What follows belongs to an exercise in optimizing a design on an open flow for small area; a production flow would make more cautious choices. At most, simulation tests tie the RTL to the original design; equivalence was not proved. Some runs may be left out. An edit can pass the tests and still lose a function that they never use. For run 2, only the layout was checked, not whether the RTL still works. Power is estimated from default activity; no workload was simulated.

[flow/flow/run.sh]
#!/bin/bash
# Own layout flow: the standard ORFS flow, except that
#  * synthesis maps the logic with an area-oriented ABC script (flow/abc.script)
#    in place of ORFS's delay-oriented one; everything else in synthesis is
#    the standard flow's own script (synth_recipe.tcl), so registers and names are unchanged;
#  * extra make variables from flow/extra.mk (port buffer cell, CTS options).
# Each tool's output stays in orfs/logs; make's own output goes to flow_make.log.
set -euo pipefail
W=$(pwd)
cat > "$W/own_synth.tcl" <<EOT
proc abc {args} {
  set i [lsearch -exact \$args -script]
  if {\$i >= 0} { set args [lreplace \$args [expr {\$i+1}] [expr {\$i+1}] {$W/flow/abc.script}] }
  yosys abc {*}\$args
}
source {$W/synth_recipe.tcl}
EOT
# The standard flow's make command line from standard.sh, without its target list
MAKECMD=$(grep '^make ' standard.sh | sed 's/ "\${@:-finish}"$//')
EXTRA=()
if [[ -f flow/extra.mk ]]; then
  while IFS= read -r l; do [[ -n "$l" && "$l" != \#* ]] && EXTRA+=("$l"); done < flow/extra.mk
fi
eval "$MAKECMD" SYNTH_SCRIPT="$W/own_synth.tcl" '"${EXTRA[@]}"' finish > "$W/flow_make.log" 2>&1
R=$W/orfs/results/$FLOW_PLATFORM/reservation_station/base
: # left out here: write the final layout as DEF
[flow/flow/abc.script]
strash
&get -n
&fraig -x
&put
scorr
dc2
dc2
strash
dch -f
amap
topo
[flow/flow/extra.mk]
BUFFER_PORTS_ARGS=-buffer_cell sky130_fd_sc_hd__buf_1
CTS_ARGS=-sink_clustering_enable -repair_clock_nets -sink_clustering_size 25 -sink_clustering_max_diameter 80 -dont_use_dummy_load
[flow/standard.sh]
#!/bin/bash
# synth_recipe.tcl (not shown) runs the flow's synth.tcl, then flattens the netlist and writes it again
# the make line also repeats each setting of config.mk as NAME=value (left out here)
make -C /OpenROAD-flow-scripts/flow DESIGN_CONFIG=/design/flow/config.mk WORK_HOME=/design/flow/orfs CLKGATE_MAP_FILE= SYNTH_SCRIPT=/design/flow/synth_recipe.tcl "${@:-finish}"
[flow/config.mk]
export PLATFORM = sky130hd
export DESIGN_NAME = reservation_station
export DESIGN_NICKNAME = reservation_station
export VERILOG_FILES = /design/flow/design.v
export SDC_FILE = /design/flow/constraint.sdc
export NUM_CORES = 8
export LEC_CHECK = 0
export CAP_MARGIN = 40
export CORE_MARGIN = 2
export CORE_UTILIZATION = 40
export PLACE_DENSITY = 0.5
export SLEW_MARGIN = 40
[flow/constraint.sdc]
create_clock -name core_clock -period 25.0 [get_ports {clk}]
set_input_delay 5.0000 -clock core_clock [delete_from_list [all_inputs] [get_ports {clk}]]
set_output_delay 5.0000 -clock core_clock [all_outputs]
set_load 0.01 [all_outputs]
[flow/design.v]
module reservation_station(
clk,
reset,
push,
bypass,
decoded_opcode, op1v, op1, op2v, op2, dest, imm, res_id, execute_stage_opcode_addr,
push_branch_unresolved,
prediction_failed,
prediction_success,
CDB,
CDB_REG_ID,
CDB_FU_ID,
CDB_ISS_ID,
pull,
pull_non_load,
decoded_opcode_o, op1_o, op2_o, dest_o, imm_o, res_id_o, execute_stage_opcode_addr_o,
rdy,
rs_full,
rs_empty
);
localparam N = 15;
input clk;
input reset;
input push;
input pull;
input bypass;
input [6:0] decoded_opcode;
input op1v;
input [63:0]op1;
input op2v;
input [63:0]op2;
input [4:0]dest;
input [31:0]imm;
input [31:0]res_id;
input [14:0] execute_stage_opcode_addr;
input [63:0]CDB;
input [4:0]CDB_REG_ID;
input [3:0]CDB_FU_ID;
input [31:0]CDB_ISS_ID;
input push_branch_unresolved;
input prediction_failed;
input prediction_success;
input pull_non_load;
output rdy;
output rs_full;
output rs_empty;
output  [6:0] decoded_opcode_o;
output  [63:0]op1_o;
output  [63:0]op2_o;
output  [4:0]dest_o;
output  [31:0]imm_o;
output [31:0]res_id_o;
output   [14:0] execute_stage_opcode_addr_o;
reg [3:0] ptr    [0:N-1];
reg       q_spec [0:N-1];
reg       q_val  [0:N-1];
reg [3:0] bp;
wire [6:0]  sl_opc  [0:N-1];
wire        sl_v1   [0:N-1];
wire [63:0] sl_op1  [0:N-1];
wire        sl_v2   [0:N-1];
wire [63:0] sl_op2  [0:N-1];
wire [4:0]  sl_dest [0:N-1];
wire [31:0] sl_imm  [0:N-1];
wire [31:0] sl_rid  [0:N-1];
wire [14:0] sl_pc   [0:N-1];
wire cdb_nz   = CDB_REG_ID != 5'd0;
wire cdb_ones = (CDB_REG_ID == 5'h1f) && (CDB_ISS_ID == 32'hffffffff) && (CDB_FU_ID == 4'hf);
wire [40:0] cdb_tag = {CDB_REG_ID, CDB_ISS_ID, CDB_FU_ID};
reg [N-1:0] mr1, mr2, srdy, sany, su1, su2;
integer i;
always @(*) begin
    for (i = 0; i < N; i = i + 1) begin
        mr1[i] = cdb_nz && (sl_v1[i] ? cdb_ones : (sl_op1[i][63:23] == cdb_tag));
        mr2[i] = cdb_nz && (sl_v2[i] ? cdb_ones : (sl_op2[i][63:23] == cdb_tag));
        srdy[i] = !(pull_non_load && (sl_opc[i] >= 7'd11) && (sl_opc[i] <= 7'd15)) &&
                  (sl_v1[i] || mr1[i]) && (sl_v2[i] || mr2[i]);
        sany[i] = mr1[i] || mr2[i] || (sl_v1[i] && sl_v2[i]);
        su1[i]  = !(sl_v1[i] && sl_v2[i]) && mr1[i];
        su2[i]  = !(sl_v1[i] && sl_v2[i]) && mr2[i];
    end
end
reg [N-1:0] live, rdyv, anymt;
always @(*) begin
    for (i = 0; i < N; i = i + 1) begin
        live[i]  = (i < bp);
        rdyv[i]  = live[i] && srdy[ptr[i]];
        anymt[i] = live[i] && sany[ptr[i]];
    end
end
reg [N-1:0] sel, mts, ge;
reg seen, seen2;
always @(*) begin
    seen = 1'b0;
    seen2 = 1'b0;
    for (i = 0; i < N; i = i + 1) begin
        sel[i] = rdyv[i] && !seen;
        seen = seen | rdyv[i];
        ge[i] = seen;
        mts[i] = anymt[i] && !seen2;
        seen2 = seen2 | anymt[i];
    end
end
wire found = |rdyv;
wire any_mt = |anymt;
reg [3:0] sel_ptr, prev_ptr, mts_ptr;
reg s_spec, s_val;
always @(*) begin
    sel_ptr = 0; prev_ptr = 0; mts_ptr = 0; s_spec = 0; s_val = 0;
    for (i = 0; i < N; i = i + 1) begin
        sel_ptr = sel_ptr | ({4{sel[i]}} & ptr[i]);
        mts_ptr = mts_ptr | ({4{mts[i]}} & ptr[i]);
        if (i > 0) prev_ptr = prev_ptr | ({4{sel[i]}} & ptr[i-1]);
        s_spec = s_spec | (sel[i] & q_spec[i]);
        s_val  = s_val  | (sel[i] & q_val[i]);
    end
end
wire has_prev = found && !sel[0];
wire take = !bypass && pull && found;
wire use_cdb1 = any_mt && su1[mts_ptr];
wire use_cdb2 = any_mt && su2[mts_ptr];
wire m1_sel = mr1[sel_ptr];
wire m2_sel = mr2[sel_ptr];
reg [N-1:0] rd;
always @(*) begin
    for (i = 0; i < N; i = i + 1)
        rd[i] = take && (sel_ptr == i);
end
reg [15*7-1:0]  p_opc;
reg [15*64-1:0] p_op1, p_op2;
reg [15*5-1:0]  p_dest;
reg [15*32-1:0] p_imm, p_rid;
reg [15*15-1:0] p_pc;
reg [N-1:0] rd1, rd2;
always @(*) begin
    for (i = 0; i < N; i = i + 1) begin
        p_opc[i*7 +: 7]   = sl_opc[i];
        p_op1[i*64 +: 64] = sl_op1[i];
        p_op2[i*64 +: 64] = sl_op2[i];
        p_dest[i*5 +: 5]  = sl_dest[i];
        p_imm[i*32 +: 32] = sl_imm[i];
        p_rid[i*32 +: 32] = sl_rid[i];
        p_pc[i*15 +: 15]  = sl_pc[i];
        rd1[i] = rd[i] && !use_cdb1;
        rd2[i] = rd[i] && !use_cdb2;
    end
end
wire [6:0]  s_opc;
rs_read #(7)  r_opc  (.d(p_opc),  .s(rd),  .e0(1'b0),   .x0(7'd0),  .e1(1'b0), .x1(7'd0), .o(s_opc));
rs_read #(64) r_op1  (.d(p_op1),  .s(rd1), .e0(bypass), .x0(op1),   .e1(take && use_cdb1), .x1(CDB), .o(op1_o));
rs_read #(64) r_op2  (.d(p_op2),  .s(rd2), .e0(bypass), .x0(op2),   .e1(take && use_cdb2), .x1(CDB), .o(op2_o));
rs_read #(5)  r_dest (.d(p_dest), .s(rd),  .e0(bypass), .x0(dest),  .e1(1'b0), .x1(5'd0),  .o(dest_o));
rs_read #(32) r_imm  (.d(p_imm),  .s(rd),  .e0(bypass), .x0(imm),   .e1(1'b0), .x1(32'd0), .o(imm_o));
rs_read #(32) r_rid  (.d(p_rid),  .s(rd),  .e0(bypass), .x0(res_id), .e1(1'b0), .x1(32'd0), .o(res_id_o));
rs_read #(15) r_pc   (.d(p_pc),   .s(rd),  .e0(bypass), .x0(execute_stage_opcode_addr), .e1(1'b0), .x1(15'd0),
                      .o(execute_stage_opcode_addr_o));
wire s_branch = (s_opc >= 7'd3) && (s_opc <= 7'd10);
wire squash = !s_val || (!s_branch && prediction_failed && s_spec);
assign rdy = take;
assign decoded_opcode_o = bypass ? decoded_opcode : squash ? 7'd0 : s_opc;
wire full = bp == N;
assign rs_full = full;
assign rs_empty = bp == 0;
wire [3:0] wslot = full ? sel_ptr : ptr[bp];
wire wr_en = push && (take || !full);
wire cap_prev1 = take && has_prev && m1_sel;
wire cap_prev2 = take && has_prev && m2_sel;
genvar g;
generate
for (g = 0; g < N; g = g + 1) begin : slot
    reg [6:0]  opc;
    reg        v1, v2;
    reg [63:0] o1, o2;
    reg [4:0]  dst;
    reg [31:0] im, rid;
    reg [14:0] pc;
    wire wr   = wr_en && (wslot == g);
    wire cap1 = !bypass && (mr1[g] || (cap_prev1 && prev_ptr == g));
    wire cap2 = !bypass && (mr2[g] || (cap_prev2 && prev_ptr == g));
    wire c1 = cap1 && !wr, h1 = !cap1 && !wr;
    wire c2 = cap2 && !wr, h2 = !cap2 && !wr;
    always @(posedge clk) begin
        if (wr) begin
            opc <= decoded_opcode; dst <= dest; im <= imm; rid <= res_id;
            pc <= execute_stage_opcode_addr;
        end
        if (wr) v1 <= op1v; else if (cap1) v1 <= 1'b1;
        if (wr) v2 <= op2v; else if (cap2) v2 <= 1'b1;
        o1 <= ({64{wr}} & op1) | ({64{c1}} & CDB) | ({64{h1}} & o1);
        o2 <= ({64{wr}} & op2) | ({64{c2}} & CDB) | ({64{h2}} & o2);
    end
    assign sl_opc[g] = opc; assign sl_v1[g] = v1; assign sl_op1[g] = o1;
    assign sl_v2[g] = v2; assign sl_op2[g] = o2; assign sl_dest[g] = dst;
    assign sl_imm[g] = im; assign sl_rid[g] = rid; assign sl_pc[g] = pc;
end
endgenerate
wire [3:0] bpm1 = bp - 4'd1;
integer j;
always @(posedge clk) begin
    if (reset) begin
        for (j = 0; j < N; j = j + 1) begin
            ptr[j] <= j; q_spec[j] <= 0; q_val[j] <= 0;
        end
        bp <= 0;
    end else if (!bypass) begin
        if (take) begin
            for (j = 0; j < N; j = j + 1) begin
                if (ge[j]) ptr[j] <= (j == N-1) ? sel_ptr : ptr[(j+1) % N];
                if (push && j == bpm1) begin
                    q_spec[j] <= push_branch_unresolved;
                    if (j == N-2) begin
                        q_val[j] <= !(prediction_failed && q_spec[N-1]);
                        if (prediction_success && q_spec[N-1]) q_spec[j] <= 1'b0;
                    end else begin
                        q_val[j] <= 1'b1;
                    end
                end else if (j < N-1) begin
                    if (ge[j] && live[j]) begin
                        q_spec[j] <= (prediction_success && q_spec[j+1]) ? 1'b0 : q_spec[j+1];
                        q_val[j]  <= (prediction_failed && q_spec[j+1]) ? 1'b0 : q_val[j+1];
                    end else begin
                        if (prediction_failed && q_spec[j+1]) q_val[j] <= 1'b0;
                        if (prediction_success && q_spec[j+1]) q_spec[j] <= 1'b0;
                    end
                end
            end
            if (!push) bp <= bpm1;
        end else begin
            for (j = 0; j < N; j = j + 1) begin
                if (push && bp == j) begin
                    q_spec[j] <= push_branch_unresolved; q_val[j] <= 1'b1;
                end else begin
                    if (prediction_failed && q_spec[j]) q_val[j] <= 1'b0;
                    if (prediction_success && q_spec[j]) q_spec[j] <= 1'b0;
                end
            end
            if (push && !full) bp <= bp + 4'd1;
        end
    end
end
endmodule
module rs_read #(parameter W = 64) (
    input  [15*W-1:0] d,
    input  [14:0]     s,
    input             e0,
    input  [W-1:0]    x0,
    input             e1,
    input  [W-1:0]    x1,
    output [W-1:0]    o
);
wire [W-1:0] p [0:5];
genvar g;
generate
for (g = 0; g < 5; g = g + 1) begin : grp
    assign p[g] = ~(({W{s[3*g]}}   & d[(3*g)*W   +: W]) |
                    ({W{s[3*g+1]}} & d[(3*g+1)*W +: W]) |
                    ({W{s[3*g+2]}} & d[(3*g+2)*W +: W]));
end
endgenerate
assign p[5] = ~(({W{e0}} & x0) | ({W{e1}} & x1));
assign o = ~(p[0] & p[1] & p[2] & p[3] & p[4] & p[5]);
endmodule
==> report_table.html, run 1 <==
<table>
<tr><th>Metric</th><th>Value</th></tr>
<tr><th colspan="2">Run status</th></tr>
<tr><td>Run status</td><td>no timing/DRC/antenna violations</td></tr>
<tr><th colspan="2">Min path</th></tr>
<tr><td>Endpoint of the worst hold-timing path</td><td>slot[3].o2[3]</td></tr>
<tr><td>Worst hold path depth</td><td>2</td></tr>
<tr><td>Source of the worst hold timing path</td><td>slot[3].o2[3]</td></tr>
<tr><td>Min-delay worst type</td><td>reg2reg</td></tr>
<tr><th colspan="2">Setup path</th></tr>
<tr><td>Type of destination of the critical path</td><td>output pin</td></tr>
<tr><td>Crit Path Class</td><td>in2out</td></tr>
<tr><td>Worst flop-to-flop path endpoint</td><td>slot[9].o2[26]</td></tr>
<tr><td>Reg2reg setup slack</td><td>10.05 ns</td></tr>
<tr><td>Worst path required time</td><td>20.00 ns</td></tr>
<tr><td>Reg-to-reg startpoint</td><td>slot[12].o1[28]</td></tr>
<tr><td>Slowest-stage cell, CP</td><td>clkinv_1</td></tr>
<tr><td>Top fanout value on the critical path</td><td>28</td></tr>
<tr><td>Worst R2R Path Depth</td><td>47</td></tr>
<tr><td>Arrival time at the worst endpoint</td><td>19.43 ns</td></tr>
<tr><td>Startpoint class of the critical path</td><td>input port</td></tr>
<tr><td>Most used cell along the critical path</td><td>clkinv_1</td></tr>
<tr><td>Slowest Stage Delay on Critical Path</td><td>0.84 ns</td></tr>
<tr><th colspan="2">Synth</th></tr>
<tr><td>Yosys warnings</td><td>9</td></tr>
<tr><td>Async set or reset register ratio after synthesis</td><td>0%</td></tr>
<tr><td>Seq/Total Area, Yosys</td><td>55.0%</td></tr>
<tr><td>Fraction of synthesized cell area taken by the top area cell type</td><td>28.0%</td></tr>
<tr><td>Leading register cell type out of synthesis</td><td>dfxtp_1</td></tr>
<tr><td>Register bit count reported by yosys</td><td>3409</td></tr>
<tr><td>Average cell area after synthesis</td><td>10.2 sq um</td></tr>
<tr><td>Unique masters post-synth</td><td>57</td></tr>
<tr><td>Largest cells by area after synthesis</td><td>edfxtp_1 28%, dfxtp_1 27%, a22oi_1 7.4%, o21ai_0 5.5%, o221ai_1 4.2%</td></tr>
<tr><td>Cell accounting for the most synthesized area</td><td>edfxtp_1</td></tr>
<tr><td>Gate count of the mapped netlist</td><td>14600</td></tr>
<tr><td>Cell area after technology mapping</td><td>0.150 sq mm</td></tr>
<tr><td>Nets in the synthesized netlist</td><td>14900</td></tr>
<tr><td>Number of enable-type register cells in the synthesized netlist</td><td>1395</td></tr>
<tr><th colspan="2">STA</th></tr>
<tr><td>Tightest Pin Transition</td><td>1.36 ns</td></tr>
<tr><td>Setup TNS Final</td><td>0 ns</td></tr>
<tr><td>Crit share post-route</td><td>97.7%</td></tr>
<tr><td>Unrepaired setup endpoints after global routing</td><td>no</td></tr>
<tr><td>Count of final hold-check violations</td><td>0</td></tr>
<tr><td>Minimum period implied by the final worst setup slack</td><td>24.43 ns</td></tr>
<tr><td>Final setup vio count</td><td>0</td></tr>
<tr><td>Final count of pins violating max slew</td><td>0</td></tr>
<tr><td>Max Freq</td><td>40.9 MHz</td></tr>
<tr><td>Slew HR</td><td>9.66%</td></tr>
<tr><td>Final worst clock skew</td><td>0.169 ns</td></tr>
<tr><th colspan="2">Floorplan</th></tr>
<tr><td>Core ar.</td><td>0.372 sq mm</td></tr>
<tr><td># rows</td><td>224</td></tr>
<tr><td>Die H</td><td>616 um</td></tr>
<tr><td>Total die area</td><td>0.379 sq mm</td></tr>
<tr><td>Initial Utilization</td><td>40.2%</td></tr>
<tr><td>Die Span X</td><td>616 um</td></tr>
<tr><td># IOs</td><td>557</td></tr>
<tr><th colspan="2">Clocking</th></tr>
<tr><td>Cts hold-fix bufs</td><td>0</td></tr>
<tr><td>Clock root buffer</td><td>clkbuf_16</td></tr>
<tr><td>Register clock-pin slew on the reported worst setup and hold paths</td><td>0.09 ns</td></tr>
<tr><td>Number of buffers between clock root and the deepest sink</td><td>4</td></tr>
<tr><td>CTS tree</td><td>yes</td></tr>
<tr><td>Post-CTS Setup Inserts</td><td>0</td></tr>
<tr><td>Number of levels in the clock H-tree</td><td>4</td></tr>
<tr><td>Source-to-sink clock delay at the later pin of the worst-skew pair</td><td>1.08 ns</td></tr>
<tr><td>Clock Sinks</td><td>3409</td></tr>
<tr><td>Post_cts resized</td><td>0</td></tr>
<tr><td>TritonCTS buffer count</td><td>202</td></tr>
<tr><th colspan="2">Global route</th></tr>
<tr><td>Number of global-route vias before repair</td><td>151000</td></tr>
<tr><td>Maximum number of pins on one net before global-route repair</td><td>105</td></tr>
<tr><td>GR Overflow Total</td><td>0</td></tr>
<tr><td>Antenna violations before repair</td><td>252</td></tr>
<tr><td>Global-route usage over all layers</td><td>60.9%</td></tr>
<tr><td>First-pass GRT wire length</td><td>1540 mm</td></tr>
<tr><th colspan="2">Finish</th></tr>
<tr><td>Net count reported at finish</td><td>16600</td></tr>
<tr><td>Area growth from synthesis to layout</td><td>16.4%</td></tr>
<tr><td>Fraction of final layout cells with drive strength greater than 1</td><td>9.64%</td></tr>
<tr><th colspan="2">Placement</th></tr>
<tr><td>Number of cells in the design after placement</td><td>21000</td></tr>
<tr><td>Detailed-placement wirelength estimate</td><td>811 mm</td></tr>
<tr><td>Routability-driven placement congestion ratio</td><td>1.18</td></tr>
<tr><td>Count of input and output buffers</td><td>556</td></tr>
<tr><th colspan="2">Detailed routing</th></tr>
<tr><td>1st-pass router iterations</td><td>17</td></tr>
<tr><td>Via count</td><td>180000</td></tr>
<tr><td>Drc violations</td><td>0</td></tr>
<tr><td>Count of antenna-violating nets left after detailed routing</td><td>0</td></tr>
<tr><td>Per-cell routed wire length</td><td>56.4 um</td></tr>
<tr><td>Total wire length</td><td>1210 mm</td></tr>
<tr><td>Number of DRC markers after the initial detailed-route iteration</td><td>47100</td></tr>
<tr><td>Via-per-instance ratio</td><td>8.38</td></tr>
<tr><th colspan="2">Pwr</th></tr>
<tr><td>Final Power</td><td>18.4 mW</td></tr>
<tr><td>Leakage power</td><td>56.8 nW</td></tr>
<tr><td>Power density normalized to cell area</td><td>106 mW/mm^2</td></tr>
<tr><td>Worst IR drop on VDD</td><td>75.4 uV</td></tr>
<tr><th colspan="2">Flow run</th></tr>
<tr><td>Number of max-capacitance violations reported</td><td>0</td></tr>
</table>
-- run 1: cells in the mapped netlist (all sizes together), types with 43 or more instances --
| cell | n |
|---|---|
| a221o | 50 |
| nand4b | 53 |
| a22o | 122 |
| nand2 | 1029 |
| nand3 | 155 |
| a211oi | 62 |
| o2111ai | 67 |
| a22oi | 1475 |
| dfxtp | 2014 |
| a2111oi | 183 |
| a222oi | 579 |
| nor2 | 1005 |
| a21oi | 412 |
| a221oi | 401 |
| a31oi | 43 |
| nor4 | 127 |
| o221ai | 720 |
| o22ai | 838 |
| nor3 | 176 |
| clkinv | 1379 |
| nand4 | 221 |
| edfxtp | 1395 |
| o22a | 60 |
| o21ai | 1644 |
| or2 | 53 |
-- run 1: worst max path at each step --
stage / depth (start not counted) / from / slack, ns / endpoint
2_1_floorplan: 31 / CDB_ISS_ID[11] / 0.25 / op1_o[52]
3_3_place_gp: 54 / CDB_ISS_ID[16] / 1.82 / op1_o[52]
3_5_place_dp: 52 / CDB_ISS_ID[16] / 2.43 / op2_o[54]
4_1_cts: 52 / CDB_ISS_ID[16] / 2.38 / op2_o[54]
5_1_grt: 53 / CDB_ISS_ID[4] / 1.09 / op2_o[50]
6_report: 53 / CDB_ISS_ID[16] / 0.57 / op2_o[50]
-- run 1: layout by cell type, fill, tap and decap left out, drive strengths merged, types with 60 or more instances in the layout --
cell type  count
a22o         122
nand2       1029
clkbuf       284
diode        218
a211oi        62
inv           67
a21oi        412
nor3         176
buf         1391
a2111oi      183
nor2        1005
edfxtp      1395
a221oi       401
a22oi       1475
o221ai       720
a222oi       579
nand3        155
nor4         127
o22a          60
nand4        221
o2111ai       67
clkinv      1312
o22ai        838
o21ai       1644
dfxtp       2014
-- run 1: logic make-up after synthesis --
logic type / share of synthesized area, %
buf+inv: 3.46
xor+xnor: 0.0468
compound gates: 32.6
fa+ha+maj: 0.0502
simple gates: 8.87
flops: 55.0
-- run 1: per-stage QoR --
stage,cell area [sq um],utilization (%),worst slack (ns),hold WS [ns]
after floorplan,150000,-,0.249,0.425
after global placement,167000,44.7,1.82,0.437
after detailed placement,168000,45.0,2.43,0.445
after CTS,173000,46.4,2.38,0.469
after global routing,174000,46.7,1.09,0.483
final,174000,46.8,0.567,0.471
-- run 1: flip-flops by register name, indices dropped and copies added (netlist names) --
register / cells
bp: 4
ptr: 60
q_spec: 15
q_val: 15
slot.dst: 75
slot.im: 480
slot.o1: 960
slot.o2: 960
slot.opc: 105
slot.pc: 225
slot.rid: 480
slot.v1: 15
slot.v2: 15
-- run 1: metal layers --
layer	track usage, %	share of wire (%)	vias to the layer above	wire, um
met2	74.7	35	22000	424000
met4	46.8	11	201	129000
met1	72.3	35	87700	420000
met5	10.6	0.50	-	6100
li1	-	-	63500	-
met3	40.2	19	6509	230000
-- run 1: final cells by class --
class,instances,area [sq um]
flip-flops and latches,3409,82200
well taps,4972,6220
inverters,1379,5350
multi-input cells,9808,64100
diodes,218,546
repair buffers,1474,10600
fillers,35600,198000
clock buffers,202,5050
-- run 1: critical path, delay by kind of cell --
family                 cells  cell delay, ns
buffers and inverters     21            5.65
AO/OA/AOI/OAI             11            3.64
AND/OR/NAND/NOR           21            4.95
-- run 1: power by group --
| part | total [mW] | leakage [nW] | internal (mW) | switching [mW] |
|---|---|---|---|---|
| combinational | 6.24 | 25.0 | 1.70 | 4.54 |
| sequential | 8.77 | 29.4 | 7.05 | 1.72 |
| clock | 3.44 | 2.49 | 1.43 | 2.01 |
| total | 18.4 | 56.8 | 10.2 | 8.26 |
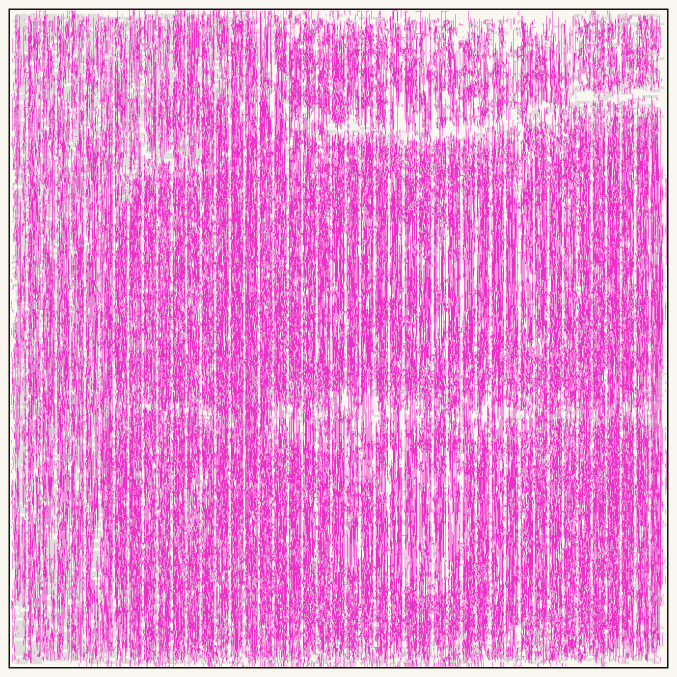
(run_1/m2.png)
nets with wire on the layer: 13415
longest straight run: 196 um
main direction: vertical
share of all routed wire: 35%

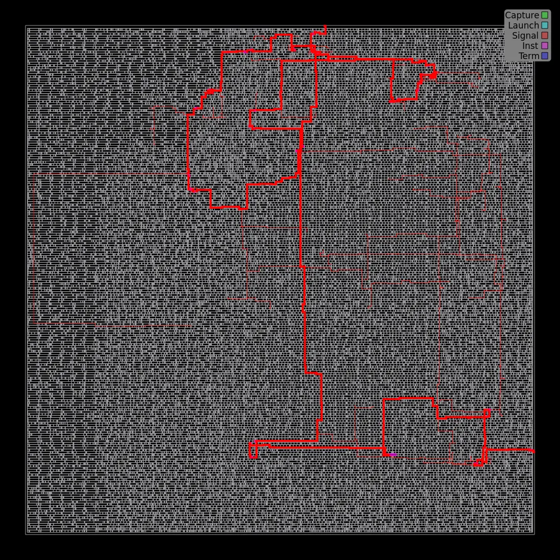
(run_1/critical_path.png)
worst-case setup margin in the final layout: 0.567 ns
Post-Layout Cell Count: 21500

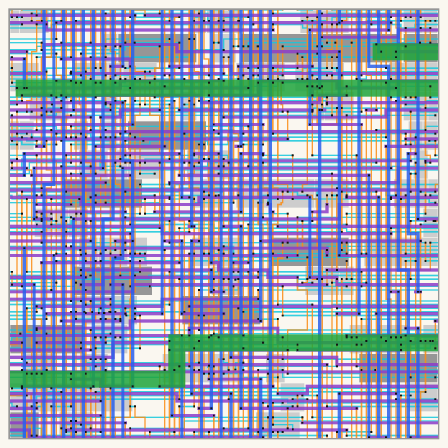
(run_1/closeup.png)
Window x 288 to 328, y 411 to 451 um. Cells in grey, sequential cells in the stronger grey; small squares are vias.
[M4] blue
[M1] cyan
[M2] orange
[M5] green
[M3] purple
most frequent: a22oi_1 (10), dfxtp_1 (10), clkinv_1 (9)
sequential cells in the window: 10
netlist names of flops here include: slot.o2 (10)
cells with their middle in the window: 80

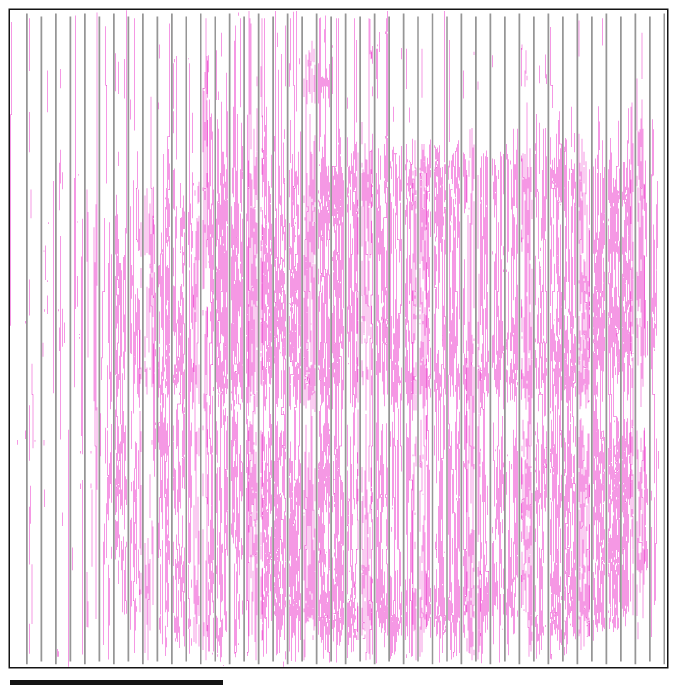
(run_1/m4.png)
The bar under the picture is 200 um long. Supply wires on this layer in grey.
main direction: vertical
nets with wire on the layer: 1552

==> run 1 -> run 2 <==
--- a/flow/design.v
+++ b/flow/design.v
@@ -126,38 +126,33 @@
     for (i = 0; i < N; i = i + 1)
         rd[i] = take && (sel_ptr == i);
 end
-reg [15*7-1:0]  p_opc;
-reg [15*64-1:0] p_op1, p_op2;
-reg [15*5-1:0]  p_dest;
-reg [15*32-1:0] p_imm, p_rid;
-reg [15*15-1:0] p_pc;
-reg [N-1:0] rd1, rd2;
-always @(*) begin
-    for (i = 0; i < N; i = i + 1) begin
-        p_opc[i*7 +: 7]   = sl_opc[i];
-        p_op1[i*64 +: 64] = sl_op1[i];
-        p_op2[i*64 +: 64] = sl_op2[i];
-        p_dest[i*5 +: 5]  = sl_dest[i];
-        p_imm[i*32 +: 32] = sl_imm[i];
-        p_rid[i*32 +: 32] = sl_rid[i];
-        p_pc[i*15 +: 15]  = sl_pc[i];
-        rd1[i] = rd[i] && !use_cdb1;
-        rd2[i] = rd[i] && !use_cdb2;
-    end
-end
-wire [6:0]  s_opc;
-rs_read #(7)  r_opc  (.d(p_opc),  .s(rd),  .e0(1'b0),   .x0(7'd0),  .e1(1'b0), .x1(7'd0), .o(s_opc));
-rs_read #(64) r_op1  (.d(p_op1),  .s(rd1), .e0(bypass), .x0(op1),   .e1(take && use_cdb1), .x1(CDB), .o(op1_o));
-rs_read #(64) r_op2  (.d(p_op2),  .s(rd2), .e0(bypass), .x0(op2),   .e1(take && use_cdb2), .x1(CDB), .o(op2_o));
-rs_read #(5)  r_dest (.d(p_dest), .s(rd),  .e0(bypass), .x0(dest),  .e1(1'b0), .x1(5'd0),  .o(dest_o));
-rs_read #(32) r_imm  (.d(p_imm),  .s(rd),  .e0(bypass), .x0(imm),   .e1(1'b0), .x1(32'd0), .o(imm_o));
-rs_read #(32) r_rid  (.d(p_rid),  .s(rd),  .e0(bypass), .x0(res_id), .e1(1'b0), .x1(32'd0), .o(res_id_o));
-rs_read #(15) r_pc   (.d(p_pc),   .s(rd),  .e0(bypass), .x0(execute_stage_opcode_addr), .e1(1'b0), .x1(15'd0),
-                      .o(execute_stage_opcode_addr_o));
+reg [6:0]  s_opc;
+reg [63:0] s_op1, s_op2;
+reg [4:0]  s_dest;
+reg [31:0] s_imm, s_rid;
+reg [14:0] s_pc;
+always @(*) begin
+    s_opc = 0; s_op1 = 0; s_op2 = 0; s_dest = 0; s_imm = 0; s_rid = 0; s_pc = 0;
+    for (i = 0; i < N; i = i + 1) begin
+        s_opc  = s_opc  | ({7{rd[i]}}  & sl_opc[i]);
+        s_op1  = s_op1  | ({64{rd[i] && !use_cdb1}} & sl_op1[i]);
+        s_op2  = s_op2  | ({64{rd[i] && !use_cdb2}} & sl_op2[i]);
+        s_dest = s_dest | ({5{rd[i]}}  & sl_dest[i]);
+        s_imm  = s_imm  | ({32{rd[i]}} & sl_imm[i]);
+        s_rid  = s_rid  | ({32{rd[i]}} & sl_rid[i]);
+        s_pc   = s_pc   | ({15{rd[i]}} & sl_pc[i]);
+    end
+end
 wire s_branch = (s_opc >= 7'd3) && (s_opc <= 7'd10);
 wire squash = !s_val || (!s_branch && prediction_failed && s_spec);
 assign rdy = take;
 assign decoded_opcode_o = bypass ? decoded_opcode : squash ? 7'd0 : s_opc;
+assign op1_o = bypass ? op1 : (s_op1 | ({64{take && use_cdb1}} & CDB));
+assign op2_o = bypass ? op2 : (s_op2 | ({64{take && use_cdb2}} & CDB));
+assign dest_o = bypass ? dest : s_dest;
+assign imm_o = bypass ? imm : s_imm;
+assign res_id_o = bypass ? res_id : s_rid;
+assign execute_stage_opcode_addr_o = bypass ? execute_stage_opcode_addr : s_pc;
 wire full = bp == N;
 assign rs_full = full;
 assign rs_empty = bp == 0;
@@ -239,24 +234,3 @@
     end
 end
 endmodule
-module rs_read #(parameter W = 64) (
-    input  [15*W-1:0] d,
-    input  [14:0]     s,
-    input             e0,
-    input  [W-1:0]    x0,
-    input             e1,
-    input  [W-1:0]    x1,
-    output [W-1:0]    o
-);
-wire [W-1:0] p [0:5];
-genvar g;
-generate
-for (g = 0; g < 5; g = g + 1) begin : grp
-    assign p[g] = ~(({W{s[3*g]}}   & d[(3*g)*W   +: W]) |
-                    ({W{s[3*g+1]}} & d[(3*g+1)*W +: W]) |
-                    ({W{s[3*g+2]}} & d[(3*g+2)*W +: W]));
-end
-endgenerate
-assign p[5] = ~(({W{e0}} & x0) | ({W{e1}} & x1));
-assign o = ~(p[0] & p[1] & p[2] & p[3] & p[4] & p[5]);
-endmodule
==> flow/flow/abc.script (replaced) <==
strash
&get -n
&fraig -x
&put
scorr
dc2
strash
dch -f
amap
topo
==> flow/flow/extra.mk (replaced) <==
BUFFER_PORTS_ARGS=-buffer_cell sky130_fd_sc_hd__buf_1
--- a/flow/config.mk
+++ b/flow/config.mk
@@ -5,8 +5,8 @@
 export SDC_FILE = /design/flow/constraint.sdc
 export NUM_CORES = 8
 export LEC_CHECK = 0
-export CAP_MARGIN = 40
+export CAP_MARGIN = 20
 export CORE_MARGIN = 2
-export CORE_UTILIZATION = 40
-export PLACE_DENSITY = 0.5
+export CORE_UTILIZATION = 60
+export PLACE_DENSITY = 0.7
 export SLEW_MARGIN = 40
==> report_table.html, run 2 <==
<table>
<tr><th>Metric</th><th>Value</th></tr>
<tr><th colspan="2">Run status</th></tr>
<tr><td>Run status</td><td>did not finish</td></tr>
<tr><td>Failing step</td><td>global routing (5_1_grt)</td></tr>
<tr><td>Error</td><td>[ERROR GRT-0116] Global routing finished with congestion. Check the congestion regions in the DRC Viewer.</td></tr>
<tr><th colspan="2">Global route</th></tr>
<tr><td>Maximum number of pins on one net before global-route repair</td><td>94</td></tr>
<tr><td>GR Overflow Total</td><td>932</td></tr>
<tr><td>First-pass GRT wire length</td><td>1590 mm</td></tr>
<tr><td>Number of global-route vias before repair</td><td>190000</td></tr>
<tr><td>Global-route usage over all layers</td><td>86.9%</td></tr>
<tr><th colspan="2">Floorplan</th></tr>
<tr><td>Initial Utilization</td><td>60.5%</td></tr>
<tr><td>Die H</td><td>505 um</td></tr>
<tr><td># IOs</td><td>557</td></tr>
<tr><td># rows</td><td>183</td></tr>
<tr><td>Die Span X</td><td>505 um</td></tr>
<tr><th colspan="2">Clocking</th></tr>
<tr><td>Post_cts resized</td><td>0</td></tr>
<tr><td>Number of buffers between clock root and the deepest sink</td><td>4</td></tr>
<tr><td>Clock root buffer</td><td>clkbuf_16</td></tr>
<tr><td>Clock Sinks</td><td>3409</td></tr>
<tr><td>Cts hold-fix bufs</td><td>0</td></tr>
<tr><td>Post-CTS Setup Inserts</td><td>0</td></tr>
<tr><td>Number of levels in the clock H-tree</td><td>5</td></tr>
<tr><td>TritonCTS buffer count</td><td>345</td></tr>
<tr><th colspan="2">Synth</th></tr>
<tr><td>Seq/Total Area, Yosys</td><td>54.6%</td></tr>
<tr><td>Count leader, synth</td><td>dfxtp_1</td></tr>
<tr><td>Unique masters post-synth</td><td>60</td></tr>
<tr><td>Async set or reset register ratio after synthesis</td><td>0%</td></tr>
<tr><td>Nets in the synthesized netlist</td><td>15500</td></tr>
<tr><td>Cell accounting for the most synthesized area</td><td>edfxtp_1</td></tr>
<tr><td>Yosys warnings</td><td>4</td></tr>
<tr><td>Cell area after technology mapping</td><td>0.151 sq mm</td></tr>
<tr><td>Commonest cells post-synth</td><td>2014 x dfxtp_1, 1994 x o21ai_0, 1537 x a22oi_1</td></tr>
<tr><td>Average cell area after synthesis</td><td>9.97 sq um</td></tr>
<tr><td>Fraction of synthesized cell area taken by the top area cell type</td><td>27.8%</td></tr>
<tr><td>Largest cells by area after synthesis</td><td>edfxtp_1 28%, dfxtp_1 27%, a22oi_1 7.7%, o21ai_0 6.6%, o22ai_1 4.3%</td></tr>
<tr><td>Leading register cell type out of synthesis</td><td>dfxtp_1</td></tr>
<tr><td>Gate count of the mapped netlist</td><td>15100</td></tr>
<tr><td>Number of enable-type register cells in the synthesized netlist</td><td>1395</td></tr>
<tr><td>Register bit count reported by yosys</td><td>3409</td></tr>
<tr><th colspan="2">Placement</th></tr>
<tr><td>Detailed-placement wirelength estimate</td><td>636 mm</td></tr>
<tr><td>Count of input and output buffers</td><td>556</td></tr>
<tr><td>Routability-driven placement congestion ratio</td><td>1.37</td></tr>
<tr><td>Number of cells in the design after placement</td><td>19600</td></tr>
</table>
-- run 2: changes by cell type after synthesis, moves of 62 or more --
cell / before / now
a222oi_1: 579 / 425
clkinv_1: 1379 / 1532
o22ai_1: 838 / 1024
nor4_1: 127 / 192
a21oi_1: 412 / 623
o221ai_1: 720 / 432
a22oi_1: 1475 / 1537
nor2_1: 1005 / 1215
o21ai_0: 1644 / 1994
nand2_1: 1029 / 760
-- run 2: kinds of logic after synthesis --
kind of cell / count (synthesis) / share of synthesized area (%)
xor gates and xnor gates: 18 / 0.105
adders and majority gates: 6 / 0.0498
DFF: 3409 / 54.6
and+or+nand+nor: 2974 / 8.96
buffers and inverters: 1532 / 3.82
AOI/OAI and AO/OA: 7170 / 32.5
-- run 2: how the worst max path moves through the flow --
stage,end,startpoint,cells after the start
after CTS,op1_o[13],CDB_ISS_ID[11],43
after global placement,op2_o[8],CDB_REG_ID[1],47
after detailed placement,decoded_opcode_o[4],CDB_ISS_ID[11],47
after floorplan,op2_o[37],CDB_FU_ID[0],35
-- run 2: power groups by stage --
stage | combinational (mW) | clock, mW | sequential (mW)
2_1_floorplan | 2.72 | 0 | 7.81
4_1_cts | 5.16 | 5.38 | 8.35
3_3_place_gp | 4.85 | 0 | 8.34
3_5_place_dp | 5.04 | 0 | 8.41
-- run 2: per-stage QoR --
step / TNS [ns] / power (mW) / area, sq um / setup WS [ns] / hold WS (ns)
after global placement: 0 / 13.2 / 163000 / 1.39 / 0.438
after CTS: 0 / 18.9 / 175000 / 1.66 / 0.467
after floorplan: -4.18 / 10.5 / 151000 / -0.300 / 0.427
after detailed placement: 0 / 13.5 / 163000 / 1.80 / 0.451
-- run 2: metal layers --
metal / GRT usage (%) / GRT overflow
met1: 89.0 / 87
met3: 79.5 / 119
met4: 81.5 / 347
met5: 56.6 / 22
met2: 95.6 / 357
==> run 2 -> run 3 <==
--- a/flow/design.v
+++ b/flow/design.v
@@ -172,17 +172,15 @@
     wire wr   = wr_en && (wslot == g);
     wire cap1 = !bypass && (mr1[g] || (cap_prev1 && prev_ptr == g));
     wire cap2 = !bypass && (mr2[g] || (cap_prev2 && prev_ptr == g));
-    wire c1 = cap1 && !wr, h1 = !cap1 && !wr;
-    wire c2 = cap2 && !wr, h2 = !cap2 && !wr;
     always @(posedge clk) begin
         if (wr) begin
             opc <= decoded_opcode; dst <= dest; im <= imm; rid <= res_id;
             pc <= execute_stage_opcode_addr;
         end
-        if (wr) v1 <= op1v; else if (cap1) v1 <= 1'b1;
-        if (wr) v2 <= op2v; else if (cap2) v2 <= 1'b1;
-        o1 <= ({64{wr}} & op1) | ({64{c1}} & CDB) | ({64{h1}} & o1);
-        o2 <= ({64{wr}} & op2) | ({64{c2}} & CDB) | ({64{h2}} & o2);
+        if (wr) begin v1 <= op1v; o1 <= op1; end
+        else if (cap1) begin v1 <= 1'b1; o1 <= CDB; end
+        if (wr) begin v2 <= op2v; o2 <= op2; end
+        else if (cap2) begin v2 <= 1'b1; o2 <= CDB; end
     end
     assign sl_opc[g] = opc; assign sl_v1[g] = v1; assign sl_op1[g] = o1;
     assign sl_v2[g] = v2; assign sl_op2[g] = o2; assign sl_dest[g] = dst;
==> flow/run.sh (new file) <==
#!/bin/bash
# synth_recipe.tcl (not shown) runs the flow's synth.tcl, then flattens the netlist and writes it again
# the make line also repeats each setting of config.mk as NAME=value (left out here)
make -C /OpenROAD-flow-scripts/flow DESIGN_CONFIG=/design/flow/config.mk WORK_HOME=/design/flow/orfs CLKGATE_MAP_FILE= SYNTH_SCRIPT=/design/flow/synth_recipe.tcl finish
--- a/flow/config.mk
+++ b/flow/config.mk
@@ -5,8 +5,8 @@
 export SDC_FILE = /design/flow/constraint.sdc
 export NUM_CORES = 8
 export LEC_CHECK = 0
-export CAP_MARGIN = 20
+export CAP_MARGIN = 40
 export CORE_MARGIN = 2
-export CORE_UTILIZATION = 60
-export PLACE_DENSITY = 0.7
+export CORE_UTILIZATION = 40
+export PLACE_DENSITY = 0.5
 export SLEW_MARGIN = 40
removed: flow/flow/run.sh
removed: flow/flow/abc.script
removed: flow/flow/extra.mk
removed: flow/standard.sh
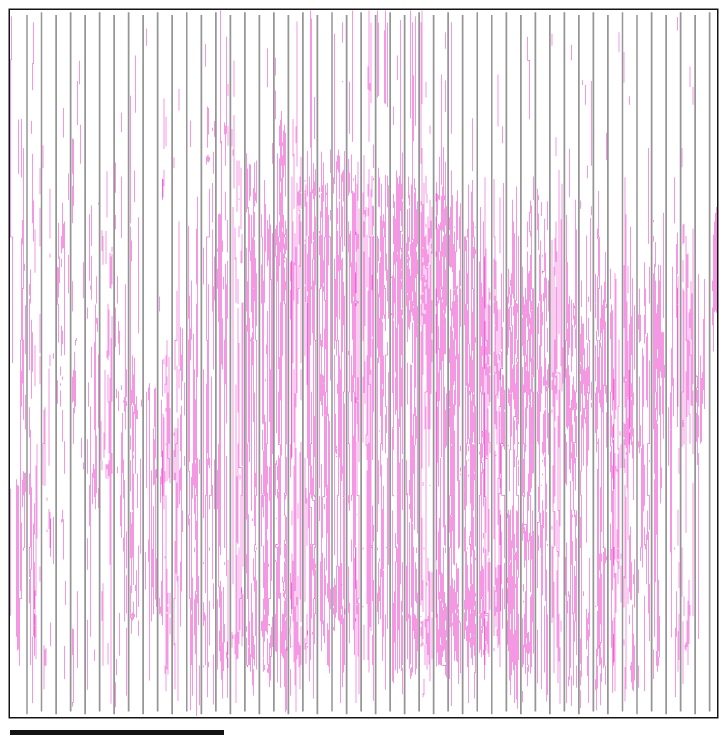
(run_3/m4.png)
The bar under the picture is 200 um long. Supply wires on this layer in grey.
via count: 161000
total wire length: 1200 mm

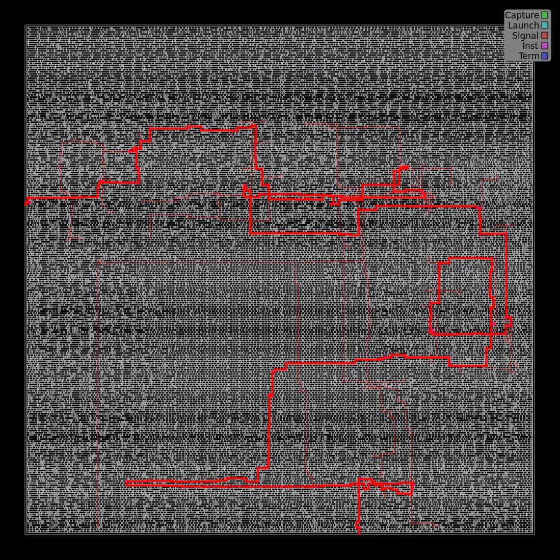
(run_3/critical_path.png)
Post-Layout Cell Count: 22400
minimum period implied by the final worst setup slack: 22.45 ns
Setup TNS Final: 0 ns
worst-case setup margin in the final layout: 2.55 ns

==> report_table.html, run 3 <==
<table>
<tr><th>Metric</th><th>Value</th></tr>
<tr><th colspan="2">Run status</th></tr>
<tr><td>Run status</td><td>no timing/DRC/antenna violations</td></tr>
<tr><th colspan="2">Detailed routing</th></tr>
<tr><td>1st-pass router iterations</td><td>12</td></tr>
<tr><td>Number of DRC markers after the initial detailed-route iteration</td><td>35500</td></tr>
<tr><td>Count of antenna-violating nets left after detailed routing</td><td>0</td></tr>
<tr><th colspan="2">Global route</th></tr>
<tr><td>First-pass GRT wire length</td><td>1510 mm</td></tr>
<tr><td>Global-route usage over all layers</td><td>53.4%</td></tr>
<tr><td>GR Overflow Total</td><td>0</td></tr>
<tr><td>Number of global-route vias before repair</td><td>139000</td></tr>
<tr><td>Maximum number of pins on one net before global-route repair</td><td>96</td></tr>
<tr><th colspan="2">Synth</th></tr>
<tr><td>Fraction of synthesized cell area taken by the top area cell type</td><td>57.7%</td></tr>
<tr><td>Number of enable-type register cells in the synthesized netlist</td><td>3315</td></tr>
<tr><td>Cell accounting for the most synthesized area</td><td>edfxtp_1</td></tr>
<tr><td>Average cell area after synthesis</td><td>10.8 sq um</td></tr>
<tr><td>Register bit count reported by yosys</td><td>3409</td></tr>
<tr><td>Leading register cell type out of synthesis</td><td>edfxtp_1</td></tr>
<tr><td>Async set or reset register ratio after synthesis</td><td>0%</td></tr>
<tr><td>Unique masters post-synth</td><td>133</td></tr>
<tr><td>Largest cells by area after synthesis</td><td>edfxtp_1 58%, nand2_1 10%, xnor2_1 5.3%, a22oi_1 2.5%, clkbuf_1 1.8%</td></tr>
<tr><td>Cell area after technology mapping</td><td>0.172 sq mm</td></tr>
<tr><th colspan="2">Setup path</th></tr>
<tr><td>Reg2reg setup slack</td><td>11.56 ns</td></tr>
<tr><td>Slowest Stage Delay on Critical Path</td><td>0.78 ns</td></tr>
<tr><td>Reg-to-reg startpoint</td><td>slot[1].o2[59]</td></tr>
<tr><td>Slowest-stage cell, CP</td><td>a311oi_2</td></tr>
<tr><td>Startpoint class of the critical path</td><td>input port</td></tr>
<tr><td>Type of destination of the critical path</td><td>output pin</td></tr>
<tr><td>Worst flop-to-flop path endpoint</td><td>slot[9].o2[38]</td></tr>
<tr><td>Most used cell along the critical path</td><td>buf_4</td></tr>
<tr><th colspan="2">Clocking</th></tr>
<tr><td>CTS tree</td><td>yes</td></tr>
<tr><td>Post-CTS Setup Inserts</td><td>0</td></tr>
<tr><td>Clock Sinks</td><td>3409</td></tr>
<tr><td>Number of levels in the clock H-tree</td><td>5</td></tr>
<tr><td>Post_cts resized</td><td>0</td></tr>
<tr><td>Number of buffers between clock root and the deepest sink</td><td>4</td></tr>
<tr><td>TritonCTS buffer count</td><td>379</td></tr>
<tr><th colspan="2">Min path</th></tr>
<tr><td>Worst hold path depth</td><td>1</td></tr>
<tr><td>Min-delay worst type</td><td>reg2reg</td></tr>
<tr><td>Endpoint of the worst hold-timing path</td><td>q_val[0]</td></tr>
<tr><td>Source of the worst hold timing path</td><td>q_val[0]</td></tr>
<tr><th colspan="2">Flow run</th></tr>
<tr><td>Number of max-capacitance violations reported</td><td>0</td></tr>
<tr><th colspan="2">STA</th></tr>
<tr><td>Count of final hold-check violations</td><td>0</td></tr>
<tr><td>Unrepaired setup endpoints after global routing</td><td>no</td></tr>
<tr><td>Slew HR</td><td>20.1%</td></tr>
<tr><td>Final count of pins violating max slew</td><td>0</td></tr>
<tr><td>WHS</td><td>0.515 ns</td></tr>
<tr><td>Final worst clock skew</td><td>0.114 ns</td></tr>
<tr><th colspan="2">Floorplan</th></tr>
<tr><td>Die H</td><td>661 um</td></tr>
<tr><td>Core ar.</td><td>0.430 sq mm</td></tr>
<tr><td># rows</td><td>241</td></tr>
<tr><td># IOs</td><td>557</td></tr>
<tr><td>Initial Utilization</td><td>40.1%</td></tr>
<tr><th colspan="2">Finish</th></tr>
<tr><td>Area growth from synthesis to layout</td><td>16.9%</td></tr>
<tr><td>Most frequent cells in the layout</td><td>4787 x nand2_1, 3315 x edfxtp_1, 803 x xnor2_1</td></tr>
<tr><td>Storage element area</td><td>0.101 sq mm</td></tr>
<tr><td>Area of the multi-input gates</td><td>0.0680 sq mm</td></tr>
<tr><td>Fraction of final layout cells with drive strength greater than 1</td><td>11.9%</td></tr>
<tr><th colspan="2">Pwr</th></tr>
<tr><td>Worst IR drop on VDD</td><td>64.3 uV</td></tr>
<tr><td>Final Power</td><td>15.1 mW</td></tr>
<tr><td>Leakage power</td><td>69.7 nW</td></tr>
<tr><td>Power density normalized to cell area</td><td>75.0 mW/mm^2</td></tr>
<tr><th colspan="2">Placement</th></tr>
<tr><td>Count of input and output buffers</td><td>556</td></tr>
<tr><td>Routability-driven placement congestion ratio</td><td>1.17</td></tr>
</table>
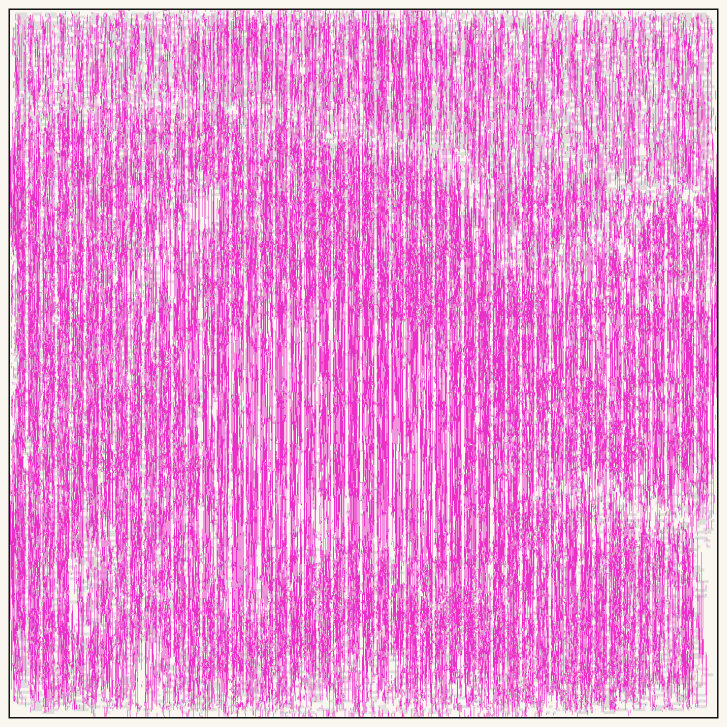
(run_3/m2.png)
nets with wire on the layer: 13349
wire length on this layer: 474 mm
main direction: vertical
share of all routed wire: 39%
grt met2 use: 72.3%

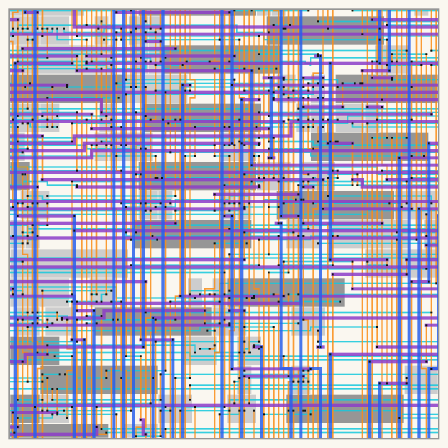
(run_3/closeup.png)
Window x 310 to 350, y 442 to 482 um. Cells in grey, sequential cells in the stronger grey; small squares are vias.
[M1] cyan
[M2] orange
[M3] purple
[M4] blue
netlist names of flops here include: slot.o2 (8), slot.o1 (6)
cells with their middle in the window: 69
sequential cells in the window: 14
most frequent: nand2_1 (20), edfxtp_1 (14)

-- run 3: worst max-delay path by stage --
stage / start / to / slack [ns]
3_3_place_gp: CDB_ISS_ID[20] / op1_o[8] / 2.66
3_5_place_dp: CDB_ISS_ID[23] / op1_o[35] / 3.48
4_1_cts: CDB_ISS_ID[23] / op2_o[6] / 3.40
2_1_floorplan: CDB_REG_ID[1] / op1_o[36] / 9.53
5_1_grt: CDB_ISS_ID[23] / op2_o[6] / 3.04
6_report: CDB_ISS_ID[23] / op2_o[6] / 2.55
-- run 3: cells by family (layout without fill, tap and decap cells) --
logic type	Yosys count	after routing	synth area share [%]
muxes	178	178	1.12
adders and majority gates	7	7	0.0493
buffers and inverters	1588	2103	4.17
AOI/OAI and AO/OA	3053	3053	13.3
other	0	165	0
xor gates and xnor gates	1234	1234	6.27
and+or+nand+nor	6558	6558	16.3
DFF	3409	3409	58.8
-- run 3: stage by stage --
stage / std cells / utilization (%) / setup slack, ns / cell area [sq um]
after floorplan: 16000 / - / 9.53 / 172000
after global placement: 21500 / 43.1 / 2.66 / 185000
after detailed placement: 21500 / 43.8 / 3.48 / 188000
after CTS: 22200 / 46.6 / 3.40 / 200000
after global routing: 22300 / 46.8 / 3.04 / 201000
final: 22400 / 46.9 / 2.55 / 202000
-- run 3: layout make-up --
class	count	share of cell area, %
Antenna cell	165	0.205
Clock buffer	467	4.92
Clock inverter	228	1.17
Inverter	134	0.313
Multi-Input combinational cell	11000	33.7
Sequential cell	3409	50.3
Tap cell	5710	3.54
Timing Repair Buffer	1274	5.81
-- run 3: worst max-delay path: cells and delay by family --
family / cells / cell delay (ns)
xor+xnor: 1 / 0.19
compound gates: 8 / 3.06
buf+inv: 13 / 4.85
simple gates: 11 / 4.10
-- run 3: power by group --
part	switching, mW	total [mW]	internal (mW)	leakage (nW)
Sequential	0.165	6.67	6.50	30.8
Combinational	2.07	2.71	0.640	32.9
Clock	2.57	5.74	3.17	5.94
Total	4.80	15.1	10.3	69.7
-- run 3: per-layer routing --
metal	global-route usage, %	wire length [um]	up-vias
li1	-	-	59700
met1	65.3	420000	80300
met2	72.3	474000	17100
met3	25.2	191000	4142
met4	40.2	113000	116
met5	3.04	2970	-
==> run 3 -> run 4 <==
--- a/flow/config.mk
+++ b/flow/config.mk
@@ -8,5 +8,7 @@
 export CAP_MARGIN = 40
 export CORE_MARGIN = 2
 export CORE_UTILIZATION = 40
+export CTS_CLUSTER_DIAMETER = 80
+export CTS_CLUSTER_SIZE = 25
 export PLACE_DENSITY = 0.5
 export SLEW_MARGIN = 40
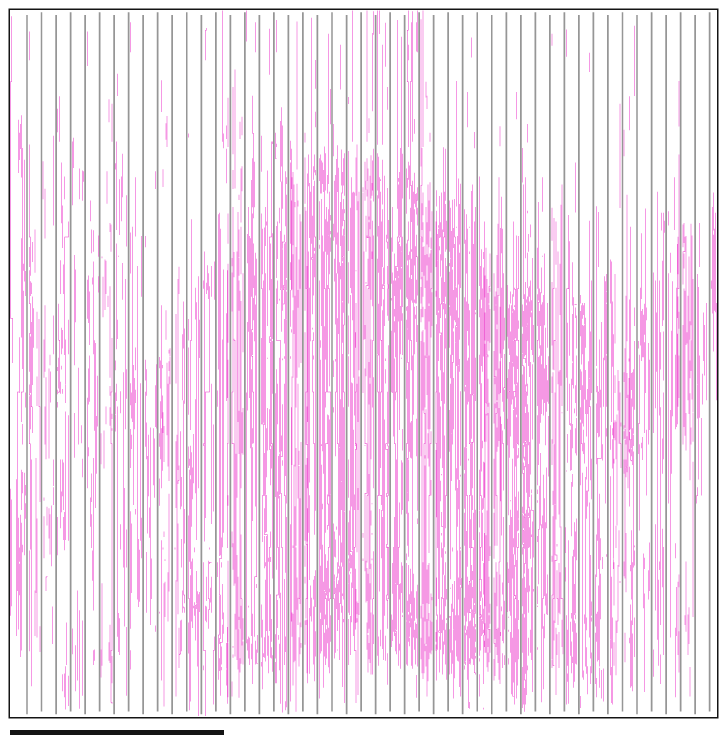
(run_4/m4.png)
The bar under the picture is 200 um long. Supply wires on this layer in grey.
nets with wire on the layer: 1144
main direction: vertical
wire length on this layer: 113 mm
longest straight run: 418 um
total wire length: 1190 mm
via count: 159000

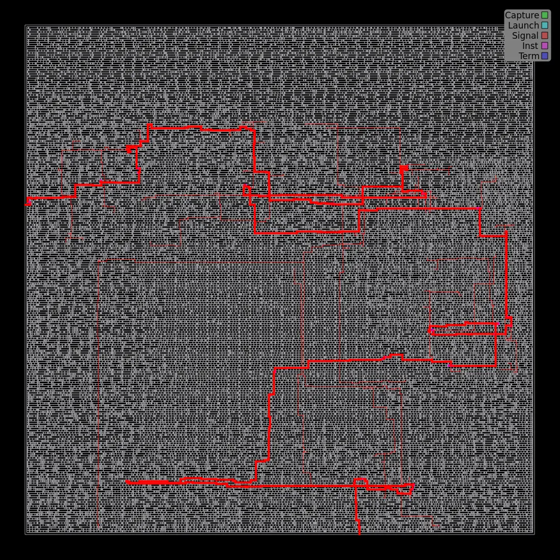
(run_4/critical_path.png)
Post-Layout Cell Count: 22000
worst-case setup margin in the final layout: 2.54 ns
final core utilization: 45.4%
minimum period implied by the final worst setup slack: 22.46 ns

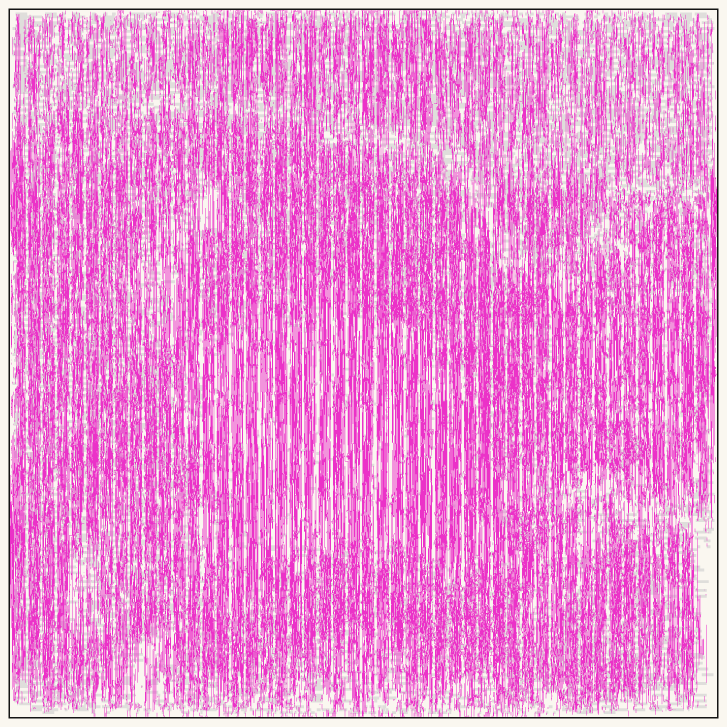
(run_4/m2.png)
longest straight run: 242 um
wire length on this layer: 472 mm
share of all routed wire: 39%
nets with wire on the layer: 13129
main direction: vertical
grt met2 use: 72.1%

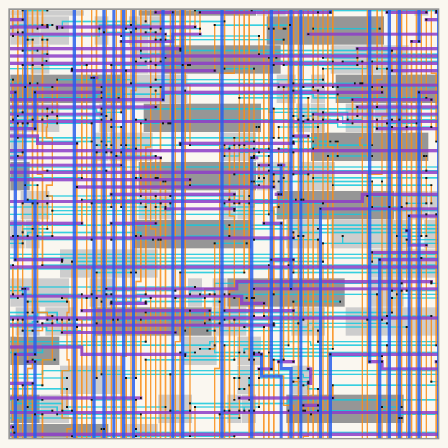
(run_4/closeup.png)
Window x 310 to 350, y 442 to 482 um. Cells in grey, sequential cells in the stronger grey; small squares are vias.
[M2] orange
[M3] purple
[M4] blue
[M1] cyan
sequential cells in the window: 13
netlist names of flops here include: slot.o2 (7), slot.o1 (6)
cells with their middle in the window: 71
most frequent: nand2_1 (20), edfxtp_1 (13)

==> report_table.html, run 4 <==
<table>
<tr><th>Metric</th><th>Value</th></tr>
<tr><th colspan="2">STA</th></tr>
<tr><td>Crit share post-route</td><td>89.8%</td></tr>
<tr><td>Count of final hold-check violations</td><td>0</td></tr>
<tr><td>Tightest Pin Transition</td><td>1.13 ns</td></tr>
<tr><td>Slew HR</td><td>24.4%</td></tr>
<tr><td>Setup TNS Final</td><td>0 ns</td></tr>
<tr><td>Final setup vio count</td><td>0</td></tr>
<tr><td>Final count of pins violating max slew</td><td>0</td></tr>
<tr><td>Final worst clock skew</td><td>0.136 ns</td></tr>
<tr><td>Unrepaired setup endpoints after global routing</td><td>no</td></tr>
<tr><td>WHS</td><td>0.518 ns</td></tr>
<tr><td>Max Freq</td><td>44.5 MHz</td></tr>
<tr><th colspan="2">Setup path</th></tr>
<tr><td>Top fanout value on the critical path</td><td>26</td></tr>
<tr><td>Worst R2R Path Depth</td><td>28</td></tr>
<tr><td>Most used cell along the critical path</td><td>buf_4</td></tr>
<tr><td>Reg-to-reg startpoint</td><td>slot[13].o1[23]</td></tr>
<tr><td>Worst flop-to-flop path endpoint</td><td>slot[9].o2[24]</td></tr>
<tr><td>Arrival time at the worst endpoint</td><td>17.46 ns</td></tr>
<tr><td>Crit Path Class</td><td>in2out</td></tr>
<tr><td>Worst path required time</td><td>20.00 ns</td></tr>
<tr><td>Reg2reg setup slack</td><td>11.46 ns</td></tr>
<tr><td>Startpoint class of the critical path</td><td>input port</td></tr>
<tr><td>Type of destination of the critical path</td><td>output pin</td></tr>
<tr><td>Slowest Stage Delay on Critical Path</td><td>0.79 ns</td></tr>
<tr><td>Slowest-stage cell, CP</td><td>a311oi_2</td></tr>
<tr><td>Critical path launch point</td><td>CDB_ISS_ID[23]</td></tr>
<tr><th colspan="2">Detailed routing</th></tr>
<tr><td>Via-per-instance ratio</td><td>7.24</td></tr>
<tr><td>Count of antenna-violating nets left after detailed routing</td><td>0</td></tr>
<tr><td>Drc violations</td><td>0</td></tr>
<tr><td>Per-cell routed wire length</td><td>54.2 um</td></tr>
<tr><td>Number of DRC markers after the initial detailed-route iteration</td><td>35600</td></tr>
<tr><td>1st-pass router iterations</td><td>11</td></tr>
<tr><th colspan="2">Finish</th></tr>
<tr><td>Fillers</td><td>40000</td></tr>
<tr><td>Final instance area</td><td>0.195 sq mm</td></tr>
<tr><td>Fraction of final layout cells with drive strength greater than 1</td><td>10.7%</td></tr>
<tr><td>Most frequent cells in the layout</td><td>4787 x nand2_1, 3315 x edfxtp_1, 799 x xnor2_1</td></tr>
<tr><td>Net count reported at finish</td><td>16400</td></tr>
<tr><td>Area growth from synthesis to layout</td><td>13.3%</td></tr>
<tr><td>Top Registers</td><td>slot.o1 x960, slot.o2 x960</td></tr>
<tr><td>Most common cell after layout, fill and taps aside</td><td>nand2_1</td></tr>
<tr><th colspan="2">Synth</th></tr>
<tr><td>Unique masters post-synth</td><td>133</td></tr>
<tr><td>Largest cells by area after synthesis</td><td>edfxtp_1 58%, nand2_1 10%, xnor2_1 5.3%, a22oi_1 2.5%, clkbuf_1 1.8%</td></tr>
<tr><td>Average cell area after synthesis</td><td>10.8 sq um</td></tr>
<tr><td>Fraction of synthesized cell area taken by the top area cell type</td><td>57.7%</td></tr>
<tr><td>Gate count of the mapped netlist</td><td>16000</td></tr>
<tr><td>Count leader, synth</td><td>nand2_1</td></tr>
<tr><td>Number of enable-type register cells in the synthesized netlist</td><td>3315</td></tr>
<tr><td>Async set or reset register ratio after synthesis</td><td>0%</td></tr>
<tr><td>Seq/Total Area, Yosys</td><td>58.8%</td></tr>
<tr><td>Cell area after technology mapping</td><td>0.172 sq mm</td></tr>
<tr><td>Yosys warnings</td><td>4</td></tr>
<tr><td>Leading register cell type out of synthesis</td><td>edfxtp_1</td></tr>
<tr><td>Nets in the synthesized netlist</td><td>16400</td></tr>
<tr><td>Commonest cells post-synth</td><td>4795 x nand2_1, 3315 x edfxtp_1, 1042 x xnor2_1</td></tr>
<tr><td>Register bit count reported by yosys</td><td>3409</td></tr>
<tr><th colspan="2">Pwr</th></tr>
<tr><td>Leakage power</td><td>66.7 nW</td></tr>
<tr><td>Power share of the combinational group</td><td>20.7%</td></tr>
<tr><td>Sequential share of power</td><td>50.9%</td></tr>
<tr><td>Worst IR drop on VDD</td><td>56.2 uV</td></tr>
<tr><td>Net Sw Frac</td><td>33.9%</td></tr>
<tr><td>Net Switching</td><td>4.43 mW</td></tr>
<tr><td>Clk network pwr share</td><td>28.5%</td></tr>
<tr><td>Total internal power</td><td>8.66 mW</td></tr>
<tr><td>Power density normalized to cell area</td><td>67.0 mW/mm^2</td></tr>
<tr><th colspan="2">Clocking</th></tr>
<tr><td>Source-to-sink clock delay at the later pin of the worst-skew pair</td><td>1.07 ns</td></tr>
<tr><td>TritonCTS buffer count</td><td>193</td></tr>
<tr><td>Cts hold-fix bufs</td><td>0</td></tr>
<tr><td>Post-CTS Setup Inserts</td><td>0</td></tr>
<tr><td>CTS tree</td><td>yes</td></tr>
<tr><td>Number of buffers between clock root and the deepest sink</td><td>4</td></tr>
<tr><td>Number of levels in the clock H-tree</td><td>4</td></tr>
<tr><td>Post_cts resized</td><td>0</td></tr>
<tr><td>Clock Sinks</td><td>3409</td></tr>
<tr><td>Clock root buffer</td><td>clkbuf_16</td></tr>
<tr><td>Register clock-pin slew on the reported worst setup and hold paths</td><td>0.08 ns</td></tr>
<tr><th colspan="2">Global route</th></tr>
<tr><td>Maximum number of pins on one net before global-route repair</td><td>96</td></tr>
<tr><td>Global-route usage over all layers</td><td>53.1%</td></tr>
<tr><td>GR Overflow Total</td><td>0</td></tr>
<tr><td>Antenna violations before repair</td><td>232</td></tr>
<tr><td>Number of global-route vias before repair</td><td>137000</td></tr>
<tr><td>First-pass GRT wire length</td><td>1500 mm</td></tr>
<tr><th colspan="2">Run status</th></tr>
<tr><td>Run status</td><td>no timing/DRC/antenna violations</td></tr>
<tr><th colspan="2">Floorplan</th></tr>
<tr><td># IOs</td><td>557</td></tr>
<tr><td># rows</td><td>241</td></tr>
<tr><td>Die Span X</td><td>661 um</td></tr>
<tr><td>Core ar.</td><td>0.430 sq mm</td></tr>
<tr><td>Die H</td><td>661 um</td></tr>
<tr><td>Initial Utilization</td><td>40.1%</td></tr>
<tr><td>Total die area</td><td>0.436 sq mm</td></tr>
<tr><th colspan="2">Min path</th></tr>
<tr><td>Min-delay worst type</td><td>reg2reg</td></tr>
<tr><td>Endpoint of the worst hold-timing path</td><td>q_val[0]</td></tr>
<tr><th colspan="2">Placement</th></tr>
<tr><td>Count of input and output buffers</td><td>556</td></tr>
<tr><td>Placed standard-cell area</td><td>0.188 sq mm</td></tr>
<tr><td>Number of cells in the design after placement</td><td>21500</td></tr>
<tr><td>Detailed-placement wirelength estimate</td><td>841 mm</td></tr>
</table>
-- run 4: cell types whose count changed in the layout (fill, tap and decap cells not counted), moves of 4 or more --
| cell | change |
|---|---|
| inv_12 | +7 |
| clkinvlp_4 | -7 |
| clkinv_1 | -81 |
| clkinv_8 | +13 |
| clkinv_2 | -55 |
| inv_6 | +9 |
| clkbuf_1 | -71 |
| xor2_2 | -5 |
| clkinv_16 | -8 |
| xnor2_1 | -4 |
| clkbuf_16 | -188 |
| inv_8 | +10 |
| bufinv_16 | -29 |
| xnor2_2 | +5 |
-- run 4: logic make-up after synthesis --
group | synth area share, %
flip-flops | 58.8
multiplexers | 1.12
adder cells (fa/ha/maj) | 0.0493
XOR/XNOR | 6.27
AND/OR/NAND/NOR | 16.3
buffers and inverters | 4.17
AO/OA/AOI/OAI | 13.3
-- run 4: worst max-delay path, delay by kind of cell --
family                 cells  cell delay [ns]
AND/OR/NAND/NOR           11             4.09
XOR/XNOR                   1             0.19
AO/OA/AOI/OAI              8             3.09
buffers and inverters     13             4.87
-- run 4: power groups by stage --
stage / logic (mW) / registers (mW) / clock network, mW
floorplan: 1.03 / 6.69 / 0
global placement: 2.45 / 6.77 / 0
detailed placement: 2.49 / 6.77 / 0
CTS: 2.49 / 6.64 / 3.68
global route: 2.63 / 6.65 / 3.85
finish: 2.70 / 6.66 / 3.73
-- run 4: layout make-up --
class	instances	area (sq um)	area share (%)
inverter	134	632	0.323
timing repair buffer	1273	11700	6.00
multi-input combinational	11000	68000	34.8
tap	5710	7140	3.66
clock inverter	87	1150	0.586
sequential	3409	101000	51.9
antenna	165	413	0.211
clock buffer	207	4920	2.52
-- run 4: stage by stage --
step	total power, mW	setup slack [ns]
4_1_cts	12.8	3.44
5_1_grt	13.1	3.22
3_5_place_dp	9.25	3.48
2_1_floorplan	7.72	9.53
3_3_place_gp	9.21	2.66
6_report	13.1	2.54
-- run 4: routing by layer --
layer	wire, um	vias up	global-route usage [%]
met5	2620	-	2.77
met4	113000	102	39.8
met3	187000	3948	24.9
met2	472000	16700	72.1
met1	420000	79500	64.9
li1	-	59100	-
-- run 4: how the worst max path moves through the flow --
stage	end	slack, ns
2_1_floorplan	op1_o[36]	9.53
3_3_place_gp	op1_o[8]	2.66
4_1_cts	op2_o[6]	3.44
3_5_place_dp	op1_o[35]	3.48
5_1_grt	op2_o[6]	3.22
6_report	op2_o[6]	2.54

-- static timing again, ports no longer ideal --
The results above use ideal ports. As a check the final layouts listed here were re-extracted and re-timed, cells and wires unchanged.
Step 1 sets driving cells, clkbuf_16 on the clock port and buf_2 on the other inputs (assumed; they add their load-dependent delay and slew).
Step 2 moves the port delays by t, midway between the first and last clock arrival at a register: inputs arrive t later, outputs are due t later. That takes back most of the time a late clock gives input paths.
Slacks: ideal ports / drivers / drivers and shift; pairs: ideal ports / drivers.
run | shift t [ns] | setup WS [ns] | worst setup path at the end
run 1 | 1.115 | 0.567 / 0.546 / 0.546 | input to output
run 3 | 1.129 | 2.548 / 2.523 / 2.523 | input to output
run 4 | 1.137 | 2.544 / 2.518 / 2.518 | input to output
After both steps setup and hold are still met in every run listed. The setup slack of run 4, which loses most, moves by -0.026 ns with the drivers and by -0.026 ns with both steps.
